Background: an optimization exercise with open tools, aiming at small area. Do not read the settings as production practice.
In this exercise RTL edits were held to simulation tests only and were not proved equivalent to the original.
Not every run is shown, and edits may drop behaviour that the tests do not exercise.
Power figures rest on the tool's default switching activity, not on a simulated workload.

<file path="flow/design.v">
module riscv_pipeline (
    input clk,
    input rst,
    output [31:0] inst_adr,
    input [31:0] inst,
    output mem_read,
    output mem_write,     
    output [3:0] data_out_mask,   
    input  [31:0] data_in,
    output [31:0] data_adr,
    output [31:0] data_out
);
    wire b,h,w;
    wire pc_en; 
    wire NOP;
    wire [4:0] ID_EX_rd_hu;
    wire mem_read_hu;
    wire [4:0] ID_Src1_hu;
    wire [4:0] ID_Src2_hu;
    wire IF_ID_en;
    wire ID_EX_en;
    wire EX_MEM_en;
    wire MEM_WB_en;
    wire[4:0] ID_EX_rd_fu;
    wire[4:0] EX_MEM_rd_fu;
    wire[4:0] MEM_WB_rd_fu;
    wire ID_EX_reg_write_fu; 
    wire EX_MEM_reg_write_fu; 
    wire MEM_WB_reg_write_fu; 
    wire[1:0] forwardSrc1; 
    wire[1:0] forwardSrc2;
    wire[6:0] opcode; 
    wire[2:0] func3;
    wire[6:0] func7; 
    wire PC_src;
    wire jal_jalr;
    wire alu_src1;
    wire [1:0] alu_src2;
    wire ensh2;
    wire set0;
    wire gt;
    wire lt;
    wire eq;
    wire sgn_unsgn;
    wire [2:0] imm_typ;
    wire [3:0] alu_operation;
    wire wb_src;
    wire reg_write;
    wire mem_read_i; 
    wire mem_write_i;
    wire bhu;
    wire IF_flush;
  datapath DP(
    .clk(clk),
    .rst(rst),
    .pc_en(pc_en), 
    .NOP(NOP),
    .ID_EX_rd_hu(ID_EX_rd_hu),
    .mem_read_hu(mem_read_hu), 
    .ID_Src1_hu(ID_Src1_hu),
    .ID_Src2_hu(ID_Src2_hu),
    .IF_ID_en(IF_ID_en),
    .ID_EX_en(ID_EX_en),
    .EX_MEM_en(ID_EX_en),
    .MEM_WB_en(ID_EX_en), 
    .ID_EX_rd_fu(ID_EX_rd_fu),
    .EX_MEM_rd_fu(EX_MEM_rd_fu),
    .MEM_WB_rd_fu(MEM_WB_rd_fu),
    .ID_EX_reg_write_fu(ID_EX_reg_write_fu), 
    .EX_MEM_reg_write_fu(EX_MEM_reg_write_fu), 
    .MEM_WB_reg_write_fu(MEM_WB_reg_write_fu), 
    .forwardSrc1(forwardSrc1), 
    .forwardSrc2(forwardSrc2),
    .inst_adr(inst_adr),
    .inst(inst),
    .opcode(opcode), 
    .func3(func3),
    .func7(func7), 
    .PC_src(PC_src),
    .jal_jalr(jal_jalr),
    .alu_src1(alu_src1),
    .alu_src2(alu_src2),
    .ensh2(ensh2),
    .set0(set0),
    .gt(gt),
    .lt(lt),
    .eq(eq),
    .sgn_unsgn(sgn_unsgn),
    .imm_typ(imm_typ),
    .alu_operation(alu_operation),
    .wb_src(wb_src),
    .reg_write(reg_write),
    .mem_read_i(mem_read_i), 
    .mem_write_i(mem_write_i),
    .b(b),
    .h(h),
    .w(w),
    .bhu(bhu),
    .IF_flush(IF_flush),
    .mem_read_o(mem_read), 
    .mem_write_o(mem_write),
    .data_out_mask(data_out_mask), 
    .data_adr(data_adr), 
    .data_out(data_out),
    .data_in(data_in)
);
  controller CU( 
    .opcode(opcode), 
    .func3(func3),
    .func7(func7),
    .gt(gt),
    .lt(lt),
    .eq(eq), 
    .PC_src(PC_src),
    .jal_jalr(jal_jalr),
    .alu_src1(alu_src1),
    .alu_src2(alu_src2),
    .ensh2(ensh2),
    .set0(set0),
    .sgn_unsgn(sgn_unsgn),
    .imm_typ(imm_typ),
    .alu_operation(alu_operation),
    .wb_src(wb_src),
    .reg_write(reg_write),
    .mem_read_i(mem_read_i), 
    .mem_write_i(mem_write_i),
    .b(b),
    .h(h),
    .w(w),
    .bhu(bhu),
    .IF_flush(IF_flush)
);
  hazard_unit HU (
    .ID_EX_memread(mem_read_hu),
    .ID_EX_rd(ID_EX_rd_hu), 
    .IF_ID_rs1(ID_Src1_hu), 
    .IF_ID_rs2(ID_Src2_hu),
    .pc_en(pc_en), 
    .IF_ID_en(IF_ID_en), 
    .ID_EX_en(ID_EX_en),
    .EX_MEM_en(ID_EX_en),
    .MEM_WB_en(ID_EX_en), 
    .c_or_nop(NOP)
);
  forwarding_unit FU(
    .ID_EX_reg_write(ID_EX_reg_write_fu), 
    .EX_MEM_reg_write(EX_MEM_reg_write_fu), 
    .MEM_WB_reg_write(MEM_WB_reg_write_fu),
    .IF_ID_rs1(ID_Src1_hu), 
    .IF_ID_rs2(ID_Src2_hu), 
    .ID_EX_rd(ID_EX_rd_fu), 
    .EX_MEM_rd(EX_MEM_rd_fu), 
    .MEM_WB_rd(MEM_WB_rd_fu),
    .forwardSrc1(forwardSrc1),
    .forwardSrc2(forwardSrc2)
);
endmodule
module datapath(
    input clk,
    input rst,
    input pc_en, 
    input NOP,
    output [4:0] ID_EX_rd_hu,
    output mem_read_hu, 
    output [4:0] ID_Src1_hu,
    output [4:0] ID_Src2_hu,
    input IF_ID_en,
    input ID_EX_en,
    input EX_MEM_en,
    input MEM_WB_en, 
    output[4:0] ID_EX_rd_fu,
    output[4:0] EX_MEM_rd_fu,
    output[4:0] MEM_WB_rd_fu,
    output ID_EX_reg_write_fu, 
    output EX_MEM_reg_write_fu, 
    output MEM_WB_reg_write_fu, 
    input[1:0] forwardSrc1, 
    input[1:0] forwardSrc2,
    output[31:0] inst_adr,
    input[31:0] inst,
    output[6:0] opcode, 
    output[2:0] func3,
    output[6:0] func7, 
    input PC_src,
    input jal_jalr,
    input alu_src1,
    input [1:0] alu_src2,
    input ensh2,
    input set0,
    output gt,
    output lt,
    output eq,
    input sgn_unsgn,
    input [2:0] imm_typ,
    input [3:0] alu_operation,
    input wb_src,
    input reg_write,
    input mem_read_i, 
    input mem_write_i,
    input b,
    input h,
    input w,
    input bhu,
    input IF_flush,
    output mem_read_o, 
    output mem_write_o,
    output [3:0] data_out_mask, 
    output[31:0] data_adr, 
    output[31:0] data_out,
    input[31:0] data_in
);
    wire [31:0] IF_PC_Out;  
    wire [31:0] IF_PC_Out_reg;  
    wire [31:0] inst_reg;  
    wire [31:0] jump_address;  
    wire bhu_reg;  
    wire b_reg;  
    wire h_reg;  
    wire w_reg;  
    wire [7:0] control_signals_nop_reg;  
    wire [31:0] ID_PC_reg;   
    wire [31:0] ID_ALU_Src2_L1_reg;  
    wire [4:0] ID_rf_rd_reg;  
    wire [31:0] ID_ALU_Src2_reg;  
    wire [31:0] ID_ALU_Src1_reg;  
    wire [4:0] ID_EX_rd;  
    wire ID_EX_reg_write;  
    wire [31:0] alu_out;  
    wire ID_EX_bhu_reg;  
    wire ID_EX_b_reg;  
    wire ID_EX_h_reg;  
    wire ID_EX_w_reg;  
    wire ID_EX_wb_src_reg;  
    wire ID_EX_reg_write_reg;  
    wire ID_EX_mem_read_i_reg;  
    wire ID_EX_mem_write_i_reg;  
    wire [31:0] EX_PC_reg;  
    wire [31:0] ID_EX_ALU_Src2_L1_reg;  
    wire [31:0] alu_out_reg;  
    wire [4:0] ID_EX_rd_reg;  
    wire[4:0] EX_MEM_rd;  
    wire EX_MEM_reg_write;  
    wire [31:0] EX_MEM_alu_out;  
    wire EX_MEM_mem_read_i;  
    wire EX_MEM_mem_write_i;  
    wire [31:0] data_out_pr;  
    wire [31:0] EX_RF_WR_Data;  
    wire EX_MEM_reg_write_reg;  
    wire [31:0] MEM_PC_reg;  
    wire [31:0] EX_RF_WR_Data_reg;  
    wire [4:0] EX_MEM_rd_reg;  
    wire[4:0] MEM_WB_rd;  
    wire MEM_WB_reg_write;  
    wire [31:0] RF_WR_Data;  
    assign ID_EX_rd_fu = ID_EX_rd;
    assign ID_EX_reg_write_fu = ID_EX_reg_write;
    assign EX_MEM_rd_fu = EX_MEM_rd;
    assign EX_MEM_reg_write_fu = EX_MEM_reg_write;
    assign MEM_WB_rd_fu = MEM_WB_rd;
    assign MEM_WB_reg_write_fu = MEM_WB_reg_write;
    assign mem_read_o = EX_MEM_mem_read_i; 
    assign mem_write_o = EX_MEM_mem_write_i; 
    assign data_out = data_out_pr;
    assign data_adr = {EX_MEM_alu_out[31:2], 2'b00};
    assign inst_adr = IF_PC_Out;
    fetch_stage IF (
        .clk(clk),
        .rst(rst),
        .pc_en(pc_en),  
        .PC_src(PC_src),  
        .IF_flush(IF_flush),  
        .IF_ID_en(IF_ID_en),  
        .inst(inst),  
        .jump_address(jump_address),  
        .IF_PC_Out(IF_PC_Out),  
        .IF_PC_Out_reg(IF_PC_Out_reg),  
        .inst_reg(inst_reg)  
    );
    decode_stage ID (
        .clk(clk),
        .rst(rst),
        .imm_typ(imm_typ),  
        .jal_jalr(jal_jalr),  
        .ensh2(ensh2),  
        .set0(set0),  
        .mem_write_i(mem_write_i),  
        .mem_read_i(mem_read_i),  
        .reg_write(reg_write),  
        .wb_src(wb_src),  
        .alu_operation(alu_operation),  
        .NOP(NOP),  
        .forwardSrc1(forwardSrc1),  
        .forwardSrc2(forwardSrc2),  
        .alu_src1(alu_src1),  
        .alu_src2(alu_src2),  
        .sgn_unsgn(sgn_unsgn),  
        .ID_EX_en(ID_EX_en),  
        .bhu(bhu),  
        .b(b),  
        .h(h),  
        .w(w),  
        .inst_reg(inst_reg),  
        .IF_PC_Out_reg(IF_PC_Out_reg),  
        .EX_RF_WR_Data(EX_RF_WR_Data),  
        .alu_out(alu_out),  
        .MEM_WB_reg_write(MEM_WB_reg_write),  
        .MEM_WB_rd(MEM_WB_rd),  
        .RF_WR_Data(RF_WR_Data),  
        .func3(func3),  
        .func7(func7),  
        .opcode(opcode),  
        .ID_Src1_hu(ID_Src1_hu),  
        .ID_Src2_hu(ID_Src2_hu),  
        .gt(gt),  
        .lt(lt),  
        .eq(eq),  
        .jump_address(jump_address),  
        .bhu_reg(bhu_reg),  
        .b_reg(b_reg),  
        .h_reg(h_reg),  
        .w_reg(w_reg),  
        .control_signals_nop_reg(control_signals_nop_reg),  
        .ID_PC_reg(ID_PC_reg),  
        .ID_ALU_Src2_L1_reg(ID_ALU_Src2_L1_reg),  
        .ID_rf_rd_reg(ID_rf_rd_reg),  
        .ID_ALU_Src2_reg(ID_ALU_Src2_reg),  
        .ID_ALU_Src1_reg(ID_ALU_Src1_reg)  
    );
    execute_stage EX(
        .clk(clk),
        .rst(rst),
        .EX_MEM_en(EX_MEM_en),  
        .bhu_reg(bhu_reg),  
        .b_reg(b_reg),  
        .h_reg(h_reg),  
        .w_reg(w_reg),  
        .control_signals_nop_reg(control_signals_nop_reg),  
        .ID_PC_reg(ID_PC_reg),  
        .ID_ALU_Src2_L1_reg(ID_ALU_Src2_L1_reg),  
        .ID_rf_rd_reg(ID_rf_rd_reg),  
        .ID_ALU_Src2_reg(ID_ALU_Src2_reg),  
        .ID_ALU_Src1_reg(ID_ALU_Src1_reg),  
        .ID_EX_rd_hu(ID_EX_rd_hu),  
        .mem_read_hu(mem_read_hu),  
        .ID_EX_rd(ID_EX_rd),  
        .ID_EX_reg_write(ID_EX_reg_write),  
        .alu_out(alu_out),  
        .ID_EX_bhu_reg(ID_EX_bhu_reg),  
        .ID_EX_b_reg(ID_EX_b_reg),  
        .ID_EX_h_reg(ID_EX_h_reg),  
        .ID_EX_w_reg(ID_EX_w_reg),  
        .ID_EX_wb_src_reg(ID_EX_wb_src_reg),  
        .ID_EX_reg_write_reg(ID_EX_reg_write_reg),  
        .ID_EX_mem_read_i_reg(ID_EX_mem_read_i_reg),  
        .ID_EX_mem_write_i_reg(ID_EX_mem_write_i_reg),  
        .EX_PC_reg(EX_PC_reg),  
        .ID_EX_ALU_Src2_L1_reg(ID_EX_ALU_Src2_L1_reg),  
        .alu_out_reg(alu_out_reg),  
        .ID_EX_rd_reg(ID_EX_rd_reg)  
    );
    mem_stage MEM(
        .clk(clk),
        .rst(rst),
        .data_in(data_in),  
        .data_out_mask(data_out_mask),  
        .MEM_WB_en(MEM_WB_en),  
        .ID_EX_bhu_reg(ID_EX_bhu_reg),  
        .ID_EX_b_reg(ID_EX_b_reg),  
        .ID_EX_h_reg(ID_EX_h_reg),  
        .ID_EX_w_reg(ID_EX_w_reg),  
        .ID_EX_wb_src_reg(ID_EX_wb_src_reg),  
        .ID_EX_reg_write_reg(ID_EX_reg_write_reg),  
        .ID_EX_mem_read_i_reg(ID_EX_mem_read_i_reg),  
        .ID_EX_mem_write_i_reg(ID_EX_mem_write_i_reg),  
        .EX_PC_reg(EX_PC_reg),  
        .ID_EX_ALU_Src2_L1_reg(ID_EX_ALU_Src2_L1_reg),  
        .alu_out_reg(alu_out_reg),  
        .ID_EX_rd_reg(ID_EX_rd_reg),  
        .EX_MEM_rd(EX_MEM_rd),  
        .EX_MEM_reg_write(EX_MEM_reg_write),  
        .EX_MEM_alu_out(EX_MEM_alu_out),  
        .EX_MEM_mem_read_i(EX_MEM_mem_read_i),  
        .EX_MEM_mem_write_i(EX_MEM_mem_write_i),  
        .data_out_pr(data_out_pr),  
        .EX_RF_WR_Data(EX_RF_WR_Data),  
        .EX_MEM_reg_write_reg(EX_MEM_reg_write_reg),  
        .MEM_PC_reg(MEM_PC_reg),  
        .EX_RF_WR_Data_reg(EX_RF_WR_Data_reg),  
        .EX_MEM_rd_reg(EX_MEM_rd_reg)  
    );
    writeback_stage WB(
        .EX_MEM_reg_write_reg(EX_MEM_reg_write_reg),  
        .MEM_PC_reg(MEM_PC_reg),  
        .EX_RF_WR_Data_reg(EX_RF_WR_Data_reg),  
        .EX_MEM_rd_reg(EX_MEM_rd_reg),  
        .MEM_WB_rd(MEM_WB_rd),  
        .MEM_WB_reg_write(MEM_WB_reg_write),  
        .RF_WR_Data(RF_WR_Data)  
    );
endmodule
module fetch_stage (
    input clk,
    input rst,
    input pc_en,  
    input PC_src,  
    input IF_flush,  
    input IF_ID_en,  
    input [31:0] inst,  
    input [31:0] jump_address,  
    output [31:0] IF_PC_Out,  
    output [31:0] IF_PC_Out_reg,  
    output [31:0] inst_reg  
);
    wire [31:0] IF_PC_In;  
    wire [31:0] PCplus4;  
    register #(
        .size(32)
    ) PC (
        .clk(clk),
        .rst(rst),
        .clr(1'b0),
        .ld(pc_en),
        .d_in(IF_PC_In),
        .d_out(IF_PC_Out)
    );
    adder #(
        .size(32)
    ) PCC_ADDER (
        .a(IF_PC_Out),
        .b(32'd4),
        .cin(1'b0),
        .cout(),
        .sum(PCplus4)
    );
    mux2to1 #(
        .size(32)
    ) PC_Input_Src_MUX (
        .i0(PCplus4), 
        .i1(jump_address),
        .sel(PC_src),
        .y(IF_PC_In)
    );
    register #(
        .size(64)
    ) IF_ID_reg (
        .clk(clk),
        .rst(rst),
        .clr(IF_flush & IF_ID_en),
        .ld(IF_ID_en),
        .d_in({IF_PC_Out, inst}),
        .d_out({IF_PC_Out_reg, inst_reg})
    );
endmodule
module decode_stage (
    input clk,
    input rst,
    input [2:0] imm_typ,  
    input jal_jalr,  
    input ensh2,  
    input set0,  
    input mem_write_i,  
    input mem_read_i,  
    input reg_write,  
    input wb_src,  
    input [3:0] alu_operation,  
    input NOP,  
    input [1:0] forwardSrc1,  
    input [1:0] forwardSrc2,  
    input alu_src1,  
    input [1:0] alu_src2,  
    input sgn_unsgn,  
    input ID_EX_en,  
    input bhu,  
    input b,  
    input h,  
    input w,  
    input [31:0] inst_reg,  
    input [31:0] IF_PC_Out_reg,  
    input [31:0] EX_RF_WR_Data,  
    input [31:0] alu_out,  
    input MEM_WB_reg_write,  
    input [4:0] MEM_WB_rd,  
    input [31:0] RF_WR_Data,  
    output [2:0] func3,  
    output [6:0] func7,  
    output [6:0] opcode,  
    output [4:0] ID_Src1_hu,  
    output [4:0] ID_Src2_hu,  
    output gt,  
    output lt,  
    output eq,  
    output [31:0] jump_address,  
    output bhu_reg, 
    output b_reg, 
    output h_reg, 
    output w_reg, 
    output [7:0] control_signals_nop_reg, 
    output [31:0] ID_PC_reg,  
    output [31:0] ID_ALU_Src2_L1_reg, 
    output [4:0] ID_rf_rd_reg, 
    output [31:0] ID_ALU_Src2_reg, 
    output [31:0] ID_ALU_Src1_reg
);
    wire [31:0] ID_PC;  
    wire [4:0] shamt;  
    wire [11:0] imm_itype;  
    wire [19:0] imm_jtype;  
    wire [11:0] imm_stype;  
    wire [11:0] imm_btype;  
    wire [19:0] imm_utype;  
    wire [4:0] ID_rf_src2;  
    wire [4:0] ID_rf_src1;  
    wire [4:0] ID_rf_rd;  
    wire [31:0] RF_src1_data;  
    wire [31:0] RF_src2_data;  
    wire [31:0] sgn_ext_imm;  
    wire [31:0] base_address;  
    wire [31:0] offset_address;  
    wire [31:0] j_address;  
    wire [7:0] control_signals_nop;  
    wire [31:0] ID_ALU_Src1_L1;  
    wire [31:0] ID_ALU_Src1;  
    wire [31:0] ID_ALU_Src2_L1;  
    wire [31:0] ID_ALU_Src2;  
    wire [32:0] diff_sgn, diff_usg;  
    wire gt_sgn, lt_sgn, gt_usg, lt_usg;  
    assign func3 = inst_reg[14:12];
    assign func7 = inst_reg[31:25];
    assign ID_rf_src2 = inst_reg[24:20];
    assign ID_rf_src1 = inst_reg[19:15];
    assign ID_rf_rd = inst_reg[11:7];
    assign opcode = inst_reg[6:0];
    assign imm_itype = inst_reg[31:20];
    assign imm_jtype = {inst_reg[31], inst_reg[20:13], inst_reg[21], inst_reg[30:21]};
    assign imm_stype = {inst_reg[31:25], inst_reg[11:7]};
    assign imm_utype = inst_reg[31:12];
    assign imm_btype = {inst_reg[31], inst_reg[7], inst_reg[30:25], inst_reg[11:8]};
    assign shamt = inst_reg[24:20];
    assign ID_PC = IF_PC_Out_reg;
    assign ID_Src1_hu = ID_rf_src1;
    assign ID_Src2_hu = ID_rf_src2;
    reg_file RF (
        .clk(clk),
        .rst(rst),
        .reg_write(MEM_WB_reg_write),  
        .rd_reg1(ID_rf_src1), 
        .rd_reg2(ID_rf_src2), 
        .wr_reg(MEM_WB_rd),
        .wr_data(RF_WR_Data),
        .rd_data1(RF_src1_data), 
        .rd_data2(RF_src2_data)
    );
    imm_gen IMM_GEN (
        .imm_itype(imm_itype),
        .imm_jtype(imm_jtype),
        .imm_stype(imm_stype),
        .imm_btype(imm_btype),
        .imm_utype(imm_utype),
        .shamt(shamt),
        .typ(imm_typ),
        .d_out(sgn_ext_imm)
    );
    mux2to1 #(
        .size(32)
    ) BASE_JMP_MUX (
        .i0(ID_PC), 
        .i1(RF_src1_data), 
        .sel(jal_jalr),
        .y(base_address)
    );
    assign offset_address = (ensh2) ? {sgn_ext_imm[29:0], 2'b00} : sgn_ext_imm;
    adder #(
        .size(32)
    ) ADDRESS_ADDER (
        .a(base_address),
        .b(offset_address),
        .cin(1'b0),
        .cout(),
        .sum(j_address)
    );
    assign jump_address = (set0) ? {j_address[31:1], 1'b0} : j_address;
    mux2to1 #(
        .size(8)
    ) STALL_MUX (
        .i0({alu_operation, wb_src, reg_write, mem_read_i, mem_write_i}), 
        .i1(8'b0),
        .sel(NOP),
        .y(control_signals_nop)
    );
    mux4to1 #(
        .size(32)
    ) MUX_ALU_Src1_L1 (
        .i0(RF_src1_data), 
        .i1(alu_out),
        .i2(EX_RF_WR_Data),
        .i3(RF_WR_Data),
        .sel(forwardSrc1),
        .y(ID_ALU_Src1_L1)
    );
    mux2to1 #(
        .size(32)
    ) MUX_ALU_Src1 (
        .i0(ID_ALU_Src1_L1), 
        .i1(ID_PC),
        .sel(alu_src1),
        .y(ID_ALU_Src1)
    );
    mux4to1 #(
        .size(32)
    ) MUX_ALU_Src2_L1 (
        .i0(RF_src2_data), 
        .i1(alu_out),
        .i2(EX_RF_WR_Data),
        .i3(RF_WR_Data),
        .sel(forwardSrc2),
        .y(ID_ALU_Src2_L1)
    );
    mux4to1 #(
        .size(32)
    ) MUX_ALU_Src2 (
        .i0(ID_ALU_Src2_L1), 
        .i1(sgn_ext_imm),
        .i2(32'd4),
        .i3(),
        .sel(alu_src2),
        .y(ID_ALU_Src2)
    );
    assign diff_sgn = {ID_ALU_Src1_L1[31], ID_ALU_Src1_L1} - {ID_ALU_Src2_L1[31], ID_ALU_Src2_L1};
    assign gt_sgn = (diff_sgn[32] == 1'b1) ? 1'b0 : 1'b1;
    assign lt_sgn = (diff_sgn[32] == 1'b1) ? 1'b1 : 1'b0;
    assign diff_usg = {1'b0, ID_ALU_Src1_L1} - {1'b0, ID_ALU_Src2_L1};
    assign gt_usg = (diff_usg[32] == 1'b1) ? 1'b0 : 1'b1;
    assign lt_usg = (diff_usg[32] == 1'b1) ? 1'b1 : 1'b0;
    assign gt = (sgn_unsgn == 1'b0) ? gt_sgn :
                gt_usg;
    assign lt = (sgn_unsgn == 1'b0) ? lt_sgn :
                lt_usg;
    assign eq = (ID_ALU_Src1_L1 == ID_ALU_Src2_L1) ? 1'b1 : 1'b0;
    register #(
        .size(145)
    ) ID_EX_reg (
        .clk(clk),
        .rst(rst),
        .clr(1'b0), 
        .ld(ID_EX_en),
        .d_in({bhu, b, h, w, control_signals_nop, ID_PC,  ID_ALU_Src2_L1, ID_rf_rd, ID_ALU_Src2, ID_ALU_Src1}),
        .d_out({bhu_reg, b_reg, h_reg, w_reg, control_signals_nop_reg, ID_PC_reg, ID_ALU_Src2_L1_reg, ID_rf_rd_reg, ID_ALU_Src2_reg, ID_ALU_Src1_reg})
    );
endmodule
module execute_stage (
    input clk,
    input rst,
    input EX_MEM_en,  
    input bhu_reg,  
    input b_reg,  
    input h_reg,  
    input w_reg,  
    input [7:0] control_signals_nop_reg,  
    input [31:0] ID_PC_reg,  
    input [31:0] ID_ALU_Src2_L1_reg,  
    input [4:0] ID_rf_rd_reg,  
    input [31:0] ID_ALU_Src2_reg,  
    input [31:0] ID_ALU_Src1_reg,  
    output [4:0] ID_EX_rd_hu,  
    output mem_read_hu,  
    output [4:0] ID_EX_rd,  
    output ID_EX_reg_write,  
    output [31:0] alu_out,  
    output ID_EX_bhu_reg,  
    output ID_EX_b_reg,  
    output ID_EX_h_reg,  
    output ID_EX_w_reg,  
    output ID_EX_wb_src_reg,  
    output ID_EX_reg_write_reg,  
    output ID_EX_mem_read_i_reg,  
    output ID_EX_mem_write_i_reg,  
    output [31:0] EX_PC_reg,  
    output [31:0] ID_EX_ALU_Src2_L1_reg,  
    output [31:0] alu_out_reg,  
    output [4:0] ID_EX_rd_reg  
);
    wire [31:0] EX_PC;  
    wire [31:0] ALU_OP1;  
    wire [31:0] ALU_OP2;  
    wire [3:0] ID_EX_alu_operation;  
    wire ID_EX_wb_src;  
    wire ID_EX_mem_read_i;  
    wire ID_EX_mem_write_i;  
    wire zero;  
    wire [31:0] ID_EX_ALU_Src2_L1;  
    wire ID_EX_b;  
    wire ID_EX_h;  
    wire ID_EX_w;  
    wire ID_EX_bhu;  
    assign EX_PC = ID_PC_reg;
    assign ID_EX_ALU_Src2_L1 = ID_ALU_Src2_L1_reg;
    assign ID_EX_rd = ID_rf_rd_reg;
    assign ALU_OP1 = ID_ALU_Src1_reg;
    assign ALU_OP2 = ID_ALU_Src2_reg;
    assign {ID_EX_alu_operation, ID_EX_wb_src, ID_EX_reg_write, ID_EX_mem_read_i, ID_EX_mem_write_i} = control_signals_nop_reg;
    assign ID_EX_w = w_reg;
    assign ID_EX_h = h_reg;
    assign ID_EX_b = b_reg;
    assign ID_EX_bhu = bhu_reg;
    assign ID_EX_rd_hu = ID_EX_rd;
    assign mem_read_hu = ID_EX_mem_read_i;
    alu #(
        .size(32)
    ) ALU (
        .a(ALU_OP1), 
        .b(ALU_OP2),
        .ctrl(ID_EX_alu_operation),
        .y(alu_out),
        .zero(zero)
    ); 
    register #(
        .size(109)
    ) EX_MEM_reg (
        .clk(clk),
        .rst(rst),
        .clr(1'b0),
        .ld(EX_MEM_en),
        .d_in({ID_EX_bhu, ID_EX_b, ID_EX_h, ID_EX_w, ID_EX_wb_src, ID_EX_reg_write, ID_EX_mem_read_i, ID_EX_mem_write_i, EX_PC, ID_EX_ALU_Src2_L1, alu_out, ID_EX_rd}),
        .d_out({ID_EX_bhu_reg, ID_EX_b_reg, ID_EX_h_reg, ID_EX_w_reg, ID_EX_wb_src_reg, ID_EX_reg_write_reg, ID_EX_mem_read_i_reg, ID_EX_mem_write_i_reg, EX_PC_reg, ID_EX_ALU_Src2_L1_reg, alu_out_reg, ID_EX_rd_reg})
    );
endmodule
module mem_stage(
    input clk,
    input rst,
    input [31:0] data_in,  
    output [3:0] data_out_mask,  
    input MEM_WB_en,  
    input ID_EX_bhu_reg,  
    input ID_EX_b_reg,  
    input ID_EX_h_reg,  
    input ID_EX_w_reg,  
    input ID_EX_wb_src_reg,  
    input ID_EX_reg_write_reg,  
    input ID_EX_mem_read_i_reg,  
    input ID_EX_mem_write_i_reg,  
    input [31:0] EX_PC_reg,  
    input [31:0] ID_EX_ALU_Src2_L1_reg,  
    input [31:0] alu_out_reg,  
    input [4:0] ID_EX_rd_reg,  
    output [4:0] EX_MEM_rd,  
    output EX_MEM_reg_write,  
    output [31:0] EX_MEM_alu_out,  
    output EX_MEM_mem_read_i,  
    output EX_MEM_mem_write_i,  
    output [31:0] data_out_pr,  
    output [31:0] EX_RF_WR_Data,  
    output EX_MEM_reg_write_reg,  
    output [31:0] MEM_PC_reg,  
    output [31:0] EX_RF_WR_Data_reg,  
    output [4:0] EX_MEM_rd_reg  
);
    wire [31:0] EX_MEM_ALU_Src2_L1;  
    wire [31:0] MEM_PC;  
    wire EX_MEM_wb_src;  
    wire [31:0] data_in_pr;
    wire EX_MEM_b;  
    wire EX_MEM_h;  
    wire EX_MEM_w;  
    wire EX_MEM_bhu;  
    assign EX_MEM_rd = ID_EX_rd_reg;
    assign EX_MEM_alu_out = alu_out_reg;
    assign EX_MEM_ALU_Src2_L1 = ID_EX_ALU_Src2_L1_reg;
    assign MEM_PC = EX_PC_reg;
    assign {EX_MEM_wb_src, EX_MEM_reg_write, EX_MEM_mem_read_i, EX_MEM_mem_write_i} = {ID_EX_wb_src_reg, ID_EX_reg_write_reg, ID_EX_mem_read_i_reg, ID_EX_mem_write_i_reg};
    assign EX_MEM_w = ID_EX_w_reg;
    assign EX_MEM_h = ID_EX_h_reg;
    assign EX_MEM_b = ID_EX_b_reg;
    assign EX_MEM_bhu = ID_EX_bhu_reg;
    assign data_in_pr = (EX_MEM_b && ~EX_MEM_bhu && EX_MEM_alu_out[1:0]==2'b00) ? {{24{data_in[7]}}, data_in[7:0]} :
                        (EX_MEM_b && ~EX_MEM_bhu && EX_MEM_alu_out[1:0]==2'b01) ? {{24{data_in[15]}}, data_in[15:8]} :
                        (EX_MEM_b && ~EX_MEM_bhu && EX_MEM_alu_out[1:0]==2'b10) ? {{24{data_in[23]}}, data_in[23:16]} :
                        (EX_MEM_b && ~EX_MEM_bhu && EX_MEM_alu_out[1:0]==2'b11) ? {{24{data_in[31]}}, data_in[31:24]} :
                        (EX_MEM_h && ~EX_MEM_bhu && EX_MEM_alu_out[1:0]==2'b00) ? {{16{data_in[15]}}, data_in[15:0]} :
                        (EX_MEM_h && ~EX_MEM_bhu && EX_MEM_alu_out[1:0]==2'b10) ? {{16{data_in[31]}}, data_in[31:16]} :
                        (EX_MEM_b && EX_MEM_bhu && EX_MEM_alu_out[1:0]==2'b00) ? {24'd0, data_in[7:0]} :
                        (EX_MEM_b && EX_MEM_bhu && EX_MEM_alu_out[1:0]==2'b01) ? {24'd0, data_in[15:8]} :
                        (EX_MEM_b && EX_MEM_bhu && EX_MEM_alu_out[1:0]==2'b10) ? {24'd0, data_in[23:16]} :
                        (EX_MEM_b && EX_MEM_bhu && EX_MEM_alu_out[1:0]==2'b11) ? {24'd0, data_in[31:24]} :
                        (EX_MEM_h && EX_MEM_bhu && EX_MEM_alu_out[1:0]==2'b00) ? {16'd0, data_in[15:0]} :
                        (EX_MEM_h && EX_MEM_bhu && EX_MEM_alu_out[1:0]==2'b10) ? {16'd0, data_in[31:16]} :
                        (EX_MEM_w) ? data_in :
                        data_in;
    assign data_out_pr = (EX_MEM_b && EX_MEM_alu_out[1:0]==2'b00) ? {24'd0, EX_MEM_ALU_Src2_L1[7:0]} :
                         (EX_MEM_b && EX_MEM_alu_out[1:0]==2'b01) ? {16'd0, EX_MEM_ALU_Src2_L1[7:0], 8'd0} :
                         (EX_MEM_b && EX_MEM_alu_out[1:0]==2'b10) ? {8'd0, EX_MEM_ALU_Src2_L1[7:0], 16'd0} :
                         (EX_MEM_b && EX_MEM_alu_out[1:0]==2'b11) ? {EX_MEM_ALU_Src2_L1[7:0], 24'd0} :
                         (EX_MEM_h && EX_MEM_alu_out[1:0]==2'b00) ? {16'd0, EX_MEM_ALU_Src2_L1[15:0]} :
                         (EX_MEM_h && EX_MEM_alu_out[1:0]==2'b10) ? {EX_MEM_ALU_Src2_L1[15:0], 16'd0} :
                         (EX_MEM_w) ? EX_MEM_ALU_Src2_L1 :
                         EX_MEM_ALU_Src2_L1;
    assign data_out_mask = (EX_MEM_b && EX_MEM_alu_out[1:0]==2'b00) ? {4'b0001} :
                           (EX_MEM_b && EX_MEM_alu_out[1:0]==2'b01) ? {4'b0010} :
                           (EX_MEM_b && EX_MEM_alu_out[1:0]==2'b10) ? {4'b0100} :
                           (EX_MEM_b && EX_MEM_alu_out[1:0]==2'b11) ? {4'b1000} :
                           (EX_MEM_h && EX_MEM_alu_out[1:0]==2'b00) ? {4'b0011} :
                           (EX_MEM_h && EX_MEM_alu_out[1:0]==2'b10) ? {4'b1100} :
                           (EX_MEM_w) ? 4'b1111 :
                           4'b1111;
    mux2to1 #(
        .size(32)
    ) MUX7 (
        .i0(EX_MEM_alu_out), 
        .i1(data_in_pr),
        .sel(EX_MEM_wb_src),
        .y(EX_RF_WR_Data)
    );
    register #(
        .size(70)
    ) MEM_WB_reg (
        .clk(clk),
        .rst(rst),
        .clr(1'b0),
        .ld(MEM_WB_en),
        .d_in({EX_MEM_reg_write, MEM_PC, EX_RF_WR_Data, EX_MEM_rd}),
        .d_out({EX_MEM_reg_write_reg, MEM_PC_reg, EX_RF_WR_Data_reg, EX_MEM_rd_reg})
    );
endmodule
module writeback_stage (
    input EX_MEM_reg_write_reg,  
    input [31:0] MEM_PC_reg,  
    input [31:0] EX_RF_WR_Data_reg,  
    input [4:0] EX_MEM_rd_reg,  
    output [4:0] MEM_WB_rd,  
    output MEM_WB_reg_write,  
    output [31:0] RF_WR_Data  
);
    wire [31:0] WB_PC;  
    assign MEM_WB_rd = EX_MEM_rd_reg;
    assign RF_WR_Data = EX_RF_WR_Data_reg;
    assign WB_PC = MEM_PC_reg;
    assign MEM_WB_reg_write = EX_MEM_reg_write_reg;
endmodule
module reg_file (
    input clk,
    input rst,
    input reg_write,  
    input [4:0] rd_reg1, 
    input [4:0] rd_reg2, 
    input [4:0] wr_reg,
    input [31:0] wr_data,
    output [31:0] rd_data1, 
    output [31:0] rd_data2  
);
    reg [31:0] register_file [0:31];
    integer i;
    assign rd_data1 = register_file[rd_reg1];
    assign rd_data2 = register_file[rd_reg2];    
    always @(negedge clk, posedge rst)begin
        if (rst == 1'b1)
            for (i=0; i<32; i=i+1 )
                register_file[i] <= 32'd0;
        else if (reg_write == 1'b1)
            if(wr_reg != 5'd0)begin
                register_file[wr_reg] <= wr_data;
            end
    end
endmodule
module register #(
    parameter size = 8
) (
    input clk,
    input rst,
    input clr,
    input ld,
    input [size-1:0] d_in,
    output reg [size-1:0] d_out
);
    always @(posedge clk, posedge rst) begin
        if (rst)
            d_out <= {{size}{1'b0}};
        else if (clr==1'b1)
            d_out <= {{size}{1'b0}};
        else if (ld)
            d_out <= d_in;
    end
endmodule
module alu #(
    parameter size=32
) (
    input [size-1:0] a, 
    input [size-1:0] b,
    input [3:0] ctrl,
    output [size-1:0] y,
    output zero
);
    wire [32:0] res;
    wire [32:0] opA;
    wire [32:0] opB;
    wire [63:0] opSRA;
    wire ov;
    assign res = opA + opB;
    assign ov = (opA[32] & opB[32] & (~res[32])) | ((~opA[32]) & (~opB[32]) & res[32]);
    assign y = (ctrl == 4'b0000) ? (32'd0) :
               (ctrl == 4'b0001) ? (res[31:0]) :
               (ctrl == 4'b0010) ? (res[31:0]) :
               (ctrl == 4'b0011) ? b :
               (ctrl == 4'b0100) ? (res[32]) :
               (ctrl == 4'b0101) ? (res[32]) :
               (ctrl == 4'b0110) ? (a ^ b) :
               (ctrl == 4'b0111) ? (a | b) :
               (ctrl == 4'b1000) ? (a & b) :
               (ctrl == 4'b1001) ? a << b[4:0] :
               (ctrl == 4'b1010) ? a >> b[4:0] :
               (ctrl == 4'b1011) ? opSRA[31:0] :
               33'd0;
    assign opA = (ctrl == 4'b0000) ? 33'b0 :
                 (ctrl == 4'b0001) ? {a[31], a} :
                 (ctrl == 4'b0010) ? {a[31], a} :
                 (ctrl == 4'b0011) ? 33'b0 :
                 (ctrl == 4'b0100) ? {a[31], a} :
                 (ctrl == 4'b0101) ? {1'b0, a} :
                 33'd0;
    assign opB = (ctrl == 4'b0000) ? 33'b0 :
                 (ctrl == 4'b0001) ? {b[31], b} :
                 (ctrl == 4'b0010) ? (~{b[31], b} + 1'b1):
                 (ctrl == 4'b0011) ? 33'b0 :
                 (ctrl == 4'b0100) ? (~{b[31], b} + 1'b1):
                 (ctrl == 4'b0101) ? (~{1'b0, b} + 1'b1):
                 33'd0;
    assign opSRA = (ctrl == 4'b1011) ? ({{32{a[31]}},a} >> b[4:0]) : 64'b0;
    assign zero = (y == 32'd0) ? 1'b1 : 1'b0;
endmodule
module adder #(
    parameter size = 8
) (
    input [size-1:0] a,
    input [size-1:0] b,
    input cin,
    output cout,
    output [size-1:0] sum
);
    assign {cout, sum} = a + b + cin;
endmodule
module imm_gen (
    input [11:0] imm_itype,
    input [19:0] imm_jtype,
    input [11:0] imm_stype,
    input [11:0] imm_btype,
    input [19:0] imm_utype,
    input [4:0] shamt,
    input [2:0] typ,
    output [31:0] d_out
);
    assign d_out = (typ == 3'b001) ? {{20{imm_itype[11]}}, imm_itype} :
                   (typ == 3'b010) ? {{20{imm_stype[11]}}, imm_stype} :
                   (typ == 3'b011) ? {{19{imm_btype[11]}}, imm_btype, 1'b0} :
                   (typ == 3'b100) ? {imm_utype, {12'd0}} :
                   (typ == 3'b101) ? {{11{imm_jtype[19]}}, imm_jtype, 1'b0} :
                   (typ == 3'b110) ? {27'd0, shamt} :
                   32'd0;
endmodule
module mux2to1 #(
    parameter size = 8
) (
    input [size-1:0] i0, 
    input [size-1:0] i1,
    input sel,
    output [size-1:0] y
);
    assign y = (sel == 1'b1) ? i1 : i0;
endmodule
module mux4to1 #(
    parameter size = 8
) (
    input [size-1:0] i0, 
    input [size-1:0] i1,
    input [size-1:0] i2,
    input [size-1:0] i3,
    input [1:0] sel,
    output [size-1:0] y
);
    assign y = (sel == 2'b00) ? i0 :
               (sel == 2'b01) ? i1 :
               (sel == 2'b10) ? i2 :
               i3;
endmodule
module controller ( 
    input [6:0] opcode, 
    input [2:0] func3,
    input [6:0] func7,
    input gt,
    input lt,
    input eq, 
    output PC_src,
    output jal_jalr,
    output alu_src1,
    output [1:0] alu_src2,
    output ensh2,
    output set0,
    output sgn_unsgn,
    output [2:0] imm_typ,
    output [3:0] alu_operation,
    output wb_src,
    output reg_write,
    output mem_read_i, 
    output mem_write_i,
    output b,
    output h,
    output w,
    output bhu,
    output IF_flush
);
    assign {IF_flush, PC_src, jal_jalr, alu_src1, alu_src2, ensh2, set0, sgn_unsgn, imm_typ, alu_operation, wb_src, reg_write, mem_read_i, mem_write_i, b, h, w, bhu} =
    (opcode==7'b0110111) ? 24'b0_0_0_0_01_0_0_0_100_0011_0_1_0_0_0_0_0_0 :
    (opcode==7'b0010111) ? 24'b0_0_0_1_01_0_0_0_100_0001_0_1_0_0_0_0_0_0 :
    (opcode==7'b1101111) ? 24'b1_1_0_1_10_0_0_0_101_0001_0_1_0_0_0_0_0_0 :
    (opcode==7'b1100111 && func3==3'b000) ? 24'b1_1_1_1_10_0_1_0_001_0001_0_1_0_0_0_0_0_0 :
    (opcode==7'b1100011 && func3==3'b000) ? {eq, eq, 22'b0_0_00_0_0_0_011_0000_0_0_0_0_0_0_0_0} :
    (opcode==7'b1100011 && func3==3'b001) ? {~eq, ~eq, 22'b0_0_00_0_0_0_011_0000_0_0_0_0_0_0_0_0} :
    (opcode==7'b1100011 && func3==3'b100) ? {lt, lt, 22'b0_0_00_0_0_0_011_0000_0_0_0_0_0_0_0_0} :
    (opcode==7'b1100011 && func3==3'b101) ? {gt, gt, 22'b0_0_00_0_0_0_011_0000_0_0_0_0_0_0_0_0} :
    (opcode==7'b1100011 && func3==3'b110) ? {lt, lt, 22'b0_0_00_0_0_1_011_0000_0_0_0_0_0_0_0_0} :
    (opcode==7'b1100011 && func3==3'b111) ? {gt, gt, 22'b0_0_00_0_0_1_011_0000_0_0_0_0_0_0_0_0} :
    (opcode==7'b0000011 && func3==3'b000) ? 24'b0_0_0_0_01_0_0_0_001_0001_1_1_1_0_1_0_0_0 :
    (opcode==7'b0000011 && func3==3'b001) ? 24'b0_0_0_0_01_0_0_0_001_0001_1_1_1_0_0_1_0_0 :
    (opcode==7'b0000011 && func3==3'b010) ? 24'b0_0_0_0_01_0_0_0_001_0001_1_1_1_0_0_0_1_0 :
    (opcode==7'b0000011 && func3==3'b100) ? 24'b0_0_0_0_01_0_0_0_001_0001_1_1_1_0_1_0_0_1 :
    (opcode==7'b0000011 && func3==3'b101) ? 24'b0_0_0_0_01_0_0_0_001_0001_1_1_1_0_0_1_0_1 :
    (opcode==7'b0100011 && func3==3'b000) ? 24'b0_0_0_0_01_0_0_0_010_0001_0_0_0_1_1_0_0_0 :
    (opcode==7'b0100011 && func3==3'b001) ? 24'b0_0_0_0_01_0_0_0_010_0001_0_0_0_1_0_1_0_0 :
    (opcode==7'b0100011 && func3==3'b010) ? 24'b0_0_0_0_01_0_0_0_010_0001_0_0_0_1_0_0_1_0 :
    (opcode==7'b0010011 && func3==3'b000) ? 24'b0_0_0_0_01_0_0_0_001_0001_0_1_0_0_0_0_0_0 :
    (opcode==7'b0010011 && func3==3'b010) ? 24'b0_0_0_0_01_0_0_0_001_0100_0_1_0_0_0_0_0_0 :
    (opcode==7'b0010011 && func3==3'b011) ? 24'b0_0_0_0_01_0_0_0_001_0101_0_1_0_0_0_0_0_0 :
    (opcode==7'b0010011 && func3==3'b100) ? 24'b0_0_0_0_01_0_0_0_001_0110_0_1_0_0_0_0_0_0 :
    (opcode==7'b0010011 && func3==3'b110) ? 24'b0_0_0_0_01_0_0_0_001_0111_0_1_0_0_0_0_0_0 :
    (opcode==7'b0010011 && func3==3'b111) ? 24'b0_0_0_0_01_0_0_0_001_1000_0_1_0_0_0_0_0_0 :
    (opcode==7'b0010011 && func3==3'b001 && func7==7'b0000000) ? 24'b0_0_0_0_01_0_0_0_110_1001_0_1_0_0_0_0_0_0 :
    (opcode==7'b0010011 && func3==3'b101 && func7==7'b0000000) ? 24'b0_0_0_0_01_0_0_0_110_1010_0_1_0_0_0_0_0_0 :
    (opcode==7'b0010011 && func3==3'b101 && func7==7'b0100000) ? 24'b0_0_0_0_01_0_0_0_110_1011_0_1_0_0_0_0_0_0 :
    (opcode==7'b0110011 && func3==3'b000 && func7==7'b0000000) ? 24'b0_0_0_0_00_0_0_0_000_0001_0_1_0_0_0_0_0_0 :
    (opcode==7'b0110011 && func3==3'b000 && func7==7'b0100000) ? 24'b0_0_0_0_00_0_0_0_000_0010_0_1_0_0_0_0_0_0 :
    (opcode==7'b0110011 && func3==3'b001 && func7==7'b0000000) ? 24'b0_0_0_0_00_0_0_0_000_1001_0_1_0_0_0_0_0_0 :
    (opcode==7'b0110011 && func3==3'b010 && func7==7'b0000000) ? 24'b0_0_0_0_00_0_0_0_000_0100_0_1_0_0_0_0_0_0 :
    (opcode==7'b0110011 && func3==3'b011 && func7==7'b0000000) ? 24'b0_0_0_0_00_0_0_0_000_0101_0_1_0_0_0_0_0_0 :
    (opcode==7'b0110011 && func3==3'b100 && func7==7'b0000000) ? 24'b0_0_0_0_00_0_0_0_000_0110_0_1_0_0_0_0_0_0 :
    (opcode==7'b0110011 && func3==3'b101 && func7==7'b0000000) ? 24'b0_0_0_0_00_0_0_0_000_1010_0_1_0_0_0_0_0_0 :
    (opcode==7'b0110011 && func3==3'b101 && func7==7'b0100000) ? 24'b0_0_0_0_00_0_0_0_000_1011_0_1_0_0_0_0_0_0 :
    (opcode==7'b0110011 && func3==3'b110 && func7==7'b0000000) ? 24'b0_0_0_0_00_0_0_0_000_0111_0_1_0_0_0_0_0_0 :
    (opcode==7'b0110011 && func3==3'b111 && func7==7'b0000000) ? 24'b0_0_0_0_00_0_0_0_000_1000_0_1_0_0_0_0_0_0 :
    24'b0_0_0_0_00_0_0_0_000_0000_0_0_0_0_0_0_0_0;
endmodule
module hazard_unit (
    input ID_EX_memread,
    input[4:0] ID_EX_rd, 
    input[4:0] IF_ID_rs1, 
    input[4:0] IF_ID_rs2,
    output pc_en, 
    output IF_ID_en, 
    output ID_EX_en,
    output EX_MEM_en,
    output MEM_WB_en, 
    output c_or_nop
);
    assign {pc_en, IF_ID_en, ID_EX_en, EX_MEM_en, MEM_WB_en, c_or_nop} = (ID_EX_memread == 1 && (ID_EX_rd == IF_ID_rs1 || ID_EX_rd == IF_ID_rs2)) ? 6'b001111 : 6'b111110;
endmodule
module forwarding_unit (
    input ID_EX_reg_write, 
    input EX_MEM_reg_write, 
    input MEM_WB_reg_write,
    input[4:0] IF_ID_rs1, 
    input[4:0] IF_ID_rs2, 
    input[4:0] ID_EX_rd, 
    input[4:0] EX_MEM_rd, 
    input[4:0] MEM_WB_rd,
    output [1:0] forwardSrc1,
    output [1:0] forwardSrc2
);
    assign forwardSrc1 = (ID_EX_reg_write == 1'b1 && IF_ID_rs1 == ID_EX_rd && ID_EX_rd != 5'b0)    ? 2'b01 :
                      (EX_MEM_reg_write == 1'b1 && IF_ID_rs1 == EX_MEM_rd && EX_MEM_rd != 5'b0) ? 2'b10 :
                      (MEM_WB_reg_write == 1'b1 && IF_ID_rs1 == MEM_WB_rd && MEM_WB_rd != 5'b0) ? 2'b11 : 
                      2'b00;
    assign forwardSrc2 = (ID_EX_reg_write == 1'b1 && IF_ID_rs2 == ID_EX_rd && ID_EX_rd != 5'b0)    ? 2'b01 :
                      (EX_MEM_reg_write == 1'b1 && IF_ID_rs2 == EX_MEM_rd && EX_MEM_rd != 5'b0) ? 2'b10 :
                      (MEM_WB_reg_write == 1'b1 && IF_ID_rs2 == MEM_WB_rd && MEM_WB_rd != 5'b0) ? 2'b11 : 
                      2'b00;
endmodule
</file>
<file path="flow/run.sh">
#!/bin/bash
# synth_recipe.tcl (not shown) runs the flow's synth.tcl, then flattens the netlist and writes it again
# the make line also repeats each setting of config.mk as NAME=value (left out here)
make -C /OpenROAD-flow-scripts/flow DESIGN_CONFIG=/design/flow/config.mk WORK_HOME=/design/flow/orfs CLKGATE_MAP_FILE= SYNTH_SCRIPT=/design/flow/synth_recipe.tcl finish
</file>
<file path="flow/config.mk">
export PLATFORM = sky130hd
export DESIGN_NAME = riscv_pipeline
export DESIGN_NICKNAME = riscv_pipeline
export VERILOG_FILES = /design/flow/design.v
export SDC_FILE = /design/flow/constraint.sdc
export NUM_CORES = 4
export LEC_CHECK = 0
export CAP_MARGIN = 20
export CORE_MARGIN = 2
export CORE_UTILIZATION = 40
export SLEW_MARGIN = 20
</file>
<file path="flow/constraint.sdc">
create_clock -name core_clock -period 20.0 [get_ports {clk}]
set_input_delay 4.0000 -clock core_clock [delete_from_list [all_inputs] [get_ports {clk}]]
set_output_delay 4.0000 -clock core_clock [all_outputs]
set_load 0.01 [all_outputs]
</file>
==> run_1/cell_classes.png <==
Drawn at 1.5 px/µm. Fill, decap, tap and diode cells in gray.
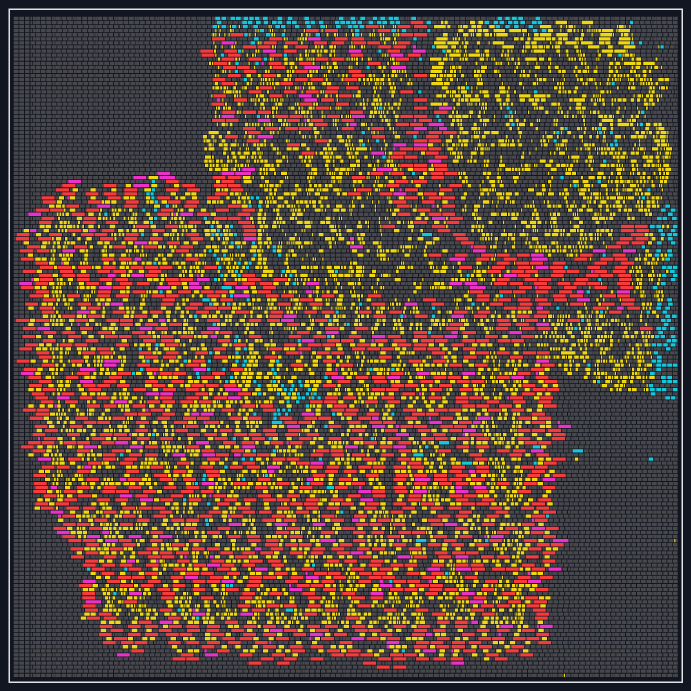
other buffers and delay cells: in cyan, cells 412, share of their area 4.3%. clock drivers and dummy loads: in magenta, cells 267, share of their area 6.1%. all other logic: in yellow, cells 5,852, share of their area 50%. flops: in red, cells 1,344, share of their area 40%.

==> run_1/pins.png <==
Pins as bars across the die edge, other pins in gray.
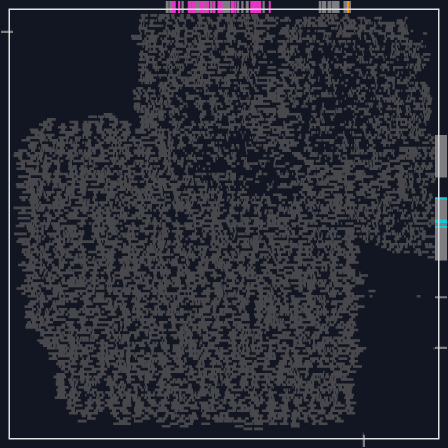
mem_read: in orange, pins 1, direction output, edge top. data_out_mask: in cyan, pins 4, direction output, edge right. inst_adr: in magenta, pins 32, direction output, edge top.
All pins by edge: 84 top, 82 right, 1 left, 1 bottom.
die extent in x: 448 µm
number of port buffers: 165
height of the die: 448 µm

==> run_1/met1.png <==
Drawn at 1 px/µm. Supply wires on this layer in gray.
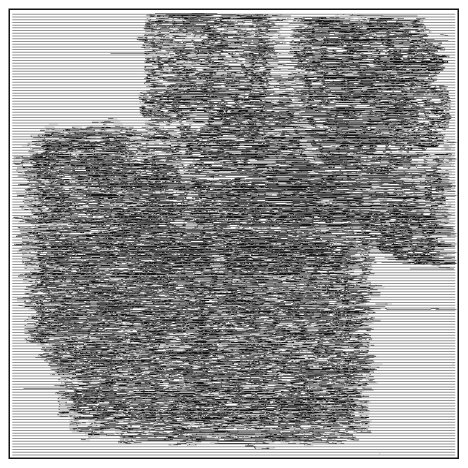
The wires run mostly horizontal. The layer holds 37% of the routed length.
M1 GR Usage: 49.6%
routed via count: 75,000
WL final: 403 mm

==> run_1/met4.png <==
Drawn at 1 px/µm. Supply wires on this layer in gray.
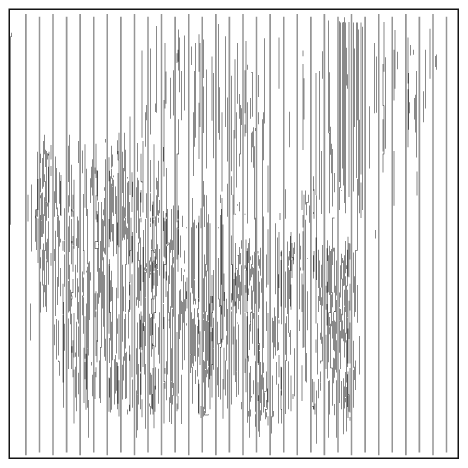
368 nets have wire on it. The layer holds 8.5% of the routed length. The wires run mostly vertical. The longest straight run is 270 µm.

run 1: synthesized netlist by cell type (51+ instances only):
cell                       count
sky130_fd_sc_hd__mux2_2     1058
sky130_fd_sc_hd__dfrtn_1    1024
sky130_fd_sc_hd__a22oi_1     840
sky130_fd_sc_hd__nand2_1     796
sky130_fd_sc_hd__clkbuf_1    508
sky130_fd_sc_hd__nor2_1      395
sky130_fd_sc_hd__o21ai_0     346
sky130_fd_sc_hd__dfrtp_1     320
sky130_fd_sc_hd__a21oi_1     315
sky130_fd_sc_hd__nand3_1     247
sky130_fd_sc_hd__inv_1       164
sky130_fd_sc_hd__ha_1        162
sky130_fd_sc_hd__nor3_1      113
sky130_fd_sc_hd__nand4_1     109
sky130_fd_sc_hd__buf_1       104
sky130_fd_sc_hd__and3_1       98
sky130_fd_sc_hd__buf_2        97
sky130_fd_sc_hd__nor4_1       78
sky130_fd_sc_hd__xnor2_1      73
sky130_fd_sc_hd__mux2i_1      72
sky130_fd_sc_hd__a211oi_1     59
sky130_fd_sc_hd__o211ai_1     52
sky130_fd_sc_hd__a21o_1       51
sky130_fd_sc_hd__nor2b_1      51
run 1: critical path: cells and delay by family (launching register included):
family,cells,cell delay [ps]
AOI/OAI and AO/OA,9,4130
and+or+nand+nor,8,1800
DFF,1,350
adders and majority gates,1,300
run 1: how the worst max path moves through the flow:
stage | to | startpoint
after floorplan | DP.ID.RF.register_file[0][0] | rst
after global placement | DP.ID.RF.register_file[5][14] | rst
after detailed placement | DP.IF.PC.d_out[30] | DP.ID.RF.register_file[2][28]
after CTS | DP.IF.PC.d_out[30] | DP.ID.RF.register_file[2][28]
after global routing | DP.IF.PC.d_out[30] | DP.ID.RF.register_file[1][28]
final | DP.IF.PC.d_out[30] | DP.ID.RF.register_file[2][28]
run 1: stage by stage:
| step | utilization [%] | setup slack, ps | std cells |
|---|---|---|---|
| 3_5_place_dp | 42.6 | 3640 | 10200 |
| 4_1_cts | 45.2 | 3710 | 10500 |
| 6_report | 45.3 | 3380 | 10500 |
| 3_3_place_gp | 42.6 | 3650 | 10200 |
| 5_1_grt | 45.3 | 3200 | 10500 |
| 2_1_floorplan | - | -12110 | 7953 |
run 1: cell families (layout without fill, tap and decap cells):
| group | after synthesis | after routing | share of synthesized area [%] |
|---|---|---|---|
| buffers and inverters | 924 | 846 | 4.83 |
| AOI/OAI and AO/OA | 2148 | 2148 | 18.9 |
| other | 1 | 32 | 0.00476 |
| muxes | 1174 | 1174 | 17.3 |
| DFF | 1344 | 1344 | 42.7 |
| xor gates and xnor gates | 95 | 95 | 1.06 |
| and+or+nand+nor | 2102 | 2102 | 12.6 |
| adders and majority gates | 164 | 164 | 2.63 |
run 1: layer usage:
layer / wire [µm] / up-vias / part of all wire (%)
met4: 34400 / 36 / 8.5
met2: 158000 / 6781 / 39
met5: 257 / - / 0.064
met1: 149000 / 37000 / 37
met3: 61300 / 1925 / 15
li1: - / 29200 / -
run 1: cell usage in the layout (no fill, tap or decap), drive strengths merged, types with 98 or more instances in the layout:
cell type         n
a21oi           315
a22oi           841
and3             98
buf             247
clkbuf          203
clkdlybuf4s50   165
dfrtn          1024
dfrtp           320
ha              162
inv             167
mux2           1058
nand2           796
nand3           247
nand4           109
nor2            396
nor3            113
o21ai           362
run 1: layout make-up:
| class | instances | area, µm² |
|---|---|---|
| inverters | 167 | 631 |
| diodes | 30 | 75.1 |
| flip-flops and latches | 1344 | 33700 |
| well taps | 2624 | 3280 |
| clock inverters | 64 | 917 |
| clock buffers | 203 | 4270 |
| multi-input cells | 5685 | 42000 |
| fillers | 18300 | 107000 |
| repair buffers | 412 | 3640 |
run 1: state kept, by name, indices dropped and copies added (netlist names):
signal,flops
DP.MEM.MEM_WB_reg.d_out,38
DP.IF.PC.d_out,32
DP.ID.RF.register_file,1024
DP.ID.ID_EX_reg.d_out,111
DP.IF.IF_ID_reg.d_out,64
DP.EX.EX_MEM_reg.d_out,75
run 1: where the power goes:
| part | internal, mW | leakage (nW) | switching [mW] |
|---|---|---|---|
| Sequential | 2.78 | 18.5 | 0.108 |
| Combinational | 0.185 | 20.1 | 0.406 |
| Clock | 1.69 | 2.52 | 1.25 |
==> notes.md, run 1 <==
* Critical Path Slowest Stage Cell: sky130_fd_sc_hd__o22ai_1
- In this run the most critical hold path is launched from DP.ID.RF.register_file[0][2].
- In this run the post-CTS setup repair buffer count came out at 0.
* Aggregate global routing overflow: 0
- Source-to-sink clock delay at the later pin of the worst-skew pair: 850 ps
* Yosys warning total: 40
- First-pass GRT wire length: 553 mm
- Instance count of the mapped netlist: between 7,000 and 8,000
- Area Overhead vs Synth: 12.4%
* Worst path required time: 20,720 ps
- In this run the deepest clock path goes through 3 buffers.
* Number of global-route vias before repair: 70,400
- A synthesized cell averages just under 10 µm².
- Across all register-to-register paths, the minimum setup slack is around 3400 ps.
* Post-route design area: 88,500 µm²
- For the pin with the worst max-slew slack, the measured transition is between 1000 and 1500 ps.
- Post-Route Hold Slack: about 340 ps
- The worst register-to-register path ends at DP.IF.PC.d_out[30].
- Total Neg Setup Slack: 0 ps
- Of the synthesized area, sequential elements account for between 40% and 50%.
- Crit path max fanout: 37
* Layer carrying the most global-route usage: met2
* Top area cells in the synthesized netlist: sky130_fd_sc_hd__dfrtn_1 33%, sky130_fd_sc_hd__mux2_2 15%, sky130_fd_sc_hd__dfrtp_1 10%
* Clk root buf: sky130_fd_sc_hd__clkbuf_16
* Drt first-iter violations: roughly 13,000
* Number of levels in the clock H-tree: 4
- The congestion estimate from routability-driven global placement came to roughly 1.
* Top_reg_cell synth: sky130_fd_sc_hd__dfrtn_1
- The share of synthesized area in the top cell type comes to 32.6%.
- In this run the count of I/O pins placed on the die edge is approximately 170.
* Worst setup path class: reg2reg
* Met2 usage in global routing: a little over half
- Entering global routing, the biggest net connects between 150 and 200 pins.
- IR analysis of the VDD net gives a maximum drop of 0.0831 mV.
- Cell area power density: around 73 nW/µm²
- In the routed design, unresolved DRC markers number 0.
- Run status: complete, no violations
==> run 2: a larger rewrite; changed files in full <==
==> flow/design.v <==
module riscv_pipeline (
    input clk,
    input rst,
    output [31:0] inst_adr,
    input [31:0] inst,
    output mem_read,
    output mem_write,
    output [3:0] data_out_mask,
    input  [31:0] data_in,
    output [31:0] data_adr,
    output [31:0] data_out
);
    integer k;
    reg  [31:0] pc;
    reg  [31:0] d_pc;           
    reg  [31:1] d_ir;
    reg         d_ir0;          
    reg  [31:0] e_a, e_b, e_sd;  
    reg  [4:0]  e_rd;
    reg  [2:0]  e_fn;
    reg         e_alt;
    reg         e_regw, e_memr, e_memw;
    reg  [31:0] m_y, m_sd;      
    reg  [4:0]  m_rd;
    reg  [2:0]  m_f3;
    reg         m_regw, m_memr, m_memw;
    reg  [31:1] rf_v;           
    wire [1023:32] rf_q;       
    wire [31:0] ir = {d_ir, d_ir0};
    wire [6:0] opc = ir[6:0];
    wire [2:0] f3  = ir[14:12];
    wire [6:0] f7  = ir[31:25];
    wire [4:0] rs1 = ir[19:15];
    wire [4:0] rs2 = ir[24:20];
    wire [4:0] rd  = ir[11:7];
    wire op_lui   = opc == 7'b0110111;
    wire op_auipc = opc == 7'b0010111;
    wire op_jal   = opc == 7'b1101111;
    wire op_jalr  = opc == 7'b1100111 && f3 == 3'b000;
    wire op_br    = opc == 7'b1100011 && f3[2:1] != 2'b01;
    wire op_load  = opc == 7'b0000011 && f3 != 3'b011 && f3[2:1] != 2'b11;
    wire op_store = opc == 7'b0100011 && (f3 == 3'b000 || f3 == 3'b001 || f3 == 3'b010);
    wire op_imm   = opc == 7'b0010011 &&
                    (f3 == 3'b001 ? f7 == 7'b0000000 :
                     f3 == 3'b101 ? (f7 == 7'b0000000 || f7 == 7'b0100000) : 1'b1);
    wire op_reg   = opc == 7'b0110011 &&
                    (f7 == 7'b0000000 || (f7 == 7'b0100000 && (f3 == 3'b000 || f3 == 3'b101)));
    wire regw = op_lui | op_auipc | op_jal | op_jalr | op_load | op_imm | op_reg;
    reg [31:0] rf1, rf2;
    always @* begin
        rf1 = 32'd0;
        rf2 = 32'd0;
        for (k = 1; k < 32; k = k + 1) begin
            rf1 = rf1 | ({32{rs1 == k && rf_v[k]}} & rf_q[k*32 +: 32]);
            rf2 = rf2 | ({32{rs2 == k && rf_v[k]}} & rf_q[k*32 +: 32]);
        end
    end
    wire [1:0] off = m_y[1:0];
    wire m_byte = m_f3[1:0] == 2'b00;
    wire m_half = m_f3[1:0] == 2'b01;
    wire m_hx   = m_half & ~off[0];
    wire [7:0]  ld_b = off == 2'b00 ? data_in[7:0] : off == 2'b01 ? data_in[15:8] :
                       off == 2'b10 ? data_in[23:16] : data_in[31:24];
    wire [15:0] ld_h = off[1] ? data_in[31:16] : data_in[15:0];
    wire        ld_s = ~m_f3[2] & (m_byte ? ld_b[7] : ld_h[15]);
    wire [31:0] ld   = m_byte ? {{24{ld_s}}, ld_b} :
                       m_hx   ? {{16{ld_s}}, ld_h} : data_in;
    wire [31:0] wb   = m_memr ? ld : m_y;
    assign mem_read  = m_memr;
    assign mem_write = m_memw;
    assign data_adr  = {m_y[31:2], 2'b00};
    assign data_out_mask = m_byte ? (4'b0001 << off) :
                           m_hx   ? (off[1] ? 4'b1100 : 4'b0011) : 4'b1111;
    assign data_out = {m_byte ? m_sd[7:0] : m_hx ? m_sd[15:8] : m_sd[31:24],
                       (m_byte | m_hx) ? m_sd[7:0] : m_sd[23:16],
                       m_byte ? m_sd[7:0] : m_sd[15:8],
                       m_sd[7:0]};
    wire [2:0] fn = (e_memr | e_memw) ? 3'b000 : e_fn;
    wire sub = (fn == 3'b000 & e_alt) | fn == 3'b010 | fn == 3'b011;
    wire [32:0] sum = {1'b0, e_a} + {1'b0, e_b ^ {32{sub}}} + {32'd0, sub};
    wire slt  = (e_a[31] ^ e_b[31]) ? e_a[31] : sum[31];
    wire sltu = ~sum[32];
    wire [31:0] sh_in;
    genvar gi;
    generate
        for (gi = 0; gi < 32; gi = gi + 1) begin : g_rev
            assign sh_in[gi] = fn[2] ? e_a[gi] : e_a[31-gi];
        end
    endgenerate
    wire sh_fill = fn[2] & e_alt & e_a[31];
    wire [31:0] sh_1 = e_b[0] ? {sh_fill, sh_in[31:1]} : sh_in;
    wire [31:0] sh_2 = e_b[1] ? {{2{sh_fill}}, sh_1[31:2]} : sh_1;
    wire [31:0] sh_4 = e_b[2] ? {{4{sh_fill}}, sh_2[31:4]} : sh_2;
    wire [31:0] sh_8 = e_b[3] ? {{8{sh_fill}}, sh_4[31:8]} : sh_4;
    wire [31:0] sh_r = e_b[4] ? {{16{sh_fill}}, sh_8[31:16]} : sh_8;
    wire [31:0] sh_l;
    generate
        for (gi = 0; gi < 32; gi = gi + 1) begin : g_rev2
            assign sh_l[gi] = sh_r[31-gi];
        end
    endgenerate
    reg [31:0] y;
    always @* begin
        case (fn)
            3'b000: y = sum[31:0];
            3'b001: y = sh_l;
            3'b010: y = {31'd0, slt};
            3'b011: y = {31'd0, sltu};
            3'b100: y = e_a ^ e_b;
            3'b101: y = sh_r[31:0];
            3'b110: y = e_a | e_b;
            default: y = e_a & e_b;
        endcase
    end
    wire stall = e_memr & (e_rd == rs1 | e_rd == rs2);
    wire [31:0] fwd1 = (e_regw && e_rd == rs1) ? y : (m_regw && m_rd == rs1) ? wb : rf1;
    wire [31:0] fwd2 = (e_regw && e_rd == rs2) ? y : (m_regw && m_rd == rs2) ? wb : rf2;
    wire uns = f3[1];
    wire eq = fwd1 == fwd2;
    wire lt_r = {fwd1[31] ^ ~uns, fwd1[30:0]} < {fwd2[31] ^ ~uns, fwd2[30:0]};
    wire cond = f3[2] ? (lt_r ^ f3[0]) : (eq ^ f3[0]);
    wire take = op_jal | op_jalr | (op_br & cond);
    wire [31:0] imm_i = {{20{ir[31]}}, ir[31:20]};
    wire [31:0] imm_s = {{20{ir[31]}}, ir[31:25], ir[11:7]};
    wire [31:0] imm_b = {{20{ir[31]}}, ir[7], ir[30:25], ir[11:8], 1'b0};
    wire [31:0] imm_u = {ir[31:12], 12'd0};
    wire [31:0] imm_j = {{12{ir[31]}}, ir[20:13], ir[21], ir[30:21], 1'b0};
    wire is_jalr = ~ir[3] & ir[2];
    wire [31:0] j_base = is_jalr ? rf1 : d_pc;
    wire [31:0] j_off  = ir[2] ? (ir[3] ? imm_j : imm_i) : imm_b;
    wire [31:0] j_sum  = j_base + j_off;
    wire [31:0] j_tgt  = {j_sum[31:1], j_sum[0] & ~is_jalr};
    wire [31:0] a_val = (op_auipc | op_jal | op_jalr) ? d_pc : op_lui ? 32'd0 : fwd1;
    wire [31:0] b_val = (op_jal | op_jalr) ? 32'd4 :
                        (op_lui | op_auipc) ? imm_u :
                        op_store ? imm_s :
                        (op_load | op_imm) ? imm_i : fwd2;
    assign inst_adr = pc;
    always @(posedge clk or posedge rst) begin
        if (rst) begin
            pc <= 32'd0;
            d_ir0 <= 1'b0;
        end else if (!stall) begin
            pc <= take ? j_tgt : {pc[31:2] + 30'd1, pc[1:0]};
            d_ir0 <= inst[0] & ~take;
        end
    end
    always @(posedge clk) begin
        if (!stall) begin
            d_pc <= pc;
            d_ir <= inst[31:1];
        end
    end
    always @(posedge clk or posedge rst) begin
        if (rst) begin
            e_regw <= 1'b0;
            e_memr <= 1'b0;
            e_memw <= 1'b0;
            m_regw <= 1'b0;
            m_memr <= 1'b0;
            m_memw <= 1'b0;
        end else begin
            e_regw <= regw & (rd != 5'd0) & ~stall;
            e_memr <= op_load & ~stall;
            e_memw <= op_store & ~stall;
            m_regw <= e_regw;
            m_memr <= e_memr;
            m_memw <= e_memw;
        end
    end
    always @(posedge clk) begin
        e_a   <= a_val;
        e_b   <= b_val;
        e_sd  <= fwd2;
        e_rd  <= rd;
        e_fn  <= (op_reg | op_imm | op_load | op_store) ? f3 : 3'b000;
        e_alt <= f7[5] & (op_reg | (op_imm & f3 == 3'b101));
        m_y   <= y;
        m_sd  <= e_sd;
        m_rd  <= e_rd;
        m_f3  <= e_fn;
    end
    always @(posedge clk or posedge rst) begin
        if (rst)
            rf_v <= 31'd0;
        else if (m_regw)
            rf_v[m_rd] <= 1'b1;
    end
    generate
        for (gi = 1; gi < 32; gi = gi + 1) begin : g_rf
            reg [31:0] r;
            always @(posedge clk)
                if (m_regw && m_rd == gi)
                    r <= wb;
            assign rf_q[gi*32 +: 32] = r;
        end
    endgenerate
endmodule
==> run_2/layout.png <==
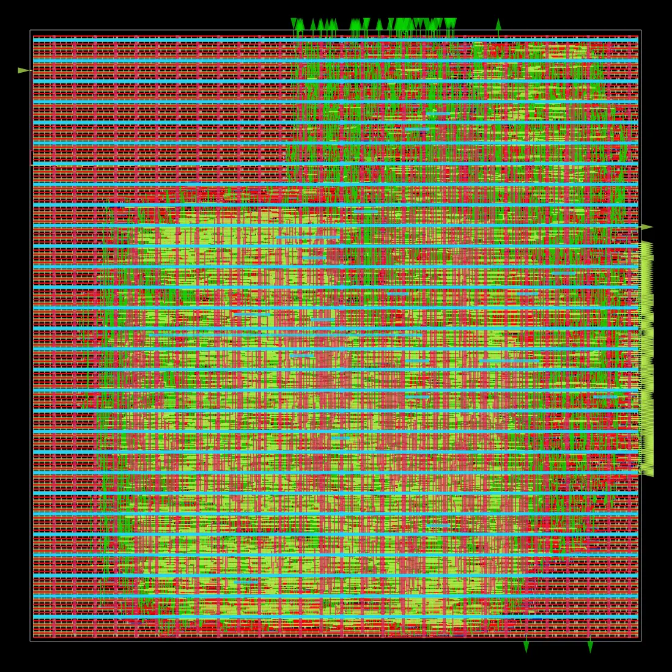
final core area utilization: 45.9%
post-route design area: 72,800 µm²
total number of placement rows: 146

==> run_2/met1.png <==
Drawn at 1 px/µm. Supply wires on this layer in gray.
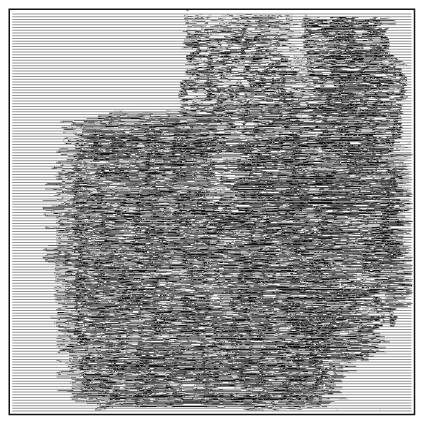
WL final: 318 mm
routed via count: 56,200
M1 GR Usage: 47.4%

==> run_2/cell_classes.png <==
Drawn at 1.5 px/µm. Fill, decap, tap and diode cells in gray.
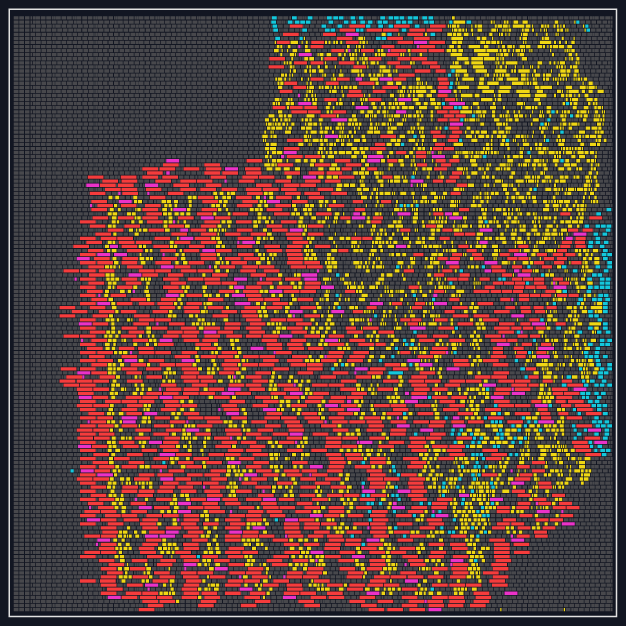
other buffers and delay cells: in cyan, cells 360, share of their area 4.5%. flops: in red, cells 1,302, share of their area 53%. clock drivers and dummy loads: in magenta, cells 244, share of their area 6.3%. all other logic: in yellow, cells 3,504, share of their area 36%.
Seq/total area: 50.8%
CORE AREA: 159,000 µm²

==> run 2 against run 1 <==
Compared with the run above: final cell count decreased by 29%; still clean on timing, DRC and antenna; critical endpoint is now pc[22]; sequential power increased by 12%; hold slack worse by 11 ps; largest cell class is now registers.
==> notes.md, run 2 <==
* Run status: complete, no violations (unchanged)
* Flip-flop count of the largest register after layout: 992 (was 1,024)
- Worst IR Drop VDD: 0.0652 mV (was 0.0831 mV)
- The worst path setup slack after routing was 10,420 ps (was 3380 ps).
- The sum of buffers and inverters on the critical path came to 2 (was 0).
- The area added between synthesis and finish was 13.8% (was 12.4%).
* Reg-to-reg critical path endpoint: pc[22] (was DP.IF.PC.d_out[30])
- Buffers inserted during post-CTS setup optimization: 0 (unchanged)
* Instance count of the mapped netlist: 5,251 (was 7,952)
* Clk root buf: sky130_fd_sc_hd__clkbuf_16 (unchanged)
* Top_reg_cell synth: sky130_fd_sc_hd__edfxtp_1 (was sky130_fd_sc_hd__dfrtn_1)
- The die extent in x was 404 µm (was 448 µm).
- The H-tree depth is 4 (unchanged).
* Commonest cells after routing, fill and taps aside: 1,055 x sky130_fd_sc_hd__edfxtp_1, 329 x sky130_fd_sc_hd__a22oi_1, 247 x sky130_fd_sc_hd__nand2_1, 247 x sky130_fd_sc_hd__a22o_1, 245 x sky130_fd_sc_hd__nor2_1 (was 1,058 x sky130_fd_sc_hd__mux2_2, 1,024 x sky130_fd_sc_hd__dfrtn_1, 840 x sky130_fd_sc_hd__a22oi_1, 786 x sky130_fd_sc_hd__nand2_1, 345 x sky130_fd_sc_hd__o21ai_0)
* Total Neg Setup Slack: 0 ps (unchanged)
- Largest reg by FF count: g_rf.r (was DP.ID.RF.register_file)
- The number of cells in the design after placement was 7,237 (was 10,200).
- The number of fill cells was 14,300 (was 18,300).
- The sequential-to-total area share from yosys stat is 57.8% (was 42.7%).
* Crit path max fanout: 49 (was 37)
- Worst setup path class: reg2reg (unchanged)
- The leading cell type in the layout, fill and taps excluded is sky130_fd_sc_hd__edfxtp_1 (was sky130_fd_sc_hd__mux2_2).
- The internal power component came to 4.83 mW (was 4.65 mW).
- NetSw: 1.80 mW (was 1.76 mW)
- The most common cell in the netlist is sky130_fd_sc_hd__edfxtp_1 (was sky130_fd_sc_hd__mux2_2).
- Number of global-route vias before repair: 51,400 (was 70,400)
* Aggregate global routing overflow: 0 (unchanged)
* Ports: 168 (unchanged)
* Mean Syn Cell Area: 12.2 µm² (was 9.90 µm²)
- The filler-free cell count of the finished design was 7,499 (was 10,500).
- The count of buffers from port buffering came to 165 (unchanged).
- The startpoint of the most critical setup path is e_memr (was DP.ID.RF.register_file[2][28]).
- The timing endpoint of the critical path is pc[22] (was DP.IF.PC.d_out[30]).
- Maximum clock insertion buffer count: 3 (unchanged)
* Slew of the pin with the lowest slew margin: 1190 ps (was 1400 ps)
- Logic depth of the worst path, buffers included: 29 (was 18)
- The worst-path cell with the longest stage delay is sky130_fd_sc_hd__nand2_2 (was sky130_fd_sc_hd__o22ai_1).
- Synth top cells by count: 1,055 x sky130_fd_sc_hd__edfxtp_1, 339 x sky130_fd_sc_hd__clkbuf_1, 329 x sky130_fd_sc_hd__a22oi_1 (was 1,058 x sky130_fd_sc_hd__mux2_2, 1,024 x sky130_fd_sc_hd__dfrtn_1, 840 x sky130_fd_sc_hd__a22oi_1)
- The global placement routability congestion is 1.09 (was 1.02).
- Source-to-sink clock delay at the later pin of the worst-skew pair: 810 ps (was 850 ps)
- Drt first-iter violations: 12,200 (was 13,300)
* Clock group share of total power: 38.8% (was 45.8%)
* Height of the die: 404 µm (was 448 µm)
- Top area cells in the synthesized netlist: sky130_fd_sc_hd__edfxtp_1 50%, sky130_fd_sc_hd__dfxtp_1 5.5%, sky130_fd_sc_hd__a22oi_1 3.9% (was sky130_fd_sc_hd__dfrtn_1 33%, sky130_fd_sc_hd__mux2_2 15%, sky130_fd_sc_hd__dfrtp_1 10%)
- Comb pwr share: 12.7% (was 9.2%)
- Maximum number of pins on one net before global-route repair: 74 (was 165)
* Worst path required time: 20,660 ps (was 20,720 ps)
* Total DRC errors in the routed layout: 0 (unchanged)
==> run 2: cell types whose count changed after synthesis, sizes merged, moves of 137 or more <==
| cell | before | now |
|---|---|---|
| a221oi | 45 | 228 |
| a222oi | 11 | 153 |
| a22o | 43 | 247 |
| a22oi | 841 | 329 |
| buf | 249 | 107 |
| clkbuf | 508 | 339 |
| dfrtn | 1024 | 0 |
| dfrtp | 320 | 70 |
| dfxtp | 0 | 177 |
| edfxtp | 0 | 1055 |
| mux2 | 1058 | 76 |
| nand2 | 796 | 250 |
| nand3 | 247 | 110 |
| o21ai | 362 | 200 |
==> run 2: cells by family after synthesis <==
kind of cell | synth area share, %
AO/OA/AOI/OAI | 20.6
other | 0.00587
multiplexers | 4.21
buffers and inverters | 4.03
flip-flops | 57.8
adder cells (fa/ha/maj) | 3.43
XOR/XNOR | 1.60
AND/OR/NAND/NOR | 8.32
==> run 2: final cells by class <==
class / count / area (µm²) / share of cell area, %
Multi-Input combinational cell: 3324 / 24900 / 34.2
Inverter: 180 / 678 / 0.932
Clock inverter: 67 / 754 / 1.04
Antenna cell: 17 / 42.5 / 0.0585
Clock buffer: 177 / 3660 / 5.03
Tap cell: 2072 / 2590 / 3.56
Sequential cell: 1302 / 37000 / 50.8
Timing Repair Buffer: 360 / 3140 / 4.31
==> run 2: how the worst min path moves through the flow <==
stage                         from  endpoint  slack (ps)  cells after the start
after floorplan            e_sd[0]   m_sd[0]         310                      0
after global placement     e_sd[9]   m_sd[9]         310                      0
after detailed placement   e_sd[4]   m_sd[4]         310                      0
after CTS                  e_sd[4]   m_sd[4]         330                      0
after global routing      e_sd[31]  m_sd[31]         330                      0
final                     e_sd[12]  m_sd[12]         330                      0
==> run 2: power by group through the flow <==
stage | Combinational [mW] | Sequential, mW | Clock [mW]
floorplan | 0.469 | 3.20 | 0
global placement | 0.805 | 3.27 | 0
detailed placement | 0.810 | 3.27 | 0
CTS | 0.814 | 3.21 | 2.57
global route | 0.886 | 3.22 | 2.67
finish | 0.842 | 3.22 | 2.57
==> run 2: metal layers <==
| metal | track usage, % | routed length (µm) |
|---|---|---|
| met1 | 47.4 | 109000 |
| met2 | 50.8 | 122000 |
| met4 | 23.8 | 26600 |
| met5 | 1.19 | 478 |
| met3 | 18.7 | 59000 |
==> run 2: stage by stage <==
step | util (%) | area (µm²) | hold WS [ps] | power, mW
after floorplan | - | 63900 | 310 | 3.66
after global placement | 43.0 | 68200 | 312 | 4.07
after detailed placement | 43.0 | 68300 | 313 | 4.08
after CTS | 45.8 | 72700 | 328 | 6.59
after global routing | 45.9 | 72700 | 332 | 6.77
final | 45.9 | 72800 | 326 | 6.63
==> run 3: a larger rewrite; changed files in full <==
removed: flow/run.sh
==> flow/design.v <==
module riscv_pipeline (
    input clk,
    input rst,
    output [31:0] inst_adr,
    input [31:0] inst,
    output mem_read,
    output mem_write,
    output [3:0] data_out_mask,
    input  [31:0] data_in,
    output [31:0] data_adr,
    output [31:0] data_out
);
    integer k;
    genvar gi;
    reg  [31:0] pc;
    reg  [31:1] d_ir;
    reg         d_ir0;          
    reg  [31:0] e_y, e_sd;      
    reg  [4:0]  e_rd;
    reg  [2:0]  e_f3;
    reg         e_regw, e_memr, e_memw;
    reg  [31:0] m_y, m_sd;      
    reg  [4:0]  m_rd;
    reg  [2:0]  m_f3;
    reg         m_regw, m_memr, m_memw;
    reg  [31:1] rf_v;           
    wire [1023:32] rf_q;        
    wire [31:0] ir = {d_ir, d_ir0};
    wire [6:0] opc = ir[6:0];
    wire [2:0] f3  = ir[14:12];
    wire [6:0] f7  = ir[31:25];
    wire [4:0] rs1 = ir[19:15];
    wire [4:0] rs2 = ir[24:20];
    wire [4:0] rd  = ir[11:7];
    wire op_lui   = opc == 7'b0110111;
    wire op_auipc = opc == 7'b0010111;
    wire op_jal   = opc == 7'b1101111;
    wire op_jalr  = opc == 7'b1100111 && f3 == 3'b000;
    wire op_br    = opc == 7'b1100011 && f3[2:1] != 2'b01;
    wire op_load  = opc == 7'b0000011 && f3 != 3'b011 && f3[2:1] != 2'b11;
    wire op_store = opc == 7'b0100011 && (f3 == 3'b000 || f3 == 3'b001 || f3 == 3'b010);
    wire op_imm   = opc == 7'b0010011 &&
                    (f3 == 3'b001 ? f7 == 7'b0000000 :
                     f3 == 3'b101 ? (f7 == 7'b0000000 || f7 == 7'b0100000) : 1'b1);
    wire op_reg   = opc == 7'b0110011 &&
                    (f7 == 7'b0000000 || (f7 == 7'b0100000 && (f3 == 3'b000 || f3 == 3'b101)));
    wire regw = op_lui | op_auipc | op_jal | op_jalr | op_load | op_imm | op_reg;
    wire [31:0] d_pc;
    wire [32:2] dec_b;          
    assign dec_b[2] = 1'b1;
    assign d_pc[1:0] = pc[1:0];
    generate
        for (gi = 2; gi < 32; gi = gi + 1) begin : g_dec
            assign d_pc[gi] = pc[gi] ^ dec_b[gi];
            assign dec_b[gi+1] = dec_b[gi] & ~pc[gi];
        end
    endgenerate
    reg [31:0] rf1, rf2;
    always @* begin
        rf1 = 32'd0;
        rf2 = 32'd0;
        for (k = 1; k < 32; k = k + 1) begin
            rf1 = rf1 | ({32{rs1 == k && rf_v[k]}} & rf_q[k*32 +: 32]);
            rf2 = rf2 | ({32{rs2 == k && rf_v[k]}} & rf_q[k*32 +: 32]);
        end
    end
    wire [1:0] off = m_y[1:0];
    wire m_byte = m_f3[1:0] == 2'b00;
    wire m_half = m_f3[1:0] == 2'b01;
    wire m_hx   = m_half & ~off[0];
    wire [7:0]  ld_b = off == 2'b00 ? data_in[7:0] : off == 2'b01 ? data_in[15:8] :
                       off == 2'b10 ? data_in[23:16] : data_in[31:24];
    wire [15:0] ld_h = off[1] ? data_in[31:16] : data_in[15:0];
    wire        ld_s = ~m_f3[2] & (m_byte ? ld_b[7] : ld_h[15]);
    wire [31:0] ld   = m_byte ? {{24{ld_s}}, ld_b} :
                       m_hx   ? {{16{ld_s}}, ld_h} : data_in;
    wire [31:0] wb   = m_memr ? ld : m_y;
    assign mem_read  = m_memr;
    assign mem_write = m_memw;
    assign data_adr  = {m_y[31:2], 2'b00};
    assign data_out_mask = m_byte ? (4'b0001 << off) :
                           m_hx   ? (off[1] ? 4'b1100 : 4'b0011) : 4'b1111;
    assign data_out = {m_byte ? m_sd[7:0] : m_hx ? m_sd[15:8] : m_sd[31:24],
                       (m_byte | m_hx) ? m_sd[7:0] : m_sd[23:16],
                       m_byte ? m_sd[7:0] : m_sd[15:8],
                       m_sd[7:0]};
    wire stall = e_memr & (e_rd == rs1 | e_rd == rs2);
    wire [31:0] fwd1 = (e_regw && e_rd == rs1) ? e_y : (m_regw && m_rd == rs1) ? wb : rf1;
    wire [31:0] fwd2 = (e_regw && e_rd == rs2) ? e_y : (m_regw && m_rd == rs2) ? wb : rf2;
    wire [31:0] imm_i = {{20{ir[31]}}, ir[31:20]};
    wire [31:0] imm_s = {{20{ir[31]}}, ir[31:25], ir[11:7]};
    wire [31:0] imm_b = {{20{ir[31]}}, ir[7], ir[30:25], ir[11:8], 1'b0};
    wire [31:0] imm_u = {ir[31:12], 12'd0};
    wire [31:0] imm_j = {{12{ir[31]}}, ir[20:13], ir[21], ir[30:21], 1'b0};
    wire c_u    = opc[2] & ~opc[6];             
    wire c_lui  = c_u & opc[5];
    wire c_jump = opc[2] & opc[6];              
    wire c_br   = opc[6] & ~opc[2];
    wire c_st   = opc[5] & ~opc[4] & ~opc[6] & ~opc[2];
    wire c_ldi  = ~opc[5] & ~opc[6] & ~opc[2];  
    wire c_alu  = opc[4] & ~opc[2];             
    wire c_reg  = c_alu & opc[5];
    wire [31:0] a = ((c_u & ~opc[5]) | c_jump) ? d_pc : c_lui ? 32'd0 : fwd1;
    wire [31:0] b = c_jump ? 32'd4 :
                    c_u ? imm_u :
                    c_st ? imm_s :
                    c_ldi ? imm_i : fwd2;
    wire [2:0] fn = c_alu ? f3 : 3'b000;
    wire alt = f7[5];
    wire sub = c_br | (c_alu & f3[2:1] == 2'b01) | (c_reg & f3 == 3'b000 & f7[5]);
    wire [32:0] sum = {1'b0, a} + {1'b0, b ^ {32{sub}}} + {32'd0, sub};
    wire lts = (a[31] ^ b[31]) ? a[31] : sum[31];
    wire ltu = ~sum[32];
    wire [31:0] x = a ^ b;
    wire [31:0] sh_in;
    generate
        for (gi = 0; gi < 32; gi = gi + 1) begin : g_rev
            assign sh_in[gi] = fn[2] ? a[gi] : a[31-gi];
        end
    endgenerate
    wire sh_fill = fn[2] & alt & a[31];
    wire [31:0] sh_1 = b[0] ? {sh_fill, sh_in[31:1]} : sh_in;
    wire [31:0] sh_2 = b[1] ? {{2{sh_fill}}, sh_1[31:2]} : sh_1;
    wire [31:0] sh_4 = b[2] ? {{4{sh_fill}}, sh_2[31:4]} : sh_2;
    wire [31:0] sh_8 = b[3] ? {{8{sh_fill}}, sh_4[31:8]} : sh_4;
    wire [31:0] sh_r = b[4] ? {{16{sh_fill}}, sh_8[31:16]} : sh_8;
    wire [31:0] sh_l;
    generate
        for (gi = 0; gi < 32; gi = gi + 1) begin : g_rev2
            assign sh_l[gi] = sh_r[31-gi];
        end
    endgenerate
    reg [31:0] y;
    always @* begin
        case (fn)
            3'b000: y = sum[31:0];
            3'b001: y = sh_l;
            3'b010: y = {31'd0, lts};
            3'b011: y = {31'd0, ltu};
            3'b100: y = x;
            3'b101: y = sh_r;
            3'b110: y = a | b;
            default: y = a & b;
        endcase
    end
    wire eq = ~|x;
    wire lt = f3[1] ? ltu : lts;
    wire cond = f3[2] ? (lt ^ f3[0]) : (eq ^ f3[0]);
    wire take = op_jal | op_jalr | (op_br & cond);
    wire is_jalr = ~ir[3] & ir[2];
    wire [31:0] j_base = is_jalr ? rf1 : d_pc;
    wire [31:0] j_off  = ir[2] ? (ir[3] ? imm_j : imm_i) : imm_b;
    wire [31:0] j_sum;
    wire [32:0] j_c;
    assign j_c[0] = 1'b0;
    generate
        for (gi = 0; gi < 32; gi = gi + 1) begin : g_jadd
            assign j_sum[gi] = j_base[gi] ^ j_off[gi] ^ j_c[gi];
            assign j_c[gi+1] = (j_base[gi] & j_off[gi]) | (j_c[gi] & (j_base[gi] ^ j_off[gi]));
        end
    endgenerate
    wire [31:0] j_tgt = {j_sum[31:1], j_sum[0] & ~is_jalr};
    assign inst_adr = pc;
    always @(posedge clk or posedge rst) begin
        if (rst) begin
            pc <= 32'd0;
            d_ir0 <= 1'b0;
        end else if (!stall) begin
            pc <= take ? j_tgt : {pc[31:2] + 30'd1, pc[1:0]};
            d_ir0 <= inst[0] & ~take;
        end
    end
    always @(posedge clk) begin
        if (!stall)
            d_ir <= inst[31:1];
    end
    always @(posedge clk or posedge rst) begin
        if (rst) begin
            e_regw <= 1'b0;
            e_memr <= 1'b0;
            e_memw <= 1'b0;
            m_regw <= 1'b0;
            m_memr <= 1'b0;
            m_memw <= 1'b0;
        end else begin
            e_regw <= regw & (rd != 5'd0) & ~stall;
            e_memr <= op_load & ~stall;
            e_memw <= op_store & ~stall;
            m_regw <= e_regw;
            m_memr <= e_memr;
            m_memw <= e_memw;
        end
    end
    always @(posedge clk) begin
        e_y   <= y;
        e_sd  <= fwd2;
        e_rd  <= rd;
        e_f3  <= f3;
        m_y   <= e_y;
        m_sd  <= e_sd;
        m_rd  <= e_rd;
        m_f3  <= e_f3;
    end
    always @(posedge clk or posedge rst) begin
        if (rst)
            rf_v <= 31'd0;
        else if (m_regw)
            rf_v[m_rd] <= 1'b1;
    end
    generate
        for (gi = 1; gi < 32; gi = gi + 1) begin : g_rf
            reg [31:0] r;
            always @(posedge clk)
                if (m_regw && m_rd == gi)
                    r <= wb;
            assign rf_q[gi*32 +: 32] = r;
        end
    endgenerate
endmodule
==> flow/flow/run.sh <==
#!/bin/bash
# Own layout flow: the standard ORFS flow (standard.sh) with three changes.
#  - Synthesis: the same ORFS/yosys script, but ABC maps the combinational
#    logic with flow/abc_area.script (area-oriented: fraig, dc2, syn2 and
#    six rounds of dch + nf) in place of ORFS's delay-oriented script.
#    Flip-flops are mapped by yosys before ABC runs, so the registers, their
#    names and cell types are those of the standard synthesis.
#  - Port buffers: every input and output port still gets its buffer, but a
#    sky130_fd_sc_hd__buf_1 instead of the larger cell buffer_ports picks.
#  - Clock tree: clkbuf_8 buffers, sink clusters of up to 14 flip-flops within
#    45 um, no dummy loads.
# Each tool's full output is in ORFS's own logs under orfs/logs; the make
# output of the whole run is in flow_make.log.
set -euo pipefail
here=$(pwd)
rm -rf "$here/scripts"
cp -r "$FLOW_HOME/scripts" "$here/scripts"
cp "$here/flow/abc_area.script" "$here/scripts/abc_speed.script"
export SCRIPTS_DIR="$here/scripts"
export BUFFER_PORTS_ARGS="-buffer_cell sky130_fd_sc_hd__buf_1"
export CTS_ARGS="-sink_clustering_enable -repair_clock_nets -dont_use_dummy_load -sink_clustering_size 14 -sink_clustering_max_diameter 45 -buf_list sky130_fd_sc_hd__clkbuf_8"
bash standard.sh finish > "$here/flow_make.log" 2>&1
==> flow/flow/abc_area.script <==
strash
&get -n
&fraig -x
&put
scorr
dc2
strash
&get -n
&syn2
&dch -f
&nf -R 1000
&put
strash
&get -n
&dch -f
&nf -R 1000
&put
strash
&get -n
&dch -f
&nf -R 1000
&put
strash
&get -n
&dch -f
&nf -R 1000
&put
strash
&get -n
&dch -f
&nf -R 1000
&put
strash
&get -n
&dch -f
&nf -R 1000
&put
topo
dnsize -c
==> flow/standard.sh <==
#!/bin/bash
# synth_recipe.tcl (not shown) runs the flow's synth.tcl, then flattens the netlist and writes it again
# the make line also repeats each setting of config.mk as NAME=value (left out here)
make -C /OpenROAD-flow-scripts/flow DESIGN_CONFIG=/design/flow/config.mk WORK_HOME=/design/flow/orfs CLKGATE_MAP_FILE= SYNTH_SCRIPT=/design/flow/synth_recipe.tcl "${@:-finish}"
==> run_3/met4.png <==
Drawn at 1 px/µm. Supply wires on this layer in gray.
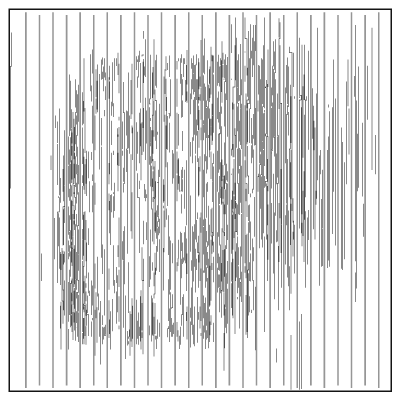
The layer holds 10% of the routed length. 347 nets have wire on it. The layer carries 31.6 mm of wire. The wires run mostly vertical.

==> run_3/cell_classes.png <==
Drawn at 2 px/µm. Fill, decap, tap and diode cells in gray.
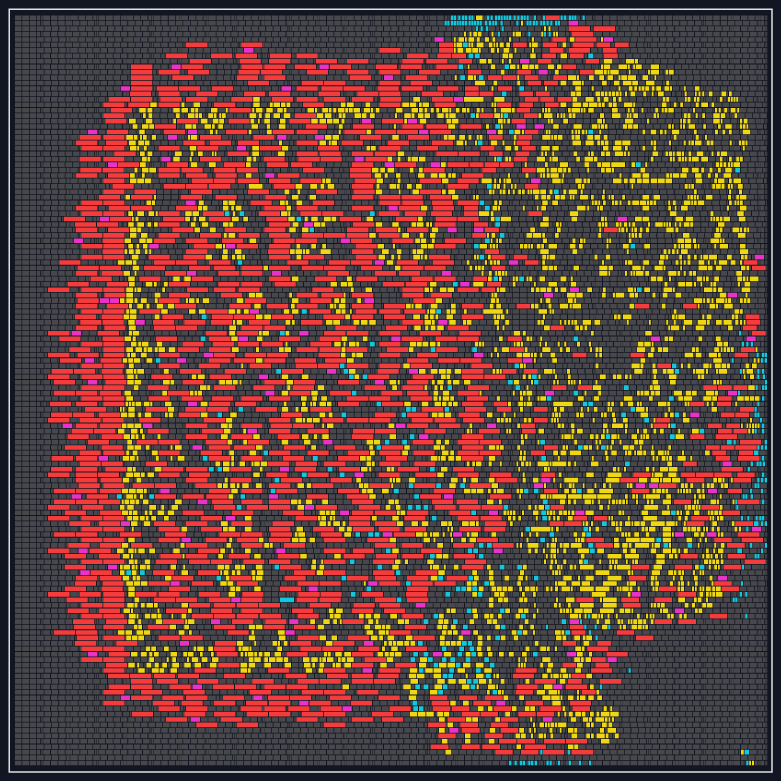
flops: in red, cells 1,237, share of their area 58%. all other logic: in yellow, cells 3,107, share of their area 35%. cells driving clock nets: in magenta, cells 148, share of their area 3.3%. other buffers and delay cells: in cyan, cells 395, share of their area 3.8%.
CORE AREA: 141,000 µm²
Seq/total area: 55.3%
post-route design area: 63,900 µm²

==> run_3/met1.png <==
Drawn at 1 px/µm. Supply wires on this layer in gray.
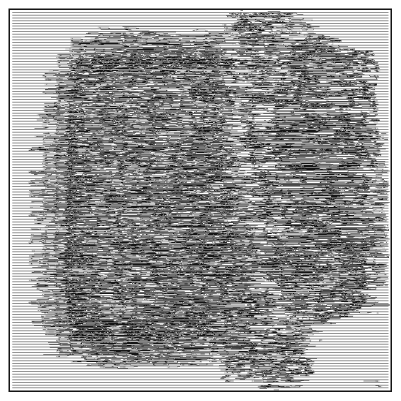
The layer carries 99.8 mm of wire. The layer holds 32% of the routed length. 4,808 nets have wire on it.
M1 GR Usage: 47.9%
routed via count: 52,300
WL final: 308 mm

==> run 3 against run 2 <==
Compared with the run above: highest routed layer unchanged; largest power group unchanged; synthesized area down 11%; non-clock buffer count grew 35; final cell count decreased by 9.3%; first-iteration DRC count is 14% higher; critical path depth increased by 35; sequential share of layout area grew 4.5 points; core utilization shrank 0.66 points; fmax fell by 43%; still clean on timing, DRC and antenna; clock-buffer cell count decreased by 29; register-to-register slack lost 5700 ps.
==> notes.md, run 3 <==
- The most common cell in the netlist was sky130_fd_sc_hd__edfxtp_1 (unchanged).
- Worst path required time: 20,820 ps (was 20,660 ps)
- The insertion delay of the later-clocked pin in the worst-skew pair was 970 ps (was 810 ps).
- Instance count of the mapped netlist: 4,383 (was 5,251)
- The mapped cell area was 56,700 µm² (was 63,900 µm²).
* Top layer used by detailed routing: met5 (unchanged)
- The global placement routability congestion came to 1.03 (was 1.09).
* Critical Path Slowest Stage Cell: sky130_fd_sc_hd__mux2i_1 (was sky130_fd_sc_hd__nand2_2)
- The total I/O pin count was 168 (unchanged).
* Area Overhead vs Synth: 12.6% (was 13.8%)
- Detailed route wirelength on metal3: 53.5 mm (was 59.0 mm)
* Minimum setup slack among reg-to-reg paths: 4730 ps (was 10,420 ps)
- The destination of the worst register-to-register timing path is pc[31] (was pc[22]).
- The cell type group with the largest total delay on the critical path was compound AO/OA/AOI/OAI gates (unchanged).
- Number of buffer and inverter instances along the worst setup path: 7 (was 2)
* Height of the die: 381 µm (was 404 µm)
- The final number of max-transition violations was 0 (unchanged).
* Drt first-iter violations: 13,900 (was 12,200)
* Run status: complete, no violations (unchanged)
- Synth top cells by count: 1,023 x sky130_fd_sc_hd__edfxtp_1, 452 x sky130_fd_sc_hd__a222oi_1, 363 x sky130_fd_sc_hd__nand2_1 (was 1,055 x sky130_fd_sc_hd__edfxtp_1, 339 x sky130_fd_sc_hd__clkbuf_1, 329 x sky130_fd_sc_hd__a22oi_1)
- Slew of the pin with the lowest slew margin: 1450 ps (was 1190 ps)
- The hold path startpoint is e_sd[10] (was e_sd[12]).
- Buffers inserted during post-CTS setup optimization: 0 (unchanged)
- Largest reg by FF count: g_rf.r (unchanged)
- First-pass GRT wire length: 409 mm (was 426 mm)
- Top-area cell type share of the netlist area: 54.2% (was 49.6%)
* Final critical-path required period: 16,770 ps (was 9580 ps)
* Flip-flop count of the largest register after layout: 992 (unchanged)
- Number of global-route vias before repair: 48,500 (was 51,400)
* Yosys warning total: 1 (unchanged)
- The die extent in x is 381 µm (was 404 µm).
- Hold Path Depth: 0 (unchanged)
- The number of iterations in the first detailed-routing pass is 17 (was 11).
* Final Total Pwr: 6.02 mW (was 6.63 mW)
* Launching element of the worst setup path: data_in[26] (was e_memr)
- Commonest cells after routing, fill and taps aside: 1,023 x sky130_fd_sc_hd__edfxtp_1, 452 x sky130_fd_sc_hd__a222oi_1, 360 x sky130_fd_sc_hd__nand2_1, 242 x sky130_fd_sc_hd__a21oi_1, 232 x sky130_fd_sc_hd__nor2_1 (was 1,055 x sky130_fd_sc_hd__edfxtp_1, 329 x sky130_fd_sc_hd__a22oi_1, 247 x sky130_fd_sc_hd__nand2_1, 247 x sky130_fd_sc_hd__a22o_1, 245 x sky130_fd_sc_hd__nor2_1)
- The total congestion overflow after global routing was 0 (unchanged).
- Crit path max fanout: 32 (was 49)
* Worst IR Drop VDD: 0.0790 mV (was 0.0652 mV)
- The count of buffers from port buffering came to 165 (unchanged).
* Combined global-route utilization of all metal layers: 41.0% (was 37.7%)
- The number of fill cells is 12,900 (was 14,300).
- The count of cell instances traversed by the critical path is 64 (was 29).
* Total DRC errors in the routed layout: 0 (unchanged)
- Top_reg_cell synth: sky130_fd_sc_hd__edfxtp_1 (unchanged)
- Total number of placement rows: 138 (was 146)
- Total Neg Setup Slack: 0 ps (unchanged)
- The mean instance size in the synthesized netlist came to 12.9 µm² (was 12.2 µm²).
* Share of synthesized area occupied by flip-flops and latches: 62.3% (was 57.8%)
* Commonest non-fill, non-tap cell in the layout: sky130_fd_sc_hd__edfxtp_1 (unchanged)
- The met2 wirelength from detailed routing came to 123 mm (was 122 mm).
* Nets: 5,125 (was 5,543)
- The length of routed wiring on met1 was 99.8 mm (was 109 mm).
* Top area cells in the synthesized netlist: sky130_fd_sc_hd__edfxtp_1 54%, sky130_fd_sc_hd__a222oi_1 8.0%, sky130_fd_sc_hd__dfxtp_1 5.1% (was sky130_fd_sc_hd__edfxtp_1 50%, sky130_fd_sc_hd__dfxtp_1 5.5%, sky130_fd_sc_hd__a22oi_1 3.9%)
- Number of levels in the clock H-tree: 4 (unchanged)
- Cell area power density: 94.2 nW/µm² (was 91.1 nW/µm²)
- Clk root buf: sky130_fd_sc_hd__clkbuf_8 (was sky130_fd_sc_hd__clkbuf_16)
## run 3: layout make-up
type                    count  area, µm²  share of cell area (%)
diodes                     21       52.6                  0.0823
inverters                 146        549                   0.860
flip-flops and latches   1237      35400                    55.3
repair buffers            395       2360                    3.69
clock buffers             148       2040                    3.19
well taps                1890       2360                    3.70
multi-input cells        2961      21200                    33.1
## run 3: kinds of logic after synthesis
family                     share of synthesized area [%]
AOI/OAI and AO/OA                                   20.4
xor gates and xnor gates                            1.13
adders and majority gates                           4.16
buffers and inverters                               1.50
DFF                                                 62.3
muxes                                               1.28
other                                            0.00661
and+or+nand+nor                                     9.23
## run 3: through the flow
| step | setup slack, ps | util [%] | hold WS [ps] | area (µm²) | instances |
|---|---|---|---|---|---|
| final | 3230 | 45.2 | 285 | 63900 | 6798 |
| after global routing | 2530 | 45.2 | 331 | 63800 | 6780 |
| after CTS | 4030 | 45.1 | 309 | 63800 | 6775 |
| after detailed placement | 3060 | 43.7 | 312 | 61700 | 6627 |
| after global placement | 3210 | 43.7 | 311 | 61700 | 6627 |
| after floorplan | 4130 | - | 310 | 56700 | 4384 |
## run 3: where the power goes
group	internal (mW)	leakage (nW)	total (mW)	switching (mW)
Combinational	0.321	9.63	1.20	0.884
Clock	0.653	1.06	1.55	0.893
Sequential	3.10	11.4	3.27	0.167
## run 3: layer usage
layer | GRT usage [%] | up-vias
li1 | - | 19400
met1 | 47.9 | 25100
met2 | 57.1 | 5864
met3 | 21.1 | 1904
met4 | 30.7 | 20
met5 | 0.694 | -
## run 3: how the worst max path moves through the flow
stage                   to  slack, ps
floorplan           pc[26]       4130
global placement    pc[26]       3210
detailed placement  pc[26]       3060
CTS                 pc[26]       4030
global route        pc[26]       2530
finish              pc[26]       3230

## re-timing with driven ports
Ports are ideal in the flow. The routed layouts listed here were re-timed in OpenROAD. Step 1 assumes that a clkbuf_16 drives the clock port and a buf_2 every other input. Step 2 also shifts input and output timing later by t, the mid clock arrival at the registers, as if the neighbouring blocks saw the same clock. a / b / c = ideal ports / drivers / drivers and shift; a / b = the first two.
run	t (ns)	slack for setup (ns)	hold slack, ns	cell pins on the clock port's net
run 2	0.869	10.415 / 10.415 / 9.771	0.326 / 0.326 / 0.326	1
run 3	0.987	3.232 / 3.287 / 2.300	0.285 / 0.285 / 0.285	1
After both steps setup and hold are still met in every run listed. For run 3, which loses most, drivers alone change the setup slack by +0.055 ns; drivers and shift together by -0.932 ns.
